Background: an optimization exercise with open tools, aiming at small area. Do not read the settings as production practice. RTL that was checked went through simulation tests only; none was proved equivalent to the original. The series may have gaps, and a smaller design here may also do less where the tests do not look. Only the layout flow was run in run 2; the RTL was not checked for function there.

run_1/met2.png
Cells faint in the background.
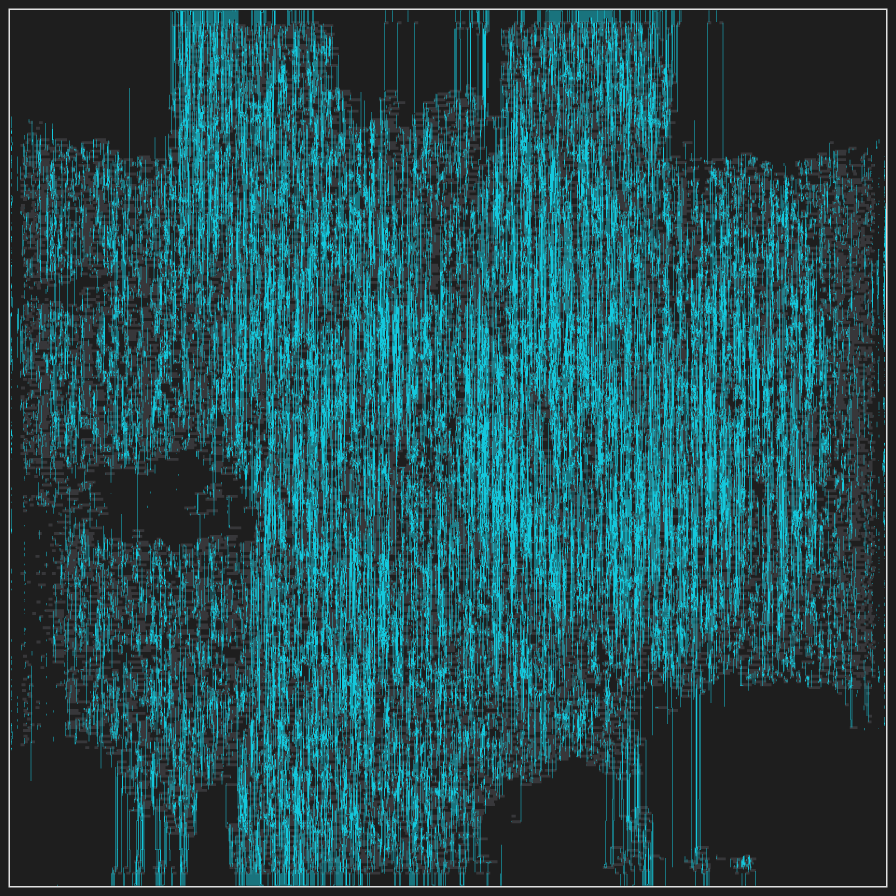
run_1/final_clocks.png
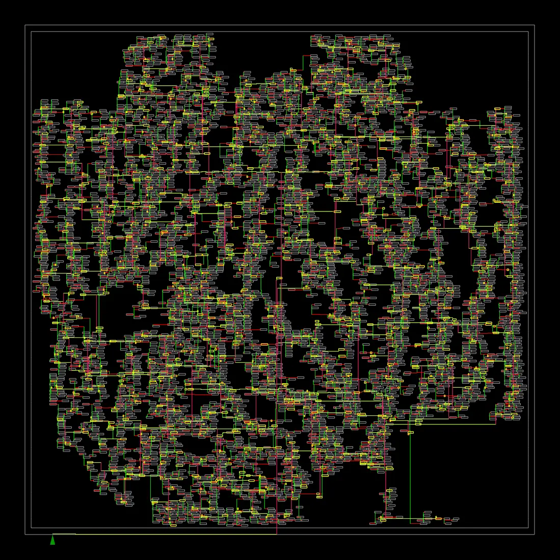
run_1/port_nets.png
The bar under the picture is 200 µm long.
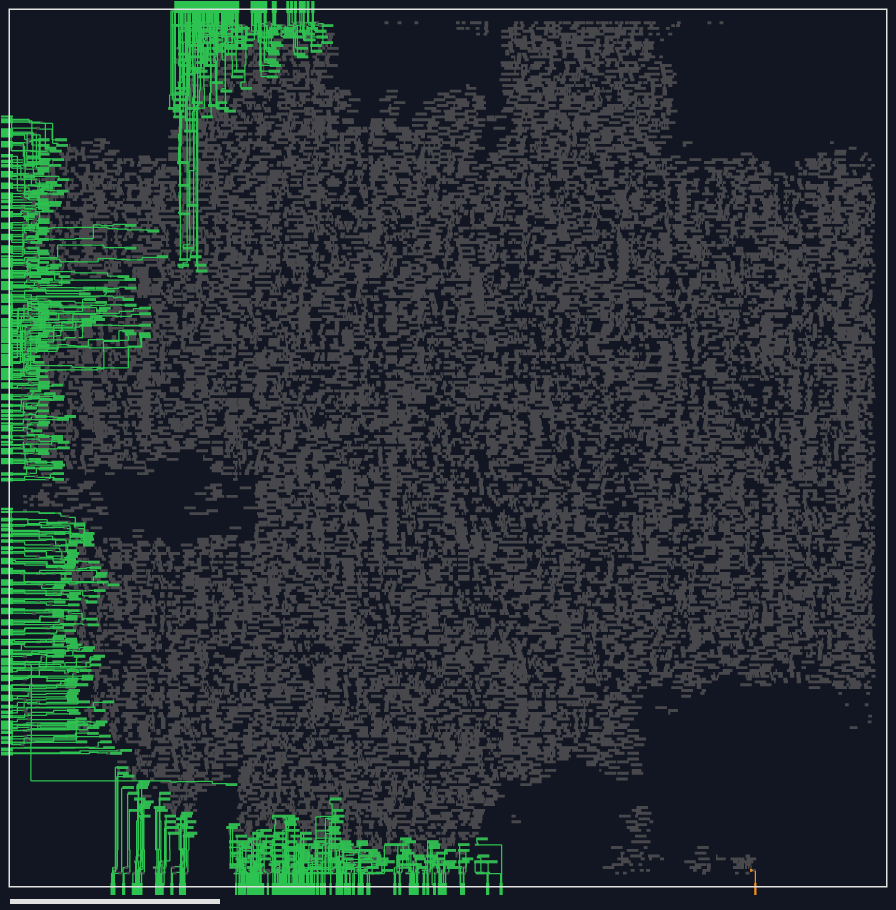
<file path="design/flow/run.sh">
#!/bin/bash
# synth_recipe.tcl (not shown) runs the flow's synth.tcl, then flattens the netlist and writes it again
# the make line also repeats each setting of config.mk as NAME=value (left out here)
make -C /OpenROAD-flow-scripts/flow DESIGN_CONFIG=/design/flow/config.mk WORK_HOME=/design/flow/orfs CLKGATE_MAP_FILE= SYNTH_SCRIPT=/design/flow/synth_recipe.tcl finish
</file>
<file path="design/flow/config.mk">
export PLATFORM = sky130hd
export DESIGN_NAME = SortingNetwork
export DESIGN_NICKNAME = SortingNetwork
export VERILOG_FILES = /design/flow/design.v
export SDC_FILE = /design/flow/constraint.sdc
export NUM_CORES = 4
export LEC_CHECK = 0
export CAP_MARGIN = 20
export CORE_MARGIN = 10
export CORE_UTILIZATION = 40
export SLEW_MARGIN = 20
</file>
<file path="design/flow/constraint.sdc">
create_clock -name core_clock -period 6.0 [get_ports {clk}]
set_input_delay 1.2000 -clock core_clock [delete_from_list [all_inputs] [get_ports {clk}]]
set_output_delay 1.2000 -clock core_clock [all_outputs]
set_load 0.01 [all_outputs]
</file>
<file path="design/flow/design.v">
module SwitchComparator (
    input wire [31:0] a_in,
    input wire [31:0] b_in,
    output wire [31:0] a_out,
    output wire [31:0] b_out
    );
    assign a_out = (a_in < b_in) ? b_in : a_in;
    assign b_out = (a_in < b_in) ? a_in : b_in;
endmodule
module SortingNetwork (
    input wire [511:0] data_in,      
    input wire clk,                  
    input wire ena,                  
    input wire rst,                  
    output reg [511:0] data_out,    
    output wire valid                
    );
    reg [3:0] cnt;
    assign valid = (cnt >= 4'd11);
    wire [31:0] data_in_1 [0:15];
    wire [31:0] data_out_1 [0:15];
    wire [31:0] data_in_2 [0:15];
    wire [31:0] data_out_2 [0:15];
    wire [31:0] data_in_3 [0:15];
    wire [31:0] data_out_3 [0:15];
    wire [31:0] data_in_4 [0:15];
    wire [31:0] data_out_4 [0:15];
    wire [31:0] data_in_5 [0:15];
    wire [31:0] data_out_5 [0:15];
    wire [31:0] data_in_6 [0:15];
    wire [31:0] data_out_6 [0:15];
    wire [31:0] data_in_7 [0:15];
    wire [31:0] data_out_7 [0:15];
    wire [31:0] data_in_8 [0:15];
    wire [31:0] data_out_8 [0:15];
    wire [31:0] data_in_9 [0:15];
    wire [31:0] data_out_9 [0:15];
    wire [31:0] data_in_10 [0:15];
    wire [31:0] data_out_10 [0:15];
    reg [511:0] reg1, reg2, reg3, reg4, reg5, reg6, reg7, reg8, reg9, reg10;
    assign {data_in_1[0], data_in_1[1], data_in_1[2], data_in_1[3], 
            data_in_1[4], data_in_1[5], data_in_1[6], data_in_1[7], 
            data_in_1[8], data_in_1[9], data_in_1[10], data_in_1[11], 
            data_in_1[12], data_in_1[13], data_in_1[14], data_in_1[15]} = reg1;
    assign {data_in_2[0], data_in_2[1], data_in_2[2], data_in_2[3], 
            data_in_2[4], data_in_2[5], data_in_2[6], data_in_2[7], 
            data_in_2[8], data_in_2[9], data_in_2[10], data_in_2[11], 
            data_in_2[12], data_in_2[13], data_in_2[14], data_in_2[15]} = reg2;
    assign {data_in_3[0], data_in_3[1], data_in_3[2], data_in_3[3], 
            data_in_3[4], data_in_3[5], data_in_3[6], data_in_3[7], 
            data_in_3[8], data_in_3[9], data_in_3[10], data_in_3[11], 
            data_in_3[12], data_in_3[13], data_in_3[14], data_in_3[15]} = reg3;
    assign {data_in_4[0], data_in_4[1], data_in_4[2], data_in_4[3], 
            data_in_4[4], data_in_4[5], data_in_4[6], data_in_4[7], 
            data_in_4[8], data_in_4[9], data_in_4[10], data_in_4[11], 
            data_in_4[12], data_in_4[13], data_in_4[14], data_in_4[15]} = reg4;
    assign {data_in_5[0], data_in_5[1], data_in_5[2], data_in_5[3], 
            data_in_5[4], data_in_5[5], data_in_5[6], data_in_5[7], 
            data_in_5[8], data_in_5[9], data_in_5[10], data_in_5[11], 
            data_in_5[12], data_in_5[13], data_in_5[14], data_in_5[15]} = reg5;
    assign {data_in_6[0], data_in_6[1], data_in_6[2], data_in_6[3], 
            data_in_6[4], data_in_6[5], data_in_6[6], data_in_6[7], 
            data_in_6[8], data_in_6[9], data_in_6[10], data_in_6[11], 
            data_in_6[12], data_in_6[13], data_in_6[14], data_in_6[15]} = reg6;
    assign {data_in_7[0], data_in_7[1], data_in_7[2], data_in_7[3], 
            data_in_7[4], data_in_7[5], data_in_7[6], data_in_7[7], 
            data_in_7[8], data_in_7[9], data_in_7[10], data_in_7[11], 
            data_in_7[12], data_in_7[13], data_in_7[14], data_in_7[15]} = reg7;
    assign {data_in_8[0], data_in_8[1], data_in_8[2], data_in_8[3], 
            data_in_8[4], data_in_8[5], data_in_8[6], data_in_8[7], 
            data_in_8[8], data_in_8[9], data_in_8[10], data_in_8[11], 
            data_in_8[12], data_in_8[13], data_in_8[14], data_in_8[15]} = reg8;
    assign {data_in_9[0], data_in_9[1], data_in_9[2], data_in_9[3], 
            data_in_9[4], data_in_9[5], data_in_9[6], data_in_9[7], 
            data_in_9[8], data_in_9[9], data_in_9[10], data_in_9[11], 
            data_in_9[12], data_in_9[13], data_in_9[14], data_in_9[15]} = reg9;
    assign {data_in_10[0], data_in_10[1], data_in_10[2], data_in_10[3], 
            data_in_10[4], data_in_10[5], data_in_10[6], data_in_10[7], 
            data_in_10[8], data_in_10[9], data_in_10[10], data_in_10[11], 
            data_in_10[12], data_in_10[13], data_in_10[14], data_in_10[15]} = reg10;
    always @(posedge clk or posedge rst) begin
        if(rst) begin
            cnt <= 0;
        end else if (ena) begin
            reg1 <= data_in;
            reg2 <= {data_out_1[0], data_out_1[1], data_out_1[2], data_out_1[3], 
                    data_out_1[4], data_out_1[5], data_out_1[6], data_out_1[7], 
                    data_out_1[8], data_out_1[9], data_out_1[10], data_out_1[11], 
                    data_out_1[12], data_out_1[13], data_out_1[14], data_out_1[15]};
            reg3 <= {data_out_2[0], data_out_2[1], data_out_2[2], data_out_2[3], 
                    data_out_2[4], data_out_2[5], data_out_2[6], data_out_2[7], 
                    data_out_2[8], data_out_2[9], data_out_2[10], data_out_2[11], 
                    data_out_2[12], data_out_2[13], data_out_2[14], data_out_2[15]};
            reg4 <= {data_out_3[0], data_out_3[1], data_out_3[2], data_out_3[3], 
                    data_out_3[4], data_out_3[5], data_out_3[6], data_out_3[7], 
                    data_out_3[8], data_out_3[9], data_out_3[10], data_out_3[11], 
                    data_out_3[12], data_out_3[13], data_out_3[14], data_out_3[15]};
            reg5 <= {data_out_4[0], data_out_4[1], data_out_4[2], data_out_4[3], 
                    data_out_4[4], data_out_4[5], data_out_4[6], data_out_4[7], 
                    data_out_4[8], data_out_4[9], data_out_4[10], data_out_4[11], 
                    data_out_4[12], data_out_4[13], data_out_4[14], data_out_4[15]};
            reg6 <= {data_out_5[0], data_out_5[1], data_out_5[2], data_out_5[3], 
                    data_out_5[4], data_out_5[5], data_out_5[6], data_out_5[7], 
                    data_out_5[8], data_out_5[9], data_out_5[10], data_out_5[11], 
                    data_out_5[12], data_out_5[13], data_out_5[14], data_out_5[15]};
            reg7 <= {data_out_6[0], data_out_6[1], data_out_6[2], data_out_6[3], 
                    data_out_6[4], data_out_6[5], data_out_6[6], data_out_6[7], 
                    data_out_6[8], data_out_6[9], data_out_6[10], data_out_6[11], 
                    data_out_6[12], data_out_6[13], data_out_6[14], data_out_6[15]};
            reg8 <= {data_out_7[0], data_out_7[1], data_out_7[2], data_out_7[3], 
                    data_out_7[4], data_out_7[5], data_out_7[6], data_out_7[7], 
                    data_out_7[8], data_out_7[9], data_out_7[10], data_out_7[11], 
                    data_out_7[12], data_out_7[13], data_out_7[14], data_out_7[15]};
            reg9 <= {data_out_8[0], data_out_8[1], data_out_8[2], data_out_8[3], 
                    data_out_8[4], data_out_8[5], data_out_8[6], data_out_8[7], 
                    data_out_8[8], data_out_8[9], data_out_8[10], data_out_8[11], 
                    data_out_8[12], data_out_8[13], data_out_8[14], data_out_8[15]};
            reg10 <= {data_out_9[0], data_out_9[1], data_out_9[2], data_out_9[3], 
                    data_out_9[4], data_out_9[5], data_out_9[6], data_out_9[7], 
                    data_out_9[8], data_out_9[9], data_out_9[10], data_out_9[11], 
                    data_out_9[12], data_out_9[13], data_out_9[14], data_out_9[15]};
            data_out <= {data_out_10[0], data_out_10[1], data_out_10[2], data_out_10[3], 
                    data_out_10[4], data_out_10[5], data_out_10[6], data_out_10[7], 
                    data_out_10[8], data_out_10[9], data_out_10[10], data_out_10[11], 
                    data_out_10[12], data_out_10[13], data_out_10[14], data_out_10[15]};
            if (cnt >= 4'd15) begin
                cnt <= 4'd12;
            end else begin
                cnt <= cnt + 1;
            end
        end
    end
    SwitchComparator cmp1_1(data_in_1[0], data_in_1[1], data_out_1[0], data_out_1[1]);
    SwitchComparator cmp1_2(data_in_1[2], data_in_1[3], data_out_1[2], data_out_1[3]);
    SwitchComparator cmp1_3(data_in_1[4], data_in_1[5], data_out_1[4], data_out_1[5]);
    SwitchComparator cmp1_4(data_in_1[6], data_in_1[7], data_out_1[6], data_out_1[7]);
    SwitchComparator cmp1_5(data_in_1[8], data_in_1[9], data_out_1[8], data_out_1[9]);
    SwitchComparator cmp1_6(data_in_1[10], data_in_1[11], data_out_1[10], data_out_1[11]);
    SwitchComparator cmp1_7(data_in_1[12], data_in_1[13], data_out_1[12], data_out_1[13]);
    SwitchComparator cmp1_8(data_in_1[14], data_in_1[15], data_out_1[14], data_out_1[15]);
    SwitchComparator cmp2_1(data_in_2[0], data_in_2[2], data_out_2[0], data_out_2[2]);
    SwitchComparator cmp2_2(data_in_2[1], data_in_2[3], data_out_2[1], data_out_2[3]);
    SwitchComparator cmp2_3(data_in_2[4], data_in_2[6], data_out_2[4], data_out_2[6]);
    SwitchComparator cmp2_4(data_in_2[5], data_in_2[7], data_out_2[5], data_out_2[7]);
    SwitchComparator cmp2_5(data_in_2[8], data_in_2[10], data_out_2[8], data_out_2[10]);
    SwitchComparator cmp2_6(data_in_2[9], data_in_2[11], data_out_2[9], data_out_2[11]);
    SwitchComparator cmp2_7(data_in_2[12], data_in_2[14], data_out_2[12], data_out_2[14]);
    SwitchComparator cmp2_8(data_in_2[13], data_in_2[15], data_out_2[13], data_out_2[15]);
    SwitchComparator cmp3_1(data_in_3[1], data_in_3[2], data_out_3[1], data_out_3[2]);
    SwitchComparator cmp3_2(data_in_3[5], data_in_3[6], data_out_3[5], data_out_3[6]);
    SwitchComparator cmp3_3(data_in_3[9], data_in_3[10], data_out_3[9], data_out_3[10]);
    SwitchComparator cmp3_4(data_in_3[13], data_in_3[14], data_out_3[13], data_out_3[14]);
    assign data_out_3[0] = data_in_3[0];
    assign data_out_3[3] = data_in_3[3];
    assign data_out_3[4] = data_in_3[4];
    assign data_out_3[7] = data_in_3[7];
    assign data_out_3[8] = data_in_3[8];
    assign data_out_3[11] = data_in_3[11];
    assign data_out_3[12] = data_in_3[12];
    assign data_out_3[15] = data_in_3[15];
    SwitchComparator cmp4_1(data_in_4[0], data_in_4[4], data_out_4[0], data_out_4[4]);
    SwitchComparator cmp4_2(data_in_4[1], data_in_4[5], data_out_4[1], data_out_4[5]);
    SwitchComparator cmp4_3(data_in_4[2], data_in_4[6], data_out_4[2], data_out_4[6]);
    SwitchComparator cmp4_4(data_in_4[3], data_in_4[7], data_out_4[3], data_out_4[7]);
    SwitchComparator cmp4_5(data_in_4[8], data_in_4[12], data_out_4[8], data_out_4[12]);
    SwitchComparator cmp4_6(data_in_4[9], data_in_4[13], data_out_4[9], data_out_4[13]);
    SwitchComparator cmp4_7(data_in_4[10], data_in_4[14], data_out_4[10], data_out_4[14]);
    SwitchComparator cmp4_8(data_in_4[11], data_in_4[15], data_out_4[11], data_out_4[15]);
    SwitchComparator cmp5_1(data_in_5[2], data_in_5[4], data_out_5[2], data_out_5[4]);
    SwitchComparator cmp5_2(data_in_5[3], data_in_5[5], data_out_5[3], data_out_5[5]);
    SwitchComparator cmp5_3(data_in_5[10], data_in_5[12], data_out_5[10], data_out_5[12]);
    SwitchComparator cmp5_4(data_in_5[11], data_in_5[13], data_out_5[11], data_out_5[13]);
    assign data_out_5[0] = data_in_5[0];
    assign data_out_5[1] = data_in_5[1];
    assign data_out_5[6] = data_in_5[6];
    assign data_out_5[7] = data_in_5[7];
    assign data_out_5[8] = data_in_5[8];
    assign data_out_5[9] = data_in_5[9];
    assign data_out_5[14] = data_in_5[14];
    assign data_out_5[15] = data_in_5[15];
    SwitchComparator cmp6_1(data_in_6[1], data_in_6[2], data_out_6[1], data_out_6[2]);
    SwitchComparator cmp6_2(data_in_6[3], data_in_6[4], data_out_6[3], data_out_6[4]);
    SwitchComparator cmp6_3(data_in_6[5], data_in_6[6], data_out_6[5], data_out_6[6]);
    SwitchComparator cmp6_4(data_in_6[9], data_in_6[10], data_out_6[9], data_out_6[10]);
    SwitchComparator cmp6_5(data_in_6[11], data_in_6[12], data_out_6[11], data_out_6[12]);
    SwitchComparator cmp6_6(data_in_6[13], data_in_6[14], data_out_6[13], data_out_6[14]);
    assign data_out_6[0] = data_in_6[0];
    assign data_out_6[7] = data_in_6[7];
    assign data_out_6[8] = data_in_6[8];
    assign data_out_6[15] = data_in_6[15];
    SwitchComparator cmp7_1(data_in_7[0], data_in_7[8], data_out_7[0], data_out_7[8]);
    SwitchComparator cmp7_2(data_in_7[1], data_in_7[9], data_out_7[1], data_out_7[9]);
    SwitchComparator cmp7_3(data_in_7[2], data_in_7[10], data_out_7[2], data_out_7[10]);
    SwitchComparator cmp7_4(data_in_7[3], data_in_7[11], data_out_7[3], data_out_7[11]);
    SwitchComparator cmp7_5(data_in_7[4], data_in_7[12], data_out_7[4], data_out_7[12]);
    SwitchComparator cmp7_6(data_in_7[5], data_in_7[13], data_out_7[5], data_out_7[13]);
    SwitchComparator cmp7_7(data_in_7[6], data_in_7[14], data_out_7[6], data_out_7[14]);
    SwitchComparator cmp7_8(data_in_7[7], data_in_7[15], data_out_7[7], data_out_7[15]);
    SwitchComparator cmp8_1(data_in_8[4], data_in_8[8], data_out_8[4], data_out_8[8]);
    SwitchComparator cmp8_2(data_in_8[5], data_in_8[9], data_out_8[5], data_out_8[9]);
    SwitchComparator cmp8_3(data_in_8[6], data_in_8[10], data_out_8[6], data_out_8[10]);
    SwitchComparator cmp8_4(data_in_8[7], data_in_8[11], data_out_8[7], data_out_8[11]);
    assign data_out_8[0] = data_in_8[0];
    assign data_out_8[1] = data_in_8[1];
    assign data_out_8[2] = data_in_8[2];
    assign data_out_8[3] = data_in_8[3];
    assign data_out_8[12] = data_in_8[12];
    assign data_out_8[13] = data_in_8[13];
    assign data_out_8[14] = data_in_8[14];
    assign data_out_8[15] = data_in_8[15];
    SwitchComparator cmp9_1(data_in_9[2], data_in_9[4], data_out_9[2], data_out_9[4]);
    SwitchComparator cmp9_2(data_in_9[3], data_in_9[5], data_out_9[3], data_out_9[5]);
    SwitchComparator cmp9_3(data_in_9[6], data_in_9[8], data_out_9[6], data_out_9[8]);
    SwitchComparator cmp9_4(data_in_9[7], data_in_9[9], data_out_9[7], data_out_9[9]);
    SwitchComparator cmp9_5(data_in_9[10], data_in_9[12], data_out_9[10], data_out_9[12]);
    SwitchComparator cmp9_6(data_in_9[11], data_in_9[13], data_out_9[11], data_out_9[13]);
    assign data_out_9[0] = data_in_9[0];
    assign data_out_9[1] = data_in_9[1];
    assign data_out_9[14] = data_in_9[14];
    assign data_out_9[15] = data_in_9[15];
    SwitchComparator cmp10_1(data_in_10[1], data_in_10[2], data_out_10[1], data_out_10[2]);
    SwitchComparator cmp10_2(data_in_10[3], data_in_10[4], data_out_10[3], data_out_10[4]);
    SwitchComparator cmp10_3(data_in_10[5], data_in_10[6], data_out_10[5], data_out_10[6]);
    SwitchComparator cmp10_4(data_in_10[7], data_in_10[8], data_out_10[7], data_out_10[8]);
    SwitchComparator cmp10_5(data_in_10[9], data_in_10[10], data_out_10[9], data_out_10[10]);
    SwitchComparator cmp10_6(data_in_10[11], data_in_10[12], data_out_10[11], data_out_10[12]);
    SwitchComparator cmp10_7(data_in_10[13], data_in_10[14], data_out_10[13], data_out_10[14]);
    assign data_out_10[0] = data_in_10[0];
    assign data_out_10[15] = data_in_10[15];
endmodule
</file>
==> impl_metrics.json, run 1 <==
{
  "rows": 299,
  "final_common_cell": "edfxtp_1",
  "fillCellCount": 56845,
  "r2r_setup_slack_ns": 1.88,
  "overflow": 0,
  "synth_ff_type": "edfxtp_1",
  "wl_per_cell_um": 30.1,
  "htree_num_levels": 6,
  "fin_cells": 27688,
  "holdPathStages": 0,
  "post-route-min-period_ns": 4.12,
  "antenna_left": 0,
  "syn-cell-area_mm2": 0.266,
  "grt_use_met1_pct": 33.2,
  "cts_resized": 0,
  "final_layout_size_suffix_gt1_share_pct": 27.6,
  "finalNetCount": 20771,
  "yosys.cell_count.top_type": "edfxtp_1",
  "async_reset_ff_share_pct": 0.0710,
  "synth-adder-area-share_pct": 9.20,
  "synth_fp_nets": 19317,
  "grt_util_met2_pct": 35.6,
  "place_area_mm2": 0.288,
  "cp-start-kind": "register",
  "synthSimpleGateAreaFrac_pct": 2.92,
  "bufAreaShareNonClock_pct": 4.21,
  "drcViolationCount": 0,
  "critPathBufInv": 2,
  "slowest_delay_ns": 0.62,
  "nonClockBufferCount": 1264,
  "ys_seq_area_share_pct": 63.7,
  "routed_wl_um": 833000,
  "grt_usage_pct": 23.1,
  "dp_cells": 26568,
  "cts_tree": "built",
  "grt_max_degree": 108,
  "synth_cell_types": 46,
  "slowest_stage": "o311a_2",
  "synth_top_area_share_pct": 63.7,
  "grt_pass1_wl_um": 1140000,
  "syn_inst": 16848,
  "seq_area_mm2": 0.169,
  "die_h_um": 835,
  "slew-limit-headroom_pct": 25.8,
  "worstPathRequired_ns": 6.88,
  "inverters_excl_clock": 1961,
  "cp_max_fo": 42,
  "io_pins": 1028,
  "timing.final.max_slew_violations": 0,
  "dieWidth_um": 835,
  "final_util_pct": 46.5,
  "min_path_type": "register to register",
  "area_dominant_class": "sequential cells",
  "finalHoldWorstSlack_ns": 0.387,
  "num_tap_cells": 8879,
  "fin_crit_sh_pct": 68.7,
  "worstMarginPinSlew_ns": 1.11,
  "tns_ns": 0,
  "crit_cells": 10,
  "hold_start": "reg8[475]",
  "synth_mux_area_share_pct": 17.2,
  "post_cts_buffers": 0,
  "start_util_pct": 40.1,
  "worst_slack_ns": 1.88,
  "core_area_mm2": 0.663,
  "drt-pass1-iter-count": 8,
  "io_buffers": 1027,
  "whs_endpoint": "reg9[475]",
  "synth_compound_area_share_pct": 3.37,
  "multi_input_area_share_pct": 28.2,
  "rsz0062_at_grt": "false",
  "fmax_mhz": 243,
  "synth_common_cells": "edfxtp_1 (5632), mux2_2 (3912), inv_1 (1961)",
  "endpoint": "reg2[456]",
  "critPathTopFamily": "compound AO/OA/AOI/OAI gates",
  "synth_area_per_cell_um2": 15.8,
  "dr_wl_met2_um": 369000,
  "clock_buffers": 719,
  "crit_path_end_kind": "register",
  "status": "no timing/DRC/antenna violations",
  "met1Wirelength_um": 370000,
  "seq_area_share_pct": 55.0,
  "clock_path_buffers": 4,
  "critical_path_arrival_ns": 5.00,
  "cpMostUsedCell": "nor3_1",
  "multi_input_area_mm2": 0.0869,
  "routabilityCongestion": 0.974,
  "maxCapViolations": 0,
  "finalInstanceArea_mm2": 0.308,
  "clkTransAtPathRegs_ns": 0.06,
  "grt-busiest-layer": "met2",
  "grt_pass1_vias": 143356,
  "clock_area_share_pct": 6.59,
  "clock_latency_ns": 1.14,
  "maxUsedRoutingLayer": "met5",
  "ctsHoldBuffers": 0,
  "syn_to_final_growth_pct": 15.9,
  "path_class": "register to register",
  "cts.sinks": 5636,
  "antenna_found_initial": 114,
  "reg2reg_depth": 10,
  "multi_input_gates": 8829,
  "use_met3_pct": 3.53,
  "synth_xor_area_share_pct": 0,
  "reg2reg_to": "reg2[456]",
  "root_buffer": "clkbuf_16",
  "cp_cell_sequence": "inv_1 > ha_1 > a211o_1 > a31oi_1 > nor3_1 > nor3_1 > o31a_1 > o311a_2 > buf_4 > mux2_2",
  "synth_area_leaders": "edfxtp_1 (64%), mux2_2 (17%), ha_1 (9.2%)",
  "yosys_warnings": 1,
  "clock_skew_ns": 0.0798,
  "diodes": 18,
  "startpoint": "reg1[450]",
  "vias": 148998,
  "finalSetupViolCount": 0,
  "met3_length_um": 56400,
  "worstReg2RegStart": "reg1[450]",
  "ys_seq_elements": 5636,
  "final_cell_mix": "edfxtp_1 (5632), mux2_2 (3912), inv_1 (1961), ha_1 (1954), clkdlybuf4s50_1 (1027)",
  "dp_worst_setup_slack_ns": 1.70,
  "synth_top_family_by_area": "multiplexers",
  "vias_per_cell": 5.38,
  "synth-edff-count": 5632,
  "post-dp-hpwl_um": 671000,
  "final-hold-violation-count": 0,
  "drtIter0Drc": 16922,
  "die-area_mm2": 0.697,
  "yosys.area.top_type": "edfxtp_1"
}
## Picture notes: met2.png
The layer carries 369 mm of wire. The wires run mostly vertical. The layer holds 44% of the routed length. 17964 nets have wire on it. The longest straight run is 217 µm.

## Picture notes: final_clocks.png
num sequential: 5636
cts bufs inserted: 610

## Picture notes: port_nets.png
Key: orange = valid [bits 1, direction output, edge bottom, end cells 1, buffers 1, wire 15.0 µm]; green = data_in [bits 512, direction input, edge 257 left, 157 bottom, 98 top, end cells 512, buffers 512, wire 30.1 mm]

--- run 2 (changed files replaced; the others as in run 1) ---
removed: design/flow/run.sh
==> design/flow/design.v <==
module INV   (input a, output y); assign y = ~a; endmodule
module O22AI (input a1, input a2, input b1, input b2, output y); assign y = ~((a1 | a2) & (b1 | b2)); endmodule
module CAS_SAME (input [31:0] x, input [31:0] y, output [31:0] lo_n, output [31:0] hi_n);
    wire s, sn;
    CMP32 cmp(.x(x), .y(y), .s(s), .sn(sn));
    genvar i;
    generate for (i = 0; i < 32; i = i + 1) begin : m
        O22AI ml(.a1(y[i]), .a2(sn), .b1(x[i]), .b2(s), .y(lo_n[i]));   
        O22AI mh(.a1(x[i]), .a2(sn), .b1(y[i]), .b2(s), .y(hi_n[i]));   
    end endgenerate
endmodule
module INV32 (input [31:0] a, output [31:0] y);
    genvar i;
    generate for (i = 0; i < 32; i = i + 1) begin : n
        INV n(.a(a[i]), .y(y[i]));
    end endgenerate
endmodule
module C4 (input [3:0] x, input [3:0] y, output G, output P);
    wire [3:0] g0 = x & ~y;
    wire [3:0] p0 = x | ~y;
    wire g10 = g0[1] | (p0[1] & g0[0]);
    wire g32 = g0[3] | (p0[3] & g0[2]);
    assign G = g32 | (p0[3] & p0[2] & g10);
    assign P = p0[3] & p0[2] & p0[1] & p0[0];
endmodule
module NODE_T (input gh, input gl, input ph, input pl, output gn, output pn);
    assign gn = ~(gh | (ph & gl));
    assign pn = ~(ph & pl);
endmodule
module NODE_I (input gnh, input gnl, input pnh, input pnl, output g, output p);
    assign g = ~(gnh & (pnh | gnl));
    assign p = ~(pnh | pnl);
endmodule
module ROOT_T (input gh, input gl, input ph, output s, output sn);
    assign sn = ~(gh | (ph & gl));
    assign s = ~sn;
endmodule
module CMP32 (input [31:0] x, input [31:0] y, output s, output sn);
    wire [7:0] G, P;
    wire [3:0] g1n, p1n;
    wire [1:0] g2, p2;
    genvar i;
    generate for (i = 0; i < 8; i = i + 1) begin : b
        C4 c(.x(x[4*i+3:4*i]), .y(y[4*i+3:4*i]), .G(G[i]), .P(P[i]));
    end endgenerate
    generate for (i = 0; i < 4; i = i + 1) begin : n1
        NODE_T n(.gh(G[2*i+1]), .gl(G[2*i]), .ph(P[2*i+1]), .pl(P[2*i]), .gn(g1n[i]), .pn(p1n[i]));
    end endgenerate
    generate for (i = 0; i < 2; i = i + 1) begin : n2
        NODE_I n(.gnh(g1n[2*i+1]), .gnl(g1n[2*i]), .pnh(p1n[2*i+1]), .pnl(p1n[2*i]), .g(g2[i]), .p(p2[i]));
    end endgenerate
    ROOT_T r(.gh(g2[1]), .gl(g2[0]), .ph(p2[1]), .s(s), .sn(sn));
endmodule
module SortingNetwork (
    input  wire [511:0] data_in,
    input  wire         clk,
    input  wire         ena,
    input  wire         rst,
    output wire [511:0] data_out,
    output wire         valid
    );
    reg [1:0] vld;
    always @(posedge clk or posedge rst) begin
        if (rst) vld <= 2'd0;
        else if (ena) vld <= {vld[0:0], 1'b1};
    end
    assign valid = vld[1];
    wire [31:0] w0_0, w0_13;
    CAS_SAME c0_0_13(.x(data_in[31:0]), .y(data_in[447:416]), .lo_n(w0_0), .hi_n(w0_13));
    wire [31:0] w0_1, w0_12;
    CAS_SAME c0_1_12(.x(data_in[63:32]), .y(data_in[415:384]), .lo_n(w0_1), .hi_n(w0_12));
    wire [31:0] w0_2, w0_15;
    CAS_SAME c0_2_15(.x(data_in[95:64]), .y(data_in[511:480]), .lo_n(w0_2), .hi_n(w0_15));
    wire [31:0] w0_3, w0_14;
    CAS_SAME c0_3_14(.x(data_in[127:96]), .y(data_in[479:448]), .lo_n(w0_3), .hi_n(w0_14));
    wire [31:0] w0_4, w0_8;
    CAS_SAME c0_4_8(.x(data_in[159:128]), .y(data_in[287:256]), .lo_n(w0_4), .hi_n(w0_8));
    wire [31:0] w0_5, w0_6;
    CAS_SAME c0_5_6(.x(data_in[191:160]), .y(data_in[223:192]), .lo_n(w0_5), .hi_n(w0_6));
    wire [31:0] w0_7, w0_11;
    CAS_SAME c0_7_11(.x(data_in[255:224]), .y(data_in[383:352]), .lo_n(w0_7), .hi_n(w0_11));
    wire [31:0] w0_9, w0_10;
    CAS_SAME c0_9_10(.x(data_in[319:288]), .y(data_in[351:320]), .lo_n(w0_9), .hi_n(w0_10));
    wire [31:0] w1_0, w1_5;
    CAS_SAME c1_0_5(.x(w0_0), .y(w0_5), .lo_n(w1_5), .hi_n(w1_0));
    wire [31:0] w1_1, w1_7;
    CAS_SAME c1_1_7(.x(w0_1), .y(w0_7), .lo_n(w1_7), .hi_n(w1_1));
    wire [31:0] w1_2, w1_9;
    CAS_SAME c1_2_9(.x(w0_2), .y(w0_9), .lo_n(w1_9), .hi_n(w1_2));
    wire [31:0] w1_3, w1_4;
    CAS_SAME c1_3_4(.x(w0_3), .y(w0_4), .lo_n(w1_4), .hi_n(w1_3));
    wire [31:0] w1_6, w1_13;
    CAS_SAME c1_6_13(.x(w0_6), .y(w0_13), .lo_n(w1_13), .hi_n(w1_6));
    wire [31:0] w1_8, w1_14;
    CAS_SAME c1_8_14(.x(w0_8), .y(w0_14), .lo_n(w1_14), .hi_n(w1_8));
    wire [31:0] w1_10, w1_15;
    CAS_SAME c1_10_15(.x(w0_10), .y(w0_15), .lo_n(w1_15), .hi_n(w1_10));
    wire [31:0] w1_11, w1_12;
    CAS_SAME c1_11_12(.x(w0_11), .y(w0_12), .lo_n(w1_12), .hi_n(w1_11));
    wire [31:0] w2_0, w2_1;
    CAS_SAME c2_0_1(.x(w1_0), .y(w1_1), .lo_n(w2_0), .hi_n(w2_1));
    wire [31:0] w2_2, w2_3;
    CAS_SAME c2_2_3(.x(w1_2), .y(w1_3), .lo_n(w2_2), .hi_n(w2_3));
    wire [31:0] w2_4, w2_5;
    CAS_SAME c2_4_5(.x(w1_4), .y(w1_5), .lo_n(w2_4), .hi_n(w2_5));
    wire [31:0] w2_6, w2_8;
    CAS_SAME c2_6_8(.x(w1_6), .y(w1_8), .lo_n(w2_6), .hi_n(w2_8));
    wire [31:0] w2_7, w2_9;
    CAS_SAME c2_7_9(.x(w1_7), .y(w1_9), .lo_n(w2_7), .hi_n(w2_9));
    wire [31:0] w2_10, w2_11;
    CAS_SAME c2_10_11(.x(w1_10), .y(w1_11), .lo_n(w2_10), .hi_n(w2_11));
    wire [31:0] w2_12, w2_13;
    CAS_SAME c2_12_13(.x(w1_12), .y(w1_13), .lo_n(w2_12), .hi_n(w2_13));
    wire [31:0] w2_14, w2_15;
    CAS_SAME c2_14_15(.x(w1_14), .y(w1_15), .lo_n(w2_14), .hi_n(w2_15));
    wire [31:0] w3_0, w3_2;
    CAS_SAME c3_0_2(.x(w2_0), .y(w2_2), .lo_n(w3_2), .hi_n(w3_0));
    wire [31:0] w3_1, w3_3;
    CAS_SAME c3_1_3(.x(w2_1), .y(w2_3), .lo_n(w3_3), .hi_n(w3_1));
    wire [31:0] w3_4, w3_10;
    CAS_SAME c3_4_10(.x(w2_4), .y(w2_10), .lo_n(w3_10), .hi_n(w3_4));
    wire [31:0] w3_5, w3_11;
    CAS_SAME c3_5_11(.x(w2_5), .y(w2_11), .lo_n(w3_11), .hi_n(w3_5));
    wire [31:0] w3_6, w3_7;
    CAS_SAME c3_6_7(.x(w2_6), .y(w2_7), .lo_n(w3_7), .hi_n(w3_6));
    wire [31:0] w3_8, w3_9;
    CAS_SAME c3_8_9(.x(w2_8), .y(w2_9), .lo_n(w3_9), .hi_n(w3_8));
    wire [31:0] w3_12, w3_14;
    CAS_SAME c3_12_14(.x(w2_12), .y(w2_14), .lo_n(w3_14), .hi_n(w3_12));
    wire [31:0] w3_13, w3_15;
    CAS_SAME c3_13_15(.x(w2_13), .y(w2_15), .lo_n(w3_15), .hi_n(w3_13));
    reg [511:0] r0;   
    always @(posedge clk) if (ena) r0 <= {w3_15, w3_14, w3_13, w3_12, w3_11, w3_10, w3_9, w3_8, w3_7, w3_6, w3_5, w3_4, w3_3, w3_2, w3_1, w3_0};
    wire [31:0] w4_1, w4_2;
    CAS_SAME c4_1_2(.x(r0[63:32]), .y(r0[95:64]), .lo_n(w4_1), .hi_n(w4_2));
    wire [31:0] w4_3, w4_12;
    CAS_SAME c4_3_12(.x(r0[127:96]), .y(r0[415:384]), .lo_n(w4_3), .hi_n(w4_12));
    wire [31:0] w4_4, w4_6;
    CAS_SAME c4_4_6(.x(r0[159:128]), .y(r0[223:192]), .lo_n(w4_4), .hi_n(w4_6));
    wire [31:0] w4_5, w4_7;
    CAS_SAME c4_5_7(.x(r0[191:160]), .y(r0[255:224]), .lo_n(w4_5), .hi_n(w4_7));
    wire [31:0] w4_8, w4_10;
    CAS_SAME c4_8_10(.x(r0[287:256]), .y(r0[351:320]), .lo_n(w4_8), .hi_n(w4_10));
    wire [31:0] w4_9, w4_11;
    CAS_SAME c4_9_11(.x(r0[319:288]), .y(r0[383:352]), .lo_n(w4_9), .hi_n(w4_11));
    wire [31:0] w4_13, w4_14;
    CAS_SAME c4_13_14(.x(r0[447:416]), .y(r0[479:448]), .lo_n(w4_13), .hi_n(w4_14));
    wire [31:0] w5_1, w5_4;
    CAS_SAME c5_1_4(.x(w4_1), .y(w4_4), .lo_n(w5_4), .hi_n(w5_1));
    wire [31:0] w5_2, w5_6;
    CAS_SAME c5_2_6(.x(w4_2), .y(w4_6), .lo_n(w5_6), .hi_n(w5_2));
    wire [31:0] w5_5, w5_8;
    CAS_SAME c5_5_8(.x(w4_5), .y(w4_8), .lo_n(w5_8), .hi_n(w5_5));
    wire [31:0] w5_7, w5_10;
    CAS_SAME c5_7_10(.x(w4_7), .y(w4_10), .lo_n(w5_10), .hi_n(w5_7));
    wire [31:0] w5_9, w5_13;
    CAS_SAME c5_9_13(.x(w4_9), .y(w4_13), .lo_n(w5_13), .hi_n(w5_9));
    wire [31:0] w5_11, w5_14;
    CAS_SAME c5_11_14(.x(w4_11), .y(w4_14), .lo_n(w5_14), .hi_n(w5_11));
    wire [31:0] w6_2, w6_4;
    CAS_SAME c6_2_4(.x(w5_2), .y(w5_4), .lo_n(w6_2), .hi_n(w6_4));
    wire [31:0] w6_3, w6_6;
    wire [31:0] t6_3;
    INV32 ti6_3(.a(w4_3), .y(t6_3));
    CAS_SAME c6_3_6(.x(t6_3), .y(w5_6), .lo_n(w6_3), .hi_n(w6_6));
    wire [31:0] w6_9, w6_12;
    wire [31:0] t6_12;
    INV32 ti6_12(.a(w4_12), .y(t6_12));
    CAS_SAME c6_9_12(.x(w5_9), .y(t6_12), .lo_n(w6_9), .hi_n(w6_12));
    wire [31:0] w6_11, w6_13;
    CAS_SAME c6_11_13(.x(w5_11), .y(w5_13), .lo_n(w6_11), .hi_n(w6_13));
    wire [31:0] w7_3, w7_5;
    wire [31:0] t7_3;
    INV32 ti7_3(.a(w6_3), .y(t7_3));
    CAS_SAME c7_3_5(.x(t7_3), .y(w5_5), .lo_n(w7_3), .hi_n(w7_5));
    wire [31:0] w7_6, w7_8;
    wire [31:0] t7_6;
    INV32 ti7_6(.a(w6_6), .y(t7_6));
    CAS_SAME c7_6_8(.x(t7_6), .y(w5_8), .lo_n(w7_6), .hi_n(w7_8));
    wire [31:0] w7_7, w7_9;
    wire [31:0] t7_9;
    INV32 ti7_9(.a(w6_9), .y(t7_9));
    CAS_SAME c7_7_9(.x(w5_7), .y(t7_9), .lo_n(w7_7), .hi_n(w7_9));
    wire [31:0] w7_10, w7_12;
    wire [31:0] t7_12;
    INV32 ti7_12(.a(w6_12), .y(t7_12));
    CAS_SAME c7_10_12(.x(w5_10), .y(t7_12), .lo_n(w7_10), .hi_n(w7_12));
    reg [511:0] r1;   
    always @(posedge clk) if (ena) r1 <= {r0[511:480], w5_14, w6_13, w7_12, w6_11, w7_10, w7_9, w7_8, w7_7, w7_6, w7_5, w6_4, w7_3, w6_2, w5_1, r0[31:0]};
    wire [31:0] w8_3, w8_4;
    CAS_SAME c8_3_4(.x(r1[127:96]), .y(r1[159:128]), .lo_n(w8_4), .hi_n(w8_3));
    wire [31:0] w8_5, w8_6;
    CAS_SAME c8_5_6(.x(r1[191:160]), .y(r1[223:192]), .lo_n(w8_6), .hi_n(w8_5));
    wire [31:0] w8_7, w8_8;
    CAS_SAME c8_7_8(.x(r1[255:224]), .y(r1[287:256]), .lo_n(w8_8), .hi_n(w8_7));
    wire [31:0] w8_9, w8_10;
    CAS_SAME c8_9_10(.x(r1[319:288]), .y(r1[351:320]), .lo_n(w8_10), .hi_n(w8_9));
    wire [31:0] w8_11, w8_12;
    CAS_SAME c8_11_12(.x(r1[383:352]), .y(r1[415:384]), .lo_n(w8_12), .hi_n(w8_11));
    wire [31:0] w9_6, w9_7;
    CAS_SAME c9_6_7(.x(w8_6), .y(w8_7), .lo_n(w9_6), .hi_n(w9_7));
    wire [31:0] w9_8, w9_9;
    CAS_SAME c9_8_9(.x(w8_8), .y(w8_9), .lo_n(w9_8), .hi_n(w9_9));
    wire [31:0] o2;
    INV32 oi2(.a(r1[95:64]), .y(o2));
    wire [31:0] o6;
    INV32 oi6(.a(w9_6), .y(o6));
    wire [31:0] o7;
    INV32 oi7(.a(w9_7), .y(o7));
    wire [31:0] o8;
    INV32 oi8(.a(w9_8), .y(o8));
    wire [31:0] o9;
    INV32 oi9(.a(w9_9), .y(o9));
    wire [31:0] o13;
    INV32 oi13(.a(r1[447:416]), .y(o13));
    assign data_out = {r1[511:480], r1[479:448], o13, w8_12, w8_11, w8_10, o9, o8, o7, o6, w8_5, w8_4, w8_3, o2, r1[63:32], r1[31:0]};
endmodule
==> design/flow/flow/run.sh <==
#!/bin/bash
# The standard layout (standard.sh, unchanged synthesis and steps), with the
# port buffers made of the smallest buffer cell instead of the one ORFS picks by default.
export BUFFER_PORTS_ARGS="-buffer_cell sky130_fd_sc_hd__buf_1"
bash standard.sh > standard.log 2>&1
==> design/flow/standard.sh <==
#!/bin/bash
# synth_recipe.tcl (not shown) runs the flow's synth.tcl, then flattens the netlist and writes it again
# the make line also repeats each setting of config.mk as NAME=value (left out here)
make -C /OpenROAD-flow-scripts/flow DESIGN_CONFIG=/design/flow/config.mk WORK_HOME=/design/flow/orfs CLKGATE_MAP_FILE= SYNTH_SCRIPT=/design/flow/synth_recipe.tcl "${@:-finish}"
==> design/flow/config.mk <==
export PLATFORM = sky130hd
export DESIGN_NAME = SortingNetwork
export DESIGN_NICKNAME = SortingNetwork
export VERILOG_FILES = /design/flow/design.v
export SDC_FILE = /design/flow/constraint.sdc
export NUM_CORES = 4
export LEC_CHECK = 0
export CAP_MARGIN = 20
export CORE_MARGIN = 2
export CORE_UTILIZATION = 55
export SLEW_MARGIN = 20
export SYNTH_HIERARCHICAL = 1
==> run 2 against run 1 <==
Synthesized area fell by 65%. Synthesized cell count decreased by 36%. The run now fails in global routing.
==> impl_metrics.json, run 2 <==
{
  "io_pins": 1028,
  "rows": 151,
  "grt_pass1_wl_um": 911000,
  "synth_area_per_cell_um2": 8.67,
  "error_message": "[ERROR GRT-0116] Global routing finished with congestion. Check the congestion regions in the DRC Viewer.",
  "cts.sinks": 1026,
  "yosys_warnings": 7,
  "die_h_um": 417,
  "ctsHoldBuffers": 0,
  "post-dp-hpwl_um": 455000,
  "clock_path_buffers": 3,
  "htree_num_levels": 3,
  "stop_stage": "global routing",
  "io_buffers": 1027,
  "status": "stopped before the end",
  "synth_fp_nets": 11356,
  "use_met3_pct": 49.9,
  "cts_resized": 504,
  "dp_cells": 18301,
  "grt_usage_pct": 70.3,
  "overflow": 7,
  "place_area_mm2": 0.135,
  "cts_buffers": 105,
  "start_util_pct": 55.4,
  "root_buffer": "clkbuf_16",
  "dieWidth_um": 417,
  "syn-cell-area_mm2": 0.0940,
  "syn_inst": 10841,
  "grt_max_degree": 173,
  "post_cts_buffers": 43,
  "grt_use_met1_pct": 71.3,
  "grt-busiest-layer": "met2",
  "dp_worst_setup_slack_ns": -2.89,
  "routabilityCongestion": 1.40,
  "grt_util_met2_pct": 89.7,
  "grt_pass1_vias": 136988
}
## Run 3: files that changed since run 2, shown whole
==> design/flow/design.v <==
module INV (input a, output y);
    assign y = ~a;
endmodule
module O22AI (input a1, input a2, input b1, input b2, output y);
    assign y = ~((a1 | a2) & (b1 | b2));
endmodule
module C4 (input [3:0] x, input [3:0] y, output G, output P);
    wire [3:0] g0 = x & ~y;
    wire [3:0] p0 = x | ~y;
    wire g10 = g0[1] | (p0[1] & g0[0]);
    wire g32 = g0[3] | (p0[3] & g0[2]);
    assign G = g32 | (p0[3] & p0[2] & g10);
    assign P = p0[3] & p0[2] & p0[1] & p0[0];
endmodule
module NODE_T (input gh, input gl, input ph, input pl, output gn, output pn);
    assign gn = ~(gh | (ph & gl));
    assign pn = ~(ph & pl);
endmodule
module NODE_I (input gnh, input gnl, input pnh, input pnl, output g, output p);
    assign g = ~(gnh & (pnh | gnl));
    assign p = ~(pnh | pnl);
endmodule
module ROOT_T (input gh, input gl, input ph, output s);
    assign s = gh | (ph & gl);
endmodule
module CMP32 (input [31:0] x, input [31:0] y, output s);
    wire [7:0] G, P;
    wire [3:0] g1n, p1n;
    wire [1:0] g2, p2;
    genvar i;
    generate for (i = 0; i < 8; i = i + 1) begin : b
        C4 c(.x(x[4*i+3:4*i]), .y(y[4*i+3:4*i]), .G(G[i]), .P(P[i]));
    end endgenerate
    generate for (i = 0; i < 4; i = i + 1) begin : n1
        NODE_T n(.gh(G[2*i+1]), .gl(G[2*i]), .ph(P[2*i+1]), .pl(P[2*i]), .gn(g1n[i]), .pn(p1n[i]));
    end endgenerate
    generate for (i = 0; i < 2; i = i + 1) begin : n2
        NODE_I n(.gnh(g1n[2*i+1]), .gnl(g1n[2*i]), .pnh(p1n[2*i+1]), .pnl(p1n[2*i]), .g(g2[i]), .p(p2[i]));
    end endgenerate
    ROOT_T r(.gh(g2[1]), .gl(g2[0]), .ph(p2[1]), .s(s));
endmodule
module MUX64 (input [31:0] x, input [31:0] y, input s, output [31:0] lo_n, output [31:0] hi_n);
    wire sn;
    INV is(.a(s), .y(sn));
    genvar i;
    generate for (i = 0; i < 32; i = i + 1) begin : m
        O22AI ml(.a1(y[i]), .a2(sn), .b1(x[i]), .b2(s), .y(lo_n[i]));
        O22AI mh(.a1(x[i]), .a2(sn), .b1(y[i]), .b2(s), .y(hi_n[i]));
    end endgenerate
endmodule
module CAS_SAME (input [31:0] x, input [31:0] y, output [31:0] lo_n, output [31:0] hi_n);
    wire s;
    CMP32 cmp(.x(x), .y(y), .s(s));
    MUX64 mux(.x(x), .y(y), .s(s), .lo_n(lo_n), .hi_n(hi_n));
endmodule
module INV32 (input [31:0] a, output [31:0] y);
    genvar i;
    generate for (i = 0; i < 32; i = i + 1) begin : n
        INV n(.a(a[i]), .y(y[i]));
    end endgenerate
endmodule
module SortingNetwork (
    input  wire [511:0] data_in,
    input  wire         clk,
    input  wire         ena,
    input  wire         rst,
    output wire [511:0] data_out,
    output wire         valid
    );
    reg [2:0] vld;
    always @(posedge clk or posedge rst) begin
        if (rst) vld <= 3'd0;
        else if (ena) vld <= {vld[1:0], 1'b1};
    end
    assign valid = vld[2];
    wire [31:0] w0_0, w0_13;
    CAS_SAME c0_0_13(.x(data_in[31:0]), .y(data_in[447:416]), .lo_n(w0_0), .hi_n(w0_13));
    wire [31:0] w0_1, w0_12;
    CAS_SAME c0_1_12(.x(data_in[63:32]), .y(data_in[415:384]), .lo_n(w0_1), .hi_n(w0_12));
    wire [31:0] w0_2, w0_15;
    CAS_SAME c0_2_15(.x(data_in[95:64]), .y(data_in[511:480]), .lo_n(w0_2), .hi_n(w0_15));
    wire [31:0] w0_3, w0_14;
    CAS_SAME c0_3_14(.x(data_in[127:96]), .y(data_in[479:448]), .lo_n(w0_3), .hi_n(w0_14));
    wire [31:0] w0_4, w0_8;
    CAS_SAME c0_4_8(.x(data_in[159:128]), .y(data_in[287:256]), .lo_n(w0_4), .hi_n(w0_8));
    wire [31:0] w0_5, w0_6;
    CAS_SAME c0_5_6(.x(data_in[191:160]), .y(data_in[223:192]), .lo_n(w0_5), .hi_n(w0_6));
    wire [31:0] w0_7, w0_11;
    CAS_SAME c0_7_11(.x(data_in[255:224]), .y(data_in[383:352]), .lo_n(w0_7), .hi_n(w0_11));
    wire [31:0] w0_9, w0_10;
    CAS_SAME c0_9_10(.x(data_in[319:288]), .y(data_in[351:320]), .lo_n(w0_9), .hi_n(w0_10));
    wire [31:0] w1_0, w1_5;
    CAS_SAME c1_0_5(.x(w0_0), .y(w0_5), .lo_n(w1_5), .hi_n(w1_0));
    wire [31:0] w1_1, w1_7;
    CAS_SAME c1_1_7(.x(w0_1), .y(w0_7), .lo_n(w1_7), .hi_n(w1_1));
    wire [31:0] w1_2, w1_9;
    CAS_SAME c1_2_9(.x(w0_2), .y(w0_9), .lo_n(w1_9), .hi_n(w1_2));
    wire [31:0] w1_3, w1_4;
    CAS_SAME c1_3_4(.x(w0_3), .y(w0_4), .lo_n(w1_4), .hi_n(w1_3));
    wire [31:0] w1_6, w1_13;
    CAS_SAME c1_6_13(.x(w0_6), .y(w0_13), .lo_n(w1_13), .hi_n(w1_6));
    wire [31:0] w1_8, w1_14;
    CAS_SAME c1_8_14(.x(w0_8), .y(w0_14), .lo_n(w1_14), .hi_n(w1_8));
    wire [31:0] w1_10, w1_15;
    CAS_SAME c1_10_15(.x(w0_10), .y(w0_15), .lo_n(w1_15), .hi_n(w1_10));
    wire [31:0] w1_11, w1_12;
    CAS_SAME c1_11_12(.x(w0_11), .y(w0_12), .lo_n(w1_12), .hi_n(w1_11));
    wire [31:0] w2_0, w2_1;
    CAS_SAME c2_0_1(.x(w1_0), .y(w1_1), .lo_n(w2_0), .hi_n(w2_1));
    wire [31:0] w2_2, w2_3;
    CAS_SAME c2_2_3(.x(w1_2), .y(w1_3), .lo_n(w2_2), .hi_n(w2_3));
    wire [31:0] w2_4, w2_5;
    CAS_SAME c2_4_5(.x(w1_4), .y(w1_5), .lo_n(w2_4), .hi_n(w2_5));
    wire [31:0] w2_6, w2_8;
    CAS_SAME c2_6_8(.x(w1_6), .y(w1_8), .lo_n(w2_6), .hi_n(w2_8));
    wire [31:0] w2_7, w2_9;
    CAS_SAME c2_7_9(.x(w1_7), .y(w1_9), .lo_n(w2_7), .hi_n(w2_9));
    wire [31:0] w2_10, w2_11;
    CAS_SAME c2_10_11(.x(w1_10), .y(w1_11), .lo_n(w2_10), .hi_n(w2_11));
    wire [31:0] w2_12, w2_13;
    CAS_SAME c2_12_13(.x(w1_12), .y(w1_13), .lo_n(w2_12), .hi_n(w2_13));
    wire [31:0] w2_14, w2_15;
    CAS_SAME c2_14_15(.x(w1_14), .y(w1_15), .lo_n(w2_14), .hi_n(w2_15));
    reg [511:0] r0;   
    always @(posedge clk) if (ena) r0 <= {w2_15, w2_14, w2_13, w2_12, w2_11, w2_10, w2_9, w2_8, w2_7, w2_6, w2_5, w2_4, w2_3, w2_2, w2_1, w2_0};
    wire [31:0] w3_0, w3_2;
    CAS_SAME c3_0_2(.x(r0[31:0]), .y(r0[95:64]), .lo_n(w3_2), .hi_n(w3_0));
    wire [31:0] w3_1, w3_3;
    CAS_SAME c3_1_3(.x(r0[63:32]), .y(r0[127:96]), .lo_n(w3_3), .hi_n(w3_1));
    wire [31:0] w3_4, w3_10;
    CAS_SAME c3_4_10(.x(r0[159:128]), .y(r0[351:320]), .lo_n(w3_10), .hi_n(w3_4));
    wire [31:0] w3_5, w3_11;
    CAS_SAME c3_5_11(.x(r0[191:160]), .y(r0[383:352]), .lo_n(w3_11), .hi_n(w3_5));
    wire [31:0] w3_6, w3_7;
    CAS_SAME c3_6_7(.x(r0[223:192]), .y(r0[255:224]), .lo_n(w3_7), .hi_n(w3_6));
    wire [31:0] w3_8, w3_9;
    CAS_SAME c3_8_9(.x(r0[287:256]), .y(r0[319:288]), .lo_n(w3_9), .hi_n(w3_8));
    wire [31:0] w3_12, w3_14;
    CAS_SAME c3_12_14(.x(r0[415:384]), .y(r0[479:448]), .lo_n(w3_14), .hi_n(w3_12));
    wire [31:0] w3_13, w3_15;
    CAS_SAME c3_13_15(.x(r0[447:416]), .y(r0[511:480]), .lo_n(w3_15), .hi_n(w3_13));
    wire [31:0] w4_1, w4_2;
    CAS_SAME c4_1_2(.x(w3_1), .y(w3_2), .lo_n(w4_1), .hi_n(w4_2));
    wire [31:0] w4_3, w4_12;
    CAS_SAME c4_3_12(.x(w3_3), .y(w3_12), .lo_n(w4_3), .hi_n(w4_12));
    wire [31:0] w4_4, w4_6;
    CAS_SAME c4_4_6(.x(w3_4), .y(w3_6), .lo_n(w4_4), .hi_n(w4_6));
    wire [31:0] w4_5, w4_7;
    CAS_SAME c4_5_7(.x(w3_5), .y(w3_7), .lo_n(w4_5), .hi_n(w4_7));
    wire [31:0] w4_8, w4_10;
    CAS_SAME c4_8_10(.x(w3_8), .y(w3_10), .lo_n(w4_8), .hi_n(w4_10));
    wire [31:0] w4_9, w4_11;
    CAS_SAME c4_9_11(.x(w3_9), .y(w3_11), .lo_n(w4_9), .hi_n(w4_11));
    wire [31:0] w4_13, w4_14;
    CAS_SAME c4_13_14(.x(w3_13), .y(w3_14), .lo_n(w4_13), .hi_n(w4_14));
    wire s5_1_4;
    CMP32 k5_1_4(.x(w4_1), .y(w4_4), .s(s5_1_4));
    wire s5_2_6;
    CMP32 k5_2_6(.x(w4_2), .y(w4_6), .s(s5_2_6));
    wire s5_5_8;
    CMP32 k5_5_8(.x(w4_5), .y(w4_8), .s(s5_5_8));
    wire s5_7_10;
    CMP32 k5_7_10(.x(w4_7), .y(w4_10), .s(s5_7_10));
    wire s5_9_13;
    CMP32 k5_9_13(.x(w4_9), .y(w4_13), .s(s5_9_13));
    wire s5_11_14;
    CMP32 k5_11_14(.x(w4_11), .y(w4_14), .s(s5_11_14));
    reg [511:0] r1;   
    always @(posedge clk) if (ena) r1 <= {w3_15, w4_14, w4_13, w4_12, w4_11, w4_10, w4_9, w4_8, w4_7, w4_6, w4_5, w4_4, w4_3, w4_2, w4_1, w3_0};
    reg [5:0] rs1;   
    always @(posedge clk) if (ena) rs1 <= {s5_11_14, s5_9_13, s5_7_10, s5_5_8, s5_2_6, s5_1_4};
    wire [31:0] w5_1, w5_4;
    MUX64 m5_1_4(.x(r1[63:32]), .y(r1[159:128]), .s(rs1[0]), .lo_n(w5_4), .hi_n(w5_1));
    wire [31:0] w5_2, w5_6;
    MUX64 m5_2_6(.x(r1[95:64]), .y(r1[223:192]), .s(rs1[1]), .lo_n(w5_6), .hi_n(w5_2));
    wire [31:0] w5_5, w5_8;
    MUX64 m5_5_8(.x(r1[191:160]), .y(r1[287:256]), .s(rs1[2]), .lo_n(w5_8), .hi_n(w5_5));
    wire [31:0] w5_7, w5_10;
    MUX64 m5_7_10(.x(r1[255:224]), .y(r1[351:320]), .s(rs1[3]), .lo_n(w5_10), .hi_n(w5_7));
    wire [31:0] w5_9, w5_13;
    MUX64 m5_9_13(.x(r1[319:288]), .y(r1[447:416]), .s(rs1[4]), .lo_n(w5_13), .hi_n(w5_9));
    wire [31:0] w5_11, w5_14;
    MUX64 m5_11_14(.x(r1[383:352]), .y(r1[479:448]), .s(rs1[5]), .lo_n(w5_14), .hi_n(w5_11));
    wire [31:0] t6_3;
    INV32 it6_3(.a(r1[127:96]), .y(t6_3));
    wire [31:0] t6_12;
    INV32 it6_12(.a(r1[415:384]), .y(t6_12));
    wire [31:0] w6_2, w6_4;
    CAS_SAME c6_2_4(.x(w5_2), .y(w5_4), .lo_n(w6_2), .hi_n(w6_4));
    wire [31:0] w6_3, w6_6;
    CAS_SAME c6_3_6(.x(t6_3), .y(w5_6), .lo_n(w6_3), .hi_n(w6_6));
    wire [31:0] w6_9, w6_12;
    CAS_SAME c6_9_12(.x(w5_9), .y(t6_12), .lo_n(w6_9), .hi_n(w6_12));
    wire [31:0] w6_11, w6_13;
    CAS_SAME c6_11_13(.x(w5_11), .y(w5_13), .lo_n(w6_11), .hi_n(w6_13));
    wire [31:0] t7_3;
    INV32 it7_3(.a(w6_3), .y(t7_3));
    wire [31:0] t7_6;
    INV32 it7_6(.a(w6_6), .y(t7_6));
    wire [31:0] t7_9;
    INV32 it7_9(.a(w6_9), .y(t7_9));
    wire [31:0] t7_12;
    INV32 it7_12(.a(w6_12), .y(t7_12));
    wire [31:0] w7_3, w7_5;
    CAS_SAME c7_3_5(.x(t7_3), .y(w5_5), .lo_n(w7_3), .hi_n(w7_5));
    wire [31:0] w7_6, w7_8;
    CAS_SAME c7_6_8(.x(t7_6), .y(w5_8), .lo_n(w7_6), .hi_n(w7_8));
    wire [31:0] w7_7, w7_9;
    CAS_SAME c7_7_9(.x(w5_7), .y(t7_9), .lo_n(w7_7), .hi_n(w7_9));
    wire [31:0] w7_10, w7_12;
    CAS_SAME c7_10_12(.x(w5_10), .y(t7_12), .lo_n(w7_10), .hi_n(w7_12));
    wire s8_3_4;
    CMP32 k8_3_4(.x(w7_3), .y(w6_4), .s(s8_3_4));
    wire s8_5_6;
    CMP32 k8_5_6(.x(w7_5), .y(w7_6), .s(s8_5_6));
    wire s8_7_8;
    CMP32 k8_7_8(.x(w7_7), .y(w7_8), .s(s8_7_8));
    wire s8_9_10;
    CMP32 k8_9_10(.x(w7_9), .y(w7_10), .s(s8_9_10));
    wire s8_11_12;
    CMP32 k8_11_12(.x(w6_11), .y(w7_12), .s(s8_11_12));
    reg [511:0] r2;   
    always @(posedge clk) if (ena) r2 <= {r1[511:480], w5_14, w6_13, w7_12, w6_11, w7_10, w7_9, w7_8, w7_7, w7_6, w7_5, w6_4, w7_3, w6_2, w5_1, r1[31:0]};
    reg [4:0] rs2;   
    always @(posedge clk) if (ena) rs2 <= {s8_11_12, s8_9_10, s8_7_8, s8_5_6, s8_3_4};
    wire [31:0] w8_3, w8_4;
    MUX64 m8_3_4(.x(r2[127:96]), .y(r2[159:128]), .s(rs2[0]), .lo_n(w8_4), .hi_n(w8_3));
    wire [31:0] w8_5, w8_6;
    MUX64 m8_5_6(.x(r2[191:160]), .y(r2[223:192]), .s(rs2[1]), .lo_n(w8_6), .hi_n(w8_5));
    wire [31:0] w8_7, w8_8;
    MUX64 m8_7_8(.x(r2[255:224]), .y(r2[287:256]), .s(rs2[2]), .lo_n(w8_8), .hi_n(w8_7));
    wire [31:0] w8_9, w8_10;
    MUX64 m8_9_10(.x(r2[319:288]), .y(r2[351:320]), .s(rs2[3]), .lo_n(w8_10), .hi_n(w8_9));
    wire [31:0] w8_11, w8_12;
    MUX64 m8_11_12(.x(r2[383:352]), .y(r2[415:384]), .s(rs2[4]), .lo_n(w8_12), .hi_n(w8_11));
    wire [31:0] w9_6, w9_7;
    CAS_SAME c9_6_7(.x(w8_6), .y(w8_7), .lo_n(w9_6), .hi_n(w9_7));
    wire [31:0] w9_8, w9_9;
    CAS_SAME c9_8_9(.x(w8_8), .y(w8_9), .lo_n(w9_8), .hi_n(w9_9));
    wire [31:0] o2;
    INV32 oi2(.a(r2[95:64]), .y(o2));
    wire [31:0] o6;
    INV32 oi6(.a(w9_6), .y(o6));
    wire [31:0] o7;
    INV32 oi7(.a(w9_7), .y(o7));
    wire [31:0] o8;
    INV32 oi8(.a(w9_8), .y(o8));
    wire [31:0] o9;
    INV32 oi9(.a(w9_9), .y(o9));
    wire [31:0] o13;
    INV32 oi13(.a(r2[447:416]), .y(o13));
    assign data_out = {r2[511:480], r2[479:448], o13, w8_12, w8_11, w8_10, o9, o8, o7, o6, w8_5, w8_4, w8_3, o2, r2[63:32], r2[31:0]};
endmodule
==> design/flow/flow/run.sh <==
#!/bin/bash
# The standard layout (standard.sh, unchanged synthesis and steps), with the
# port buffers made of the smallest buffer cell instead of the one ORFS picks by default,
# and ORFS's power recovery (downsizing gates off the critical paths) after global routing.
export BUFFER_PORTS_ARGS="-buffer_cell sky130_fd_sc_hd__buf_1"
export RECOVER_POWER=100
bash standard.sh > standard.log 2>&1
==> design/flow/config.mk <==
export PLATFORM = sky130hd
export DESIGN_NAME = SortingNetwork
export DESIGN_NICKNAME = SortingNetwork
export VERILOG_FILES = /design/flow/design.v
export SDC_FILE = /design/flow/constraint.sdc
export NUM_CORES = 4
export LEC_CHECK = 0
export CAP_MARGIN = 0
export CORE_MARGIN = 2
export CORE_UTILIZATION = 70
export PLACE_DENSITY = 0.8
export SLEW_MARGIN = 0
export SYNTH_HIERARCHICAL = 1
==> run 3 against run 2 <==
The run again fails in global routing. Synthesized area increased by 17%. Synthesized cell count increased by 4.8%.
==> impl_metrics.json, run 3 <==
{
  "status": "stopped before the end",
  "stop_stage": "global routing",
  "error_message": "[ERROR GRT-0116] Global routing finished with congestion. Check the congestion regions in the DRC Viewer.",
  "cts_buffers": 154,
  "routabilityCongestion": 1.47,
  "grt_max_degree": 161,
  "dp_cells": 16746,
  "synth_area_per_cell_um2": 9.65,
  "dp_worst_setup_slack_ns": -1.53,
  "grt-busiest-layer": "met2",
  "cts.sinks": 1550,
  "rows": 145,
  "htree_num_levels": 4,
  "synth_fp_nets": 11881,
  "clock_path_buffers": 3,
  "die_h_um": 400,
  "place_area_mm2": 0.135,
  "grt_pass1_wl_um": 1070000,
  "syn-cell-area_mm2": 0.110,
  "use_met3_pct": 80.8,
  "dieWidth_um": 400,
  "root_buffer": "clkbuf_16",
  "post_cts_buffers": 4,
  "yosys_warnings": 7,
  "syn_inst": 11366,
  "cts_resized": 210,
  "grt_pass1_vias": 149994,
  "io_pins": 1028,
  "grt_use_met1_pct": 85.9,
  "ctsHoldBuffers": 0,
  "io_buffers": 1027,
  "start_util_pct": 70.4,
  "grt_util_met2_pct": 100,
  "grt_usage_pct": 89.0,
  "post-dp-hpwl_um": 448000,
  "overflow": 2168
}
## Run 4: files that changed since run 3, shown whole
==> design/flow/design.v <==
module INV (input a, output y);
    assign y = ~a;
endmodule
module O22AI (input a1, input a2, input b1, input b2, output y);
    assign y = ~((a1 | a2) & (b1 | b2));
endmodule
module C4 (input [3:0] x, input [3:0] y, output G, output P);
    wire [3:0] g0 = x & ~y;
    wire [3:0] p0 = x | ~y;
    wire g10 = g0[1] | (p0[1] & g0[0]);
    wire g32 = g0[3] | (p0[3] & g0[2]);
    assign G = g32 | (p0[3] & p0[2] & g10);
    assign P = p0[3] & p0[2] & p0[1] & p0[0];
endmodule
module NODE_T (input gh, input gl, input ph, input pl, output gn, output pn);
    assign gn = ~(gh | (ph & gl));
    assign pn = ~(ph & pl);
endmodule
module NODE_I (input gnh, input gnl, input pnh, input pnl, output g, output p);
    assign g = ~(gnh & (pnh | gnl));
    assign p = ~(pnh | pnl);
endmodule
module ROOT_P (input gh, input gl, input ph, output s);
    assign s = gh | (ph & gl);
endmodule
module ROOT_N (input gh, input gl, input ph, output sn);
    assign sn = ~(gh | (ph & gl));
endmodule
module CMP32 (input [31:0] x, input [31:0] y, output s, output sn);
    wire [7:0] G, P;
    wire [3:0] g1n, p1n;
    wire [1:0] g2, p2;
    genvar i;
    generate for (i = 0; i < 8; i = i + 1) begin : b
        C4 c(.x(x[4*i+3:4*i]), .y(y[4*i+3:4*i]), .G(G[i]), .P(P[i]));
    end endgenerate
    generate for (i = 0; i < 4; i = i + 1) begin : n1
        NODE_T n(.gh(G[2*i+1]), .gl(G[2*i]), .ph(P[2*i+1]), .pl(P[2*i]), .gn(g1n[i]), .pn(p1n[i]));
    end endgenerate
    generate for (i = 0; i < 2; i = i + 1) begin : n2
        NODE_I n(.gnh(g1n[2*i+1]), .gnl(g1n[2*i]), .pnh(p1n[2*i+1]), .pnl(p1n[2*i]), .g(g2[i]), .p(p2[i]));
    end endgenerate
    ROOT_P rp(.gh(g2[1]), .gl(g2[0]), .ph(p2[1]), .s(s));
    ROOT_N rn(.gh(g2[1]), .gl(g2[0]), .ph(p2[1]), .sn(sn));
endmodule
module MUX64 (input [31:0] x, input [31:0] y, input s, input sn, output [31:0] lo_n, output [31:0] hi_n);
    genvar i;
    generate for (i = 0; i < 32; i = i + 1) begin : m
        O22AI ml(.a1(y[i]), .a2(sn), .b1(x[i]), .b2(s), .y(lo_n[i]));
        O22AI mh(.a1(x[i]), .a2(sn), .b1(y[i]), .b2(s), .y(hi_n[i]));
    end endgenerate
endmodule
module CAS_SAME (input [31:0] x, input [31:0] y, output [31:0] lo_n, output [31:0] hi_n);
    wire s, sn;
    CMP32 cmp(.x(x), .y(y), .s(s), .sn(sn));
    MUX64 mux(.x(x), .y(y), .s(s), .sn(sn), .lo_n(lo_n), .hi_n(hi_n));
endmodule
module INV32 (input [31:0] a, output [31:0] y);
    genvar i;
    generate for (i = 0; i < 32; i = i + 1) begin : n
        INV n(.a(a[i]), .y(y[i]));
    end endgenerate
endmodule
module SortingNetwork (
    input  wire [511:0] data_in,
    input  wire         clk,
    input  wire         ena,
    input  wire         rst,
    output wire [511:0] data_out,
    output wire         valid
    );
    reg [2:0] vld;
    always @(posedge clk or posedge rst) begin
        if (rst) vld <= 3'd0;
        else if (ena) vld <= {vld[1:0], 1'b1};
    end
    assign valid = vld[2];
    wire [31:0] w0_0, w0_13;
    CAS_SAME c0_0_13(.x(data_in[31:0]), .y(data_in[447:416]), .lo_n(w0_0), .hi_n(w0_13));
    wire [31:0] w0_1, w0_12;
    CAS_SAME c0_1_12(.x(data_in[63:32]), .y(data_in[415:384]), .lo_n(w0_1), .hi_n(w0_12));
    wire [31:0] w0_2, w0_15;
    CAS_SAME c0_2_15(.x(data_in[95:64]), .y(data_in[511:480]), .lo_n(w0_2), .hi_n(w0_15));
    wire [31:0] w0_3, w0_14;
    CAS_SAME c0_3_14(.x(data_in[127:96]), .y(data_in[479:448]), .lo_n(w0_3), .hi_n(w0_14));
    wire [31:0] w0_4, w0_8;
    CAS_SAME c0_4_8(.x(data_in[159:128]), .y(data_in[287:256]), .lo_n(w0_4), .hi_n(w0_8));
    wire [31:0] w0_5, w0_6;
    CAS_SAME c0_5_6(.x(data_in[191:160]), .y(data_in[223:192]), .lo_n(w0_5), .hi_n(w0_6));
    wire [31:0] w0_7, w0_11;
    CAS_SAME c0_7_11(.x(data_in[255:224]), .y(data_in[383:352]), .lo_n(w0_7), .hi_n(w0_11));
    wire [31:0] w0_9, w0_10;
    CAS_SAME c0_9_10(.x(data_in[319:288]), .y(data_in[351:320]), .lo_n(w0_9), .hi_n(w0_10));
    wire [31:0] w1_0, w1_5;
    CAS_SAME c1_0_5(.x(w0_0), .y(w0_5), .lo_n(w1_5), .hi_n(w1_0));
    wire [31:0] w1_1, w1_7;
    CAS_SAME c1_1_7(.x(w0_1), .y(w0_7), .lo_n(w1_7), .hi_n(w1_1));
    wire [31:0] w1_2, w1_9;
    CAS_SAME c1_2_9(.x(w0_2), .y(w0_9), .lo_n(w1_9), .hi_n(w1_2));
    wire [31:0] w1_3, w1_4;
    CAS_SAME c1_3_4(.x(w0_3), .y(w0_4), .lo_n(w1_4), .hi_n(w1_3));
    wire [31:0] w1_6, w1_13;
    CAS_SAME c1_6_13(.x(w0_6), .y(w0_13), .lo_n(w1_13), .hi_n(w1_6));
    wire [31:0] w1_8, w1_14;
    CAS_SAME c1_8_14(.x(w0_8), .y(w0_14), .lo_n(w1_14), .hi_n(w1_8));
    wire [31:0] w1_10, w1_15;
    CAS_SAME c1_10_15(.x(w0_10), .y(w0_15), .lo_n(w1_15), .hi_n(w1_10));
    wire [31:0] w1_11, w1_12;
    CAS_SAME c1_11_12(.x(w0_11), .y(w0_12), .lo_n(w1_12), .hi_n(w1_11));
    wire [31:0] w2_0, w2_1;
    CAS_SAME c2_0_1(.x(w1_0), .y(w1_1), .lo_n(w2_0), .hi_n(w2_1));
    wire [31:0] w2_2, w2_3;
    CAS_SAME c2_2_3(.x(w1_2), .y(w1_3), .lo_n(w2_2), .hi_n(w2_3));
    wire [31:0] w2_4, w2_5;
    CAS_SAME c2_4_5(.x(w1_4), .y(w1_5), .lo_n(w2_4), .hi_n(w2_5));
    wire [31:0] w2_6, w2_8;
    CAS_SAME c2_6_8(.x(w1_6), .y(w1_8), .lo_n(w2_6), .hi_n(w2_8));
    wire [31:0] w2_7, w2_9;
    CAS_SAME c2_7_9(.x(w1_7), .y(w1_9), .lo_n(w2_7), .hi_n(w2_9));
    wire [31:0] w2_10, w2_11;
    CAS_SAME c2_10_11(.x(w1_10), .y(w1_11), .lo_n(w2_10), .hi_n(w2_11));
    wire [31:0] w2_12, w2_13;
    CAS_SAME c2_12_13(.x(w1_12), .y(w1_13), .lo_n(w2_12), .hi_n(w2_13));
    wire [31:0] w2_14, w2_15;
    CAS_SAME c2_14_15(.x(w1_14), .y(w1_15), .lo_n(w2_14), .hi_n(w2_15));
    reg [511:0] r0;   
    always @(posedge clk) if (ena) r0 <= {w2_15, w2_14, w2_13, w2_12, w2_11, w2_10, w2_9, w2_8, w2_7, w2_6, w2_5, w2_4, w2_3, w2_2, w2_1, w2_0};
    wire [31:0] w3_0, w3_2;
    CAS_SAME c3_0_2(.x(r0[31:0]), .y(r0[95:64]), .lo_n(w3_2), .hi_n(w3_0));
    wire [31:0] w3_1, w3_3;
    CAS_SAME c3_1_3(.x(r0[63:32]), .y(r0[127:96]), .lo_n(w3_3), .hi_n(w3_1));
    wire [31:0] w3_4, w3_10;
    CAS_SAME c3_4_10(.x(r0[159:128]), .y(r0[351:320]), .lo_n(w3_10), .hi_n(w3_4));
    wire [31:0] w3_5, w3_11;
    CAS_SAME c3_5_11(.x(r0[191:160]), .y(r0[383:352]), .lo_n(w3_11), .hi_n(w3_5));
    wire [31:0] w3_6, w3_7;
    CAS_SAME c3_6_7(.x(r0[223:192]), .y(r0[255:224]), .lo_n(w3_7), .hi_n(w3_6));
    wire [31:0] w3_8, w3_9;
    CAS_SAME c3_8_9(.x(r0[287:256]), .y(r0[319:288]), .lo_n(w3_9), .hi_n(w3_8));
    wire [31:0] w3_12, w3_14;
    CAS_SAME c3_12_14(.x(r0[415:384]), .y(r0[479:448]), .lo_n(w3_14), .hi_n(w3_12));
    wire [31:0] w3_13, w3_15;
    CAS_SAME c3_13_15(.x(r0[447:416]), .y(r0[511:480]), .lo_n(w3_15), .hi_n(w3_13));
    wire [31:0] w4_1, w4_2;
    CAS_SAME c4_1_2(.x(w3_1), .y(w3_2), .lo_n(w4_1), .hi_n(w4_2));
    wire [31:0] w4_3, w4_12;
    CAS_SAME c4_3_12(.x(w3_3), .y(w3_12), .lo_n(w4_3), .hi_n(w4_12));
    wire [31:0] w4_4, w4_6;
    CAS_SAME c4_4_6(.x(w3_4), .y(w3_6), .lo_n(w4_4), .hi_n(w4_6));
    wire [31:0] w4_5, w4_7;
    CAS_SAME c4_5_7(.x(w3_5), .y(w3_7), .lo_n(w4_5), .hi_n(w4_7));
    wire [31:0] w4_8, w4_10;
    CAS_SAME c4_8_10(.x(w3_8), .y(w3_10), .lo_n(w4_8), .hi_n(w4_10));
    wire [31:0] w4_9, w4_11;
    CAS_SAME c4_9_11(.x(w3_9), .y(w3_11), .lo_n(w4_9), .hi_n(w4_11));
    wire [31:0] w4_13, w4_14;
    CAS_SAME c4_13_14(.x(w3_13), .y(w3_14), .lo_n(w4_13), .hi_n(w4_14));
    wire s5_1_4, s5_1_4n;
    CMP32 k5_1_4(.x(w4_1), .y(w4_4), .s(s5_1_4), .sn(s5_1_4n));
    wire s5_2_6, s5_2_6n;
    CMP32 k5_2_6(.x(w4_2), .y(w4_6), .s(s5_2_6), .sn(s5_2_6n));
    wire s5_5_8, s5_5_8n;
    CMP32 k5_5_8(.x(w4_5), .y(w4_8), .s(s5_5_8), .sn(s5_5_8n));
    wire s5_7_10, s5_7_10n;
    CMP32 k5_7_10(.x(w4_7), .y(w4_10), .s(s5_7_10), .sn(s5_7_10n));
    wire s5_9_13, s5_9_13n;
    CMP32 k5_9_13(.x(w4_9), .y(w4_13), .s(s5_9_13), .sn(s5_9_13n));
    wire s5_11_14, s5_11_14n;
    CMP32 k5_11_14(.x(w4_11), .y(w4_14), .s(s5_11_14), .sn(s5_11_14n));
    reg [511:0] r1;   
    always @(posedge clk) if (ena) r1 <= {w3_15, w4_14, w4_13, w4_12, w4_11, w4_10, w4_9, w4_8, w4_7, w4_6, w4_5, w4_4, w4_3, w4_2, w4_1, w3_0};
    reg [11:0] rs1;   
    always @(posedge clk) if (ena) rs1 <= {s5_11_14n, s5_11_14, s5_9_13n, s5_9_13, s5_7_10n, s5_7_10, s5_5_8n, s5_5_8, s5_2_6n, s5_2_6, s5_1_4n, s5_1_4};
    wire [31:0] w5_1, w5_4;
    MUX64 m5_1_4(.x(r1[63:32]), .y(r1[159:128]), .s(rs1[0]), .sn(rs1[1]), .lo_n(w5_4), .hi_n(w5_1));
    wire [31:0] w5_2, w5_6;
    MUX64 m5_2_6(.x(r1[95:64]), .y(r1[223:192]), .s(rs1[2]), .sn(rs1[3]), .lo_n(w5_6), .hi_n(w5_2));
    wire [31:0] w5_5, w5_8;
    MUX64 m5_5_8(.x(r1[191:160]), .y(r1[287:256]), .s(rs1[4]), .sn(rs1[5]), .lo_n(w5_8), .hi_n(w5_5));
    wire [31:0] w5_7, w5_10;
    MUX64 m5_7_10(.x(r1[255:224]), .y(r1[351:320]), .s(rs1[6]), .sn(rs1[7]), .lo_n(w5_10), .hi_n(w5_7));
    wire [31:0] w5_9, w5_13;
    MUX64 m5_9_13(.x(r1[319:288]), .y(r1[447:416]), .s(rs1[8]), .sn(rs1[9]), .lo_n(w5_13), .hi_n(w5_9));
    wire [31:0] w5_11, w5_14;
    MUX64 m5_11_14(.x(r1[383:352]), .y(r1[479:448]), .s(rs1[10]), .sn(rs1[11]), .lo_n(w5_14), .hi_n(w5_11));
    wire [31:0] t6_3;
    INV32 it6_3(.a(r1[127:96]), .y(t6_3));
    wire [31:0] t6_12;
    INV32 it6_12(.a(r1[415:384]), .y(t6_12));
    wire [31:0] w6_2, w6_4;
    CAS_SAME c6_2_4(.x(w5_2), .y(w5_4), .lo_n(w6_2), .hi_n(w6_4));
    wire [31:0] w6_3, w6_6;
    CAS_SAME c6_3_6(.x(t6_3), .y(w5_6), .lo_n(w6_3), .hi_n(w6_6));
    wire [31:0] w6_9, w6_12;
    CAS_SAME c6_9_12(.x(w5_9), .y(t6_12), .lo_n(w6_9), .hi_n(w6_12));
    wire [31:0] w6_11, w6_13;
    CAS_SAME c6_11_13(.x(w5_11), .y(w5_13), .lo_n(w6_11), .hi_n(w6_13));
    wire [31:0] t7_3;
    INV32 it7_3(.a(w6_3), .y(t7_3));
    wire [31:0] t7_6;
    INV32 it7_6(.a(w6_6), .y(t7_6));
    wire [31:0] t7_9;
    INV32 it7_9(.a(w6_9), .y(t7_9));
    wire [31:0] t7_12;
    INV32 it7_12(.a(w6_12), .y(t7_12));
    wire [31:0] w7_3, w7_5;
    CAS_SAME c7_3_5(.x(t7_3), .y(w5_5), .lo_n(w7_3), .hi_n(w7_5));
    wire [31:0] w7_6, w7_8;
    CAS_SAME c7_6_8(.x(t7_6), .y(w5_8), .lo_n(w7_6), .hi_n(w7_8));
    wire [31:0] w7_7, w7_9;
    CAS_SAME c7_7_9(.x(w5_7), .y(t7_9), .lo_n(w7_7), .hi_n(w7_9));
    wire [31:0] w7_10, w7_12;
    CAS_SAME c7_10_12(.x(w5_10), .y(t7_12), .lo_n(w7_10), .hi_n(w7_12));
    wire s8_3_4, s8_3_4n;
    CMP32 k8_3_4(.x(w7_3), .y(w6_4), .s(s8_3_4), .sn(s8_3_4n));
    wire s8_5_6, s8_5_6n;
    CMP32 k8_5_6(.x(w7_5), .y(w7_6), .s(s8_5_6), .sn(s8_5_6n));
    wire s8_7_8, s8_7_8n;
    CMP32 k8_7_8(.x(w7_7), .y(w7_8), .s(s8_7_8), .sn(s8_7_8n));
    wire s8_9_10, s8_9_10n;
    CMP32 k8_9_10(.x(w7_9), .y(w7_10), .s(s8_9_10), .sn(s8_9_10n));
    wire s8_11_12, s8_11_12n;
    CMP32 k8_11_12(.x(w6_11), .y(w7_12), .s(s8_11_12), .sn(s8_11_12n));
    reg [511:0] r2;   
    always @(posedge clk) if (ena) r2 <= {r1[511:480], w5_14, w6_13, w7_12, w6_11, w7_10, w7_9, w7_8, w7_7, w7_6, w7_5, w6_4, w7_3, w6_2, w5_1, r1[31:0]};
    reg [9:0] rs2;   
    always @(posedge clk) if (ena) rs2 <= {s8_11_12n, s8_11_12, s8_9_10n, s8_9_10, s8_7_8n, s8_7_8, s8_5_6n, s8_5_6, s8_3_4n, s8_3_4};
    wire [31:0] w8_3, w8_4;
    MUX64 m8_3_4(.x(r2[127:96]), .y(r2[159:128]), .s(rs2[0]), .sn(rs2[1]), .lo_n(w8_4), .hi_n(w8_3));
    wire [31:0] w8_5, w8_6;
    MUX64 m8_5_6(.x(r2[191:160]), .y(r2[223:192]), .s(rs2[2]), .sn(rs2[3]), .lo_n(w8_6), .hi_n(w8_5));
    wire [31:0] w8_7, w8_8;
    MUX64 m8_7_8(.x(r2[255:224]), .y(r2[287:256]), .s(rs2[4]), .sn(rs2[5]), .lo_n(w8_8), .hi_n(w8_7));
    wire [31:0] w8_9, w8_10;
    MUX64 m8_9_10(.x(r2[319:288]), .y(r2[351:320]), .s(rs2[6]), .sn(rs2[7]), .lo_n(w8_10), .hi_n(w8_9));
    wire [31:0] w8_11, w8_12;
    MUX64 m8_11_12(.x(r2[383:352]), .y(r2[415:384]), .s(rs2[8]), .sn(rs2[9]), .lo_n(w8_12), .hi_n(w8_11));
    wire [31:0] w9_6, w9_7;
    CAS_SAME c9_6_7(.x(w8_6), .y(w8_7), .lo_n(w9_6), .hi_n(w9_7));
    wire [31:0] w9_8, w9_9;
    CAS_SAME c9_8_9(.x(w8_8), .y(w8_9), .lo_n(w9_8), .hi_n(w9_9));
    wire [31:0] o2;
    INV32 oi2(.a(r2[95:64]), .y(o2));
    wire [31:0] o6;
    INV32 oi6(.a(w9_6), .y(o6));
    wire [31:0] o7;
    INV32 oi7(.a(w9_7), .y(o7));
    wire [31:0] o8;
    INV32 oi8(.a(w9_8), .y(o8));
    wire [31:0] o9;
    INV32 oi9(.a(w9_9), .y(o9));
    wire [31:0] o13;
    INV32 oi13(.a(r2[447:416]), .y(o13));
    assign data_out = {r2[511:480], r2[479:448], o13, w8_12, w8_11, w8_10, o9, o8, o7, o6, w8_5, w8_4, w8_3, o2, r2[63:32], r2[31:0]};
endmodule
==> design/flow/flow/run.sh <==
#!/bin/bash
# The standard layout (standard.sh, unchanged synthesis and steps), with the
# port buffers made of the smallest buffer cell instead of the one ORFS picks by default.
export BUFFER_PORTS_ARGS="-buffer_cell sky130_fd_sc_hd__buf_1"
bash standard.sh > standard.log 2>&1
==> design/flow/config.mk <==
export PLATFORM = sky130hd
export DESIGN_NAME = SortingNetwork
export DESIGN_NICKNAME = SortingNetwork
export VERILOG_FILES = /design/flow/design.v
export SDC_FILE = /design/flow/constraint.sdc
export NUM_CORES = 4
export LEC_CHECK = 0
export CAP_MARGIN = 0
export CORE_MARGIN = 2
export CORE_UTILIZATION = 60
export CTS_BUF_LIST = sky130_fd_sc_hd__clkbuf_4 sky130_fd_sc_hd__clkbuf_8
export SLEW_MARGIN = 0
export SYNTH_HIERARCHICAL = 1
==> run 4 against run 3 <==
The flow again stops in global routing. Synthesized cell count barely moved. Synthesized area grew 0.57%.
==> impl_metrics.json, run 4 <==
{
  "grt_pass1_vias": 129245,
  "dp_worst_setup_slack_ns": -1.07,
  "post_cts_buffers": 3,
  "root_buffer": "clkbuf_8",
  "error_message": "[ERROR GRT-0116] Global routing finished with congestion. Check the congestion regions in the DRC Viewer.",
  "cts.sinks": 1561,
  "rows": 157,
  "cts_resized": 2,
  "syn-cell-area_mm2": 0.110,
  "io_buffers": 1027,
  "post-dp-hpwl_um": 456000,
  "place_area_mm2": 0.139,
  "yosys_warnings": 7,
  "htree_num_levels": 5,
  "dp_cells": 17440,
  "dieWidth_um": 433,
  "start_util_pct": 60.3,
  "grt_use_met1_pct": 64.4,
  "status": "stopped before the end",
  "io_pins": 1028,
  "use_met3_pct": 38.9,
  "grt_max_degree": 156,
  "grt_util_met2_pct": 83.5,
  "overflow": 12,
  "cts_buffers": 280,
  "stop_stage": "global routing",
  "synth_area_per_cell_um2": 9.70,
  "synth_fp_nets": 11892,
  "die_h_um": 433,
  "ctsHoldBuffers": 1,
  "grt-busiest-layer": "met2",
  "syn_inst": 11377,
  "grt_usage_pct": 62.5,
  "routabilityCongestion": 1.41,
  "clock_path_buffers": 4,
  "grt_pass1_wl_um": 846000
}
--- run 5: outline of the changes from run 4 ---
design/flow/design.v: 255 -> 391 lines; modules unchanged: 11
  CMP32S: new, 16 lines
  SortingNetwork: edited, 192 -> 312 lines
==> module CMP32S as of run 5 <==
module CMP32S (input [31:0] x, input [31:0] y, output s);
    wire [7:0] G, P;
    wire [3:0] g1n, p1n;
    wire [1:0] g2, p2;
    genvar i;
    generate for (i = 0; i < 8; i = i + 1) begin : b
        C4 c(.x(x[4*i+3:4*i]), .y(y[4*i+3:4*i]), .G(G[i]), .P(P[i]));
    end endgenerate
    generate for (i = 0; i < 4; i = i + 1) begin : n1
        NODE_T n(.gh(G[2*i+1]), .gl(G[2*i]), .ph(P[2*i+1]), .pl(P[2*i]), .gn(g1n[i]), .pn(p1n[i]));
    end endgenerate
    generate for (i = 0; i < 2; i = i + 1) begin : n2
        NODE_I n(.gnh(g1n[2*i+1]), .gnl(g1n[2*i]), .pnh(p1n[2*i+1]), .pnl(p1n[2*i]), .g(g2[i]), .p(p2[i]));
    end endgenerate
    ROOT_P rp(.gh(g2[1]), .gl(g2[0]), .ph(p2[1]), .s(s));
endmodule
--- a/design/flow/config.mk
+++ b/design/flow/config.mk
@@ -8,5 +8,5 @@
 export CAP_MARGIN = 0
 export CORE_MARGIN = 2
-export CORE_UTILIZATION = 60
+export CORE_UTILIZATION = 55
 export CTS_BUF_LIST = sky130_fd_sc_hd__clkbuf_4 sky130_fd_sc_hd__clkbuf_8
 export SLEW_MARGIN = 0
run_5/port_nets.png
The bar under the picture is 100 µm long.
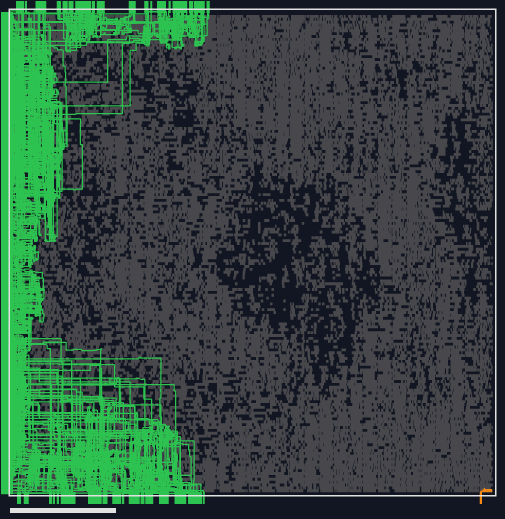
Key: green = data_in [bits 512, direction input, edge 335 left, 92 bottom, 85 top, end cells 1080, buffers 575, wire 47.6 mm]; orange = valid [bits 1, direction output, edge bottom, end cells 1, buffers 1, wire 17.8 µm]
PortBufs: 1027
IO Count: 1028

==> run 5 against run 4 <==
Synthesized cell count grew 4.7%. Now fails the layout checks on capacitance limit, slew limit, setup timing. Synthesized area up 3.2%.
==> impl_metrics.json, run 5 <==
{
  "status": "complete, but fails checks",
  "check.faults": "capacitance limit, slew limit, setup timing",
  "final_layout_size_suffix_gt1_share_pct": 20.8,
  "dieWidth_um": 459,
  "met3_length_um": 97300,
  "worstReg2RegStart": "rs0[14]",
  "area_dominant_class": "multi-input gates",
  "bufAreaShareNonClock_pct": 12.5,
  "syn-cell-area_mm2": 0.114,
  "antenna_left": 0,
  "antenna_found_initial": 93,
  "finalNetCount": 15257,
  "ctsHoldBuffers": 1,
  "cts_buffers": 279,
  "worstMarginPinSlew_ns": 1.63,
  "vias": 133242,
  "cts_tree": "built",
  "cp_max_fo": 38,
  "overflow": 0,
  "min_path_type": "register to register",
  "critPathTopFamily": "compound AO/OA/AOI/OAI gates",
  "rows": 166,
  "timing.final.max_slew_violations": 4,
  "fmax_mhz": 165,
  "cp_cell_sequence": "buf_12 > o22ai_1 > nor2b_1 > a211oi_1 > nand2_1 > nor2_1 > a21oi_4 > buf_12 > o22ai_1 > o2bb2ai_1 > a211oi_1 > a21oi_2 > o21ai_2 > a21oi_4 > buf_4 > o22ai_1 > buf_4",
  "final_common_cell": "o22ai_1",
  "clock_path_buffers": 4,
  "multi_input_area_share_pct": 42.4,
  "routabilityCongestion": 1.24,
  "drcViolationCount": 0,
  "critical_path_arrival_ns": 6.82,
  "critPathBufInv": 4,
  "core_area_mm2": 0.205,
  "fin_crit_sh_pct": 101,
  "finalSetupViolCount": 4,
  "reg2reg_depth": 17,
  "clkTransAtPathRegs_ns": 0.06,
  "dp_cells": 17138,
  "grt_max_degree": 181,
  "tns_ns": -0.110,
  "cts_resized": 0,
  "diodes": 81,
  "use_met3_pct": 22.4,
  "seq_area_mm2": 0.0467,
  "met1Wirelength_um": 191000,
  "synth_fp_nets": 12432,
  "hold_start": "r1[2]",
  "grt_usage_pct": 55.4,
  "final_cell_mix": "o22ai_1 (3809), inv_1 (1969), edfxtp_1 (1552), buf_4 (1539), buf_1 (1026)",
  "worstPathRequired_ns": 6.77,
  "die_h_um": 459,
  "place_area_mm2": 0.134,
  "startpoint": "rs0[14]",
  "slowest_stage": "o22ai_1",
  "maxCapViolations": 1,
  "worst_slack_ns": -0.0484,
  "post_cts_buffers": 0,
  "crit_cells": 17,
  "crit_path_end_kind": "register",
  "seq_area_share_pct": 33.3,
  "htree_num_levels": 5,
  "finalInstanceArea_mm2": 0.140,
  "die-area_mm2": 0.211,
  "slew-limit-headroom_pct": -8.92,
  "multi_input_gates": 8266,
  "grt-busiest-layer": "met2"
}
run_5/final_clocks.png
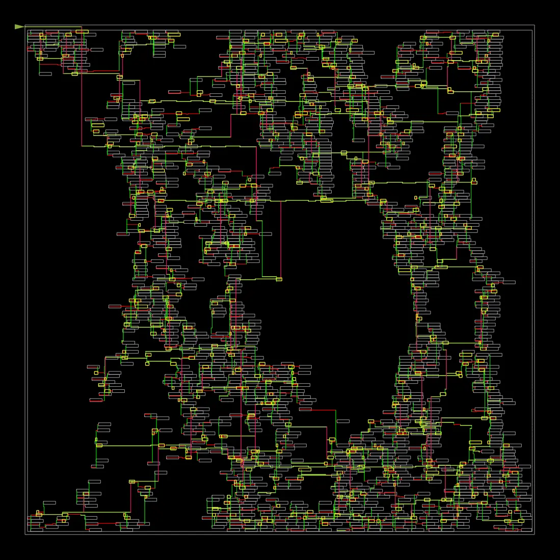
clk_skew: 0.107 ns
clock sinks: 1555
worst skew pair latency: 1.13 ns
num sequential: 1555

## Run 6: what changed since run 5
--- a/design/flow/config.mk
+++ b/design/flow/config.mk
@@ -7,7 +7,7 @@
 export LEC_CHECK = 0
 export CAP_MARGIN = 0
 export CORE_MARGIN = 2
-export CORE_UTILIZATION = 55
+export CORE_UTILIZATION = 50
 export CTS_BUF_LIST = sky130_fd_sc_hd__clkbuf_4 sky130_fd_sc_hd__clkbuf_8
 export SLEW_MARGIN = 0
 export SYNTH_HIERARCHICAL = 1
run_6/final_clocks.png
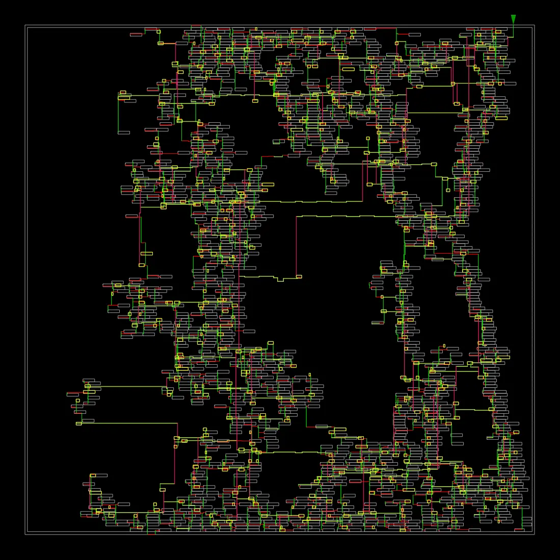
clk_skew: 0.0876 ns

==> run 6 against run 5 <==
Via count rose by 0.21%. Count of clock-buffer cells in the layout grew 6. The run now finishes clean. Fmax up 3.2%. Synthesized area is the same. Register-to-register slack gained 0.19 ns. Cell count rose by 4.6%. Largest cell class unchanged. Global-route usage fell by 3.4 points.
==> impl_metrics.json, run 6 <==
{
  "status": "no timing/DRC/antenna violations",
  "cts_resized": 0,
  "slew-limit-headroom_pct": 4.04,
  "drcViolationCount": 0,
  "hold_start": "r1[30]",
  "met3_length_um": 90900,
  "seq_cells": 1555,
  "grt_util_met2_pct": 74.0,
  "startpoint": "rs0[10]",
  "post-route-min-period_ns": 5.86,
  "synth_area_per_cell_um2": 9.55,
  "syn-cell-area_mm2": 0.114,
  "antenna_found_initial": 82,
  "post_cts_buffers": 0,
  "grt_max_degree": 199,
  "die_h_um": 481,
  "critPathBufInv": 5,
  "syn_to_final_growth_pct": 26.9,
  "tns_ns": 0,
  "fillCellCount": 18417,
  "worstMarginPinSlew_ns": 1.44,
  "bufAreaShareNonClock_pct": 15.0,
  "cp_max_fo": 30,
  "clkTransAtPathRegs_ns": 0.06,
  "routabilityCongestion": 1.18,
  "grt-busiest-layer": "met2",
  "root_buffer": "clkbuf_8",
  "clock_latency_ns": 1.13,
  "num_tap_cells": 3009,
  "slowest_delay_ns": 0.98,
  "start_util_pct": 50.2,
  "multi_input_gates": 8267,
  "yosys_warnings": 7,
  "die-area_mm2": 0.231,
  "rows": 175,
  "cp-start-kind": "register",
  "crit_cells": 18,
  "area_dominant_class": "multi-input gates",
  "overflow": 0,
  "final_common_cell": "o22ai_1",
  "maxCapViolations": 0,
  "maxUsedRoutingLayer": "met5",
  "worstReg2RegStart": "rs0[10]",
  "cp_cell_sequence": "buf_4 > o22ai_1 > inv_1 > a2bb2oi_1 > o31ai_1 > a21oi_2 > o21ai_2 > a21oi_4 > buf_4 > o22ai_1 > o2bb2ai_1 > a211oi_1 > buf_4 > a21oi_2 > o21ai_2 > a21o_2 > buf_12 > o22ai_1",
  "slowest_stage": "o22ai_1",
  "cts_buffers": 276,
  "fmax_mhz": 171,
  "final_cell_mix": "o22ai_1 (3824), buf_4 (2054), inv_1 (1969), edfxtp_1 (1552), buf_1 (1026)",
  "min_path_type": "register to register",
  "drtIter0Drc": 24390,
  "finalInstanceArea_mm2": 0.144,
  "ctsHoldBuffers": 1,
  "grt_pass1_vias": 120168,
  "antenna_left": 0,
  "met1Wirelength_um": 210000,
  "multi_input_area_share_pct": 41.1,
  "clock_area_share_pct": 3.77,
  "clock_buffers": 344,
  "clock_path_buffers": 4,
  "nonClockBufferCount": 3201,
  "cts_tree": "built",
  "vias_per_cell": 7.21,
  "io_pins": 1028,
  "drt-pass1-iter-count": 13,
  "largestRegisters": "r0 (512), r1 (512), r2 (512)",
  "crit_path_end_kind": "register",
  "fin_cells": 18522,
  "worst_slack_ns": 0.139,
  "routed_wl_um": 631000,
  "place_area_mm2": 0.139,
  "wl_per_cell_um": 34.1,
  "synth_fp_nets": 12432,
  "grt_usage_pct": 51.9,
  "core_area_mm2": 0.227,
  "dp_cells": 17992,
  "holdPathStages": 0,
  "diodes": 52,
  "rsz0062_at_grt": "false",
  "dieWidth_um": 481,
  "finalHoldWorstSlack_ns": 0.411,
  "htree_num_levels": 5,
  "timing.final.max_slew_violations": 0,
  "multi_input_area_mm2": 0.0593,
  "reg2reg_to": "r1[327]",
  "path_class": "register to register",
  "dr_wl_met2_um": 254000,
  "dp_worst_setup_slack_ns": -0.508,
  "fin_crit_sh_pct": 97.7,
  "critPathTopFamily": "compound AO/OA/AOI/OAI gates",
  "post-dp-hpwl_um": 517000,
  "cts.sinks": 1555,
  "grt_use_met1_pct": 61.2,
  "worstPathRequired_ns": 6.78,
  "grt_pass1_wl_um": 859000,
  "final_layout_size_suffix_gt1_share_pct": 23.5,
  "r2r_setup_slack_ns": 0.14,
  "finalNetCount": 15785,
  "final-hold-violation-count": 0,
  "syn_inst": 11917,
  "reg2reg_depth": 18,
  "vias": 133517,
  "critical_path_arrival_ns": 6.64,
  "io_buffers": 1027,
  "finalSetupViolCount": 0,
  "use_met3_pct": 17.0,
  "inverters_excl_clock": 1969,
  "endpoint": "r1[327]",
  "whs_endpoint": "r2[30]"
}
run_6/registers.png
The bar under the picture is 100 µm long. Other sequential cells in the stronger gray, the rest of the logic in the fainter gray.
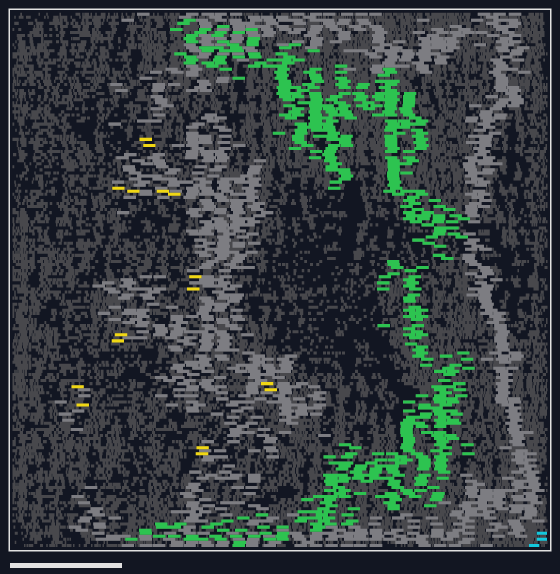
Key: green = r1 [placed flops 512]; cyan = vld [placed flops 3]; yellow = rs0 [placed flops 16]
Another 1024 sequential cells are not colored.
Sequential cell area: 0.0467 mm²
Util after Layout: 63.6%
fraction of area in registers: 32.3%

## Run 7: what changed since run 6
==> design/flow/config.mk (replaced) <==
export PLATFORM = sky130hd
export DESIGN_NAME = SortingNetwork
export DESIGN_NICKNAME = SortingNetwork
export VERILOG_FILES = /design/flow/design.v
export SDC_FILE = /design/flow/constraint.sdc
export NUM_CORES = 4
export LEC_CHECK = 0
export CAP_MARGIN = 20
export CORE_MARGIN = 2
export CORE_UTILIZATION = 55
export SETUP_SLACK_MARGIN = 0.2
export SLEW_MARGIN = 20
export SYNTH_HIERARCHICAL = 1
run_7/final_clocks.png
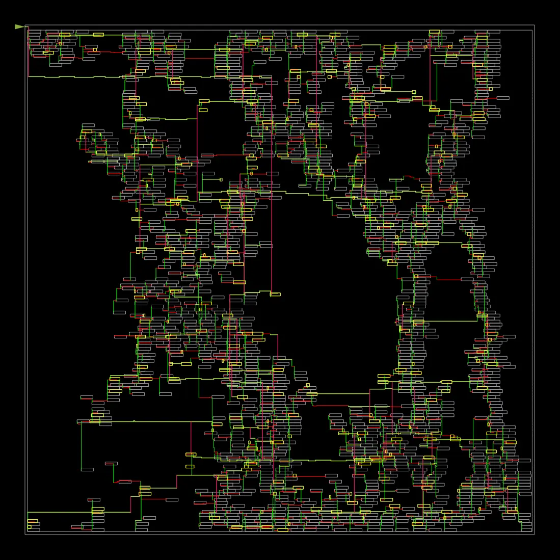
cts bufs inserted: 163

==> run 7 against run 6 <==
Non-clock buffer count shrank 609. Clock skew shrank 0.0073 ns. Hold slack lost 0.26 ns. Synthesized area is the same. Via count shrank 1.8%. Synthesized cell count is the same. Setup slack gained 0.052 ns. Register-to-register slack gained 0.10 ns. Count of clock-buffer cells in the layout shrank 156. Critical endpoint is now rs0[15].
==> impl_metrics.json, run 7 <==
{
  "vias": 131097,
  "seq_area_share_pct": 33.4,
  "clock_path_buffers": 3,
  "largestRegisters": "r0 (512), r1 (512), r2 (512)",
  "diodes": 81,
  "drt-pass1-iter-count": 13,
  "clock_buffers": 188,
  "cts.sinks": 1555,
  "start_util_pct": 55.5,
  "reg2reg_to": "r1[161]",
  "fin_cells": 17450,
  "final-hold-violation-count": 0,
  "slew-limit-headroom_pct": 13.9,
  "synth_area_per_cell_um2": 9.55,
  "syn-cell-area_mm2": 0.114,
  "vias_per_cell": 7.51,
  "num_tap_cells": 2688,
  "io_pins": 1028,
  "grt_max_degree": 197,
  "die_h_um": 459,
  "endpoint": "rs0[15]",
  "worstReg2RegStart": "rs0[4]",
  "finalHoldWorstSlack_ns": 0.152,
  "clock_area_share_pct": 4.00,
  "post_cts_buffers": 0,
  "syn_to_final_growth_pct": 22.7,
  "overflow": 0,
  "dp_cells": 17061,
  "io_buffers": 1027,
  "worstPathRequired_ns": 6.63,
  "post-dp-hpwl_um": 486000,
  "htree_num_levels": 4,
  "inverters_excl_clock": 1969,
  "routabilityCongestion": 1.19,
  "synth_fp_nets": 12432,
  "syn_inst": 11917,
  "die-area_mm2": 0.211,
  "finalNetCount": 15062,
  "grt-busiest-layer": "met2",
  "fmax_mhz": 172,
  "core_area_mm2": 0.205,
  "clock_skew_ns": 0.0803,
  "nonClockBufferCount": 2592,
  "grt_pass1_wl_um": 821000,
  "dp_worst_setup_slack_ns": -0.354,
  "place_area_mm2": 0.133,
  "path_class": "input port to register",
  "seq_area_mm2": 0.0467,
  "timing.final.max_slew_violations": 0,
  "slowest_delay_ns": 0.44,
  "antenna_found_initial": 102,
  "maxUsedRoutingLayer": "met5",
  "grt_pass1_vias": 117158,
  "met1Wirelength_um": 191000,
  "fillCellCount": 15709,
  "tns_ns": 0,
  "multi_input_gates": 8266,
  "clkTransAtPathRegs_ns": 0.06,
  "use_met3_pct": 19.9,
  "wl_per_cell_um": 34.4,
  "grt_usage_pct": 54.1,
  "ctsHoldBuffers": 0,
  "antenna_left": 0,
  "cp_cell_sequence": "buf_1 > inv_1 > o2bb2ai_1 > a211oi_1 > nand2_1 > nor2_1 > buf_4 > a21oi_4 > buf_4 > o22ai_1 > inv_1 > o2bb2ai_1 > o31ai_1 > a21oi_2 > o21ai_2 > a21oi_4 > o22ai_2 > buf_4 > inv_1 > o2bb2ai_1 > a211oi_1 > nand2_1 > nor2_1 > a21oi_2",
  "final_common_cell": "o22ai_1",
  "multi_input_area_share_pct": 42.6,
  "met3_length_um": 92700,
  "startpoint": "data_in[127]",
  "dr_wl_met2_um": 238000,
  "bufAreaShareNonClock_pct": 12.1,
  "cts_resized": 0,
  "clock_latency_ns": 0.91,
  "finalSetupViolCount": 0,
  "post-route-min-period_ns": 5.81,
  "grt_util_met2_pct": 76.7,
  "multi_input_area_mm2": 0.0595,
  "critical_path_arrival_ns": 6.44,
  "drcViolationCount": 0,
  "cts_tree": "built",
  "crit_path_end_kind": "register",
  "final_util_pct": 68.0,
  "reg2reg_depth": 18,
  "area_dominant_class": "multi-input gates",
  "worstMarginPinSlew_ns": 1.29,
  "final_layout_size_suffix_gt1_share_pct": 19.7,
  "yosys_warnings": 7,
  "cp_max_fo": 18,
  "worst_slack_ns": 0.191,
  "min_path_type": "input port to async pin",
  "slowest_stage": "o22ai_1",
  "final_cell_mix": "o22ai_1 (3806), inv_1 (1969), edfxtp_1 (1552), buf_4 (1461), buf_1 (1026)",
  "routed_wl_um": 600000,
  "rows": 166,
  "r2r_setup_slack_ns": 0.24,
  "cp-start-kind": "input port",
  "maxCapViolations": 0,
  "status": "no timing/DRC/antenna violations",
  "rsz0062_at_grt": "false",
  "critPathBufInv": 7,
  "root_buffer": "clkbuf_16",
  "crit_cells": 24,
  "grt_use_met1_pct": 61.9,
  "critPathTopFamily": "compound AO/OA/AOI/OAI gates"
}
run_7/port_nets.png
The bar under the picture is 100 µm long.
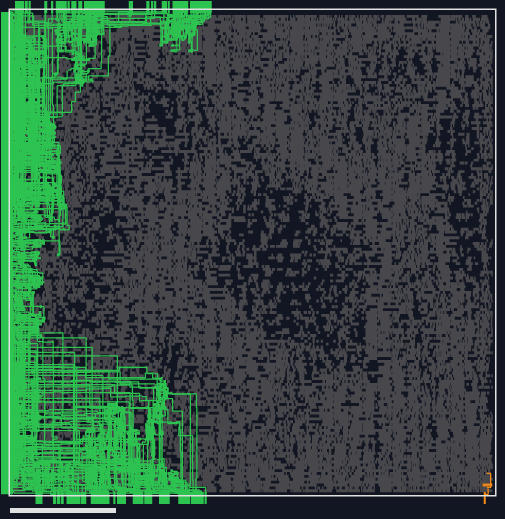
Key: green = data_in [bits 512, direction input, edge 335 left, 94 bottom, 83 top, end cells 1080, buffers 575, wire 46.3 mm]; orange = valid [bits 1, direction output, edge bottom, end cells 1, buffers 1, wire 30.7 µm]

==> separate check: timing with driven ports <==
The results above use ideal ports. As a check the final layouts listed here were re-extracted and re-timed, cells and wires unchanged.
Step 1: set_driving_cell puts a clkbuf_16 on clk and a buf_2 on each other input, an assumption about the parent block.
Step 2 adds t to the input delays and takes it off the output delays; t is the mean of the earliest and latest rising clock arrival at the registers after step 1. Input paths then give back, and output paths get back, about the clock's delay inside the block.
Three values: ideal ports, drivers, drivers and shift; two values: the first two.
run | t (ns) | setup WS [ns] | clock arrival spread, ns
run 1 | 1.231 | 1.880 / 1.880 / 1.717 | 0.092 / 0.092
run 5 | 1.185 | -0.048 / -0.048 / -1.167 | 0.112 / 0.112
run 6 | 1.191 | 0.139 / 0.139 / -0.834 | 0.096 / 0.096
run 7 | 0.990 | 0.191 / 0.198 / -0.784 | 0.081 / 0.081
With both steps, setup timing fails in run 6 and run 7, where it was met with ideal ports. The setup slack of run 5, which loses most, moves by 0.000 ns with the drivers and by -1.119 ns with both steps.
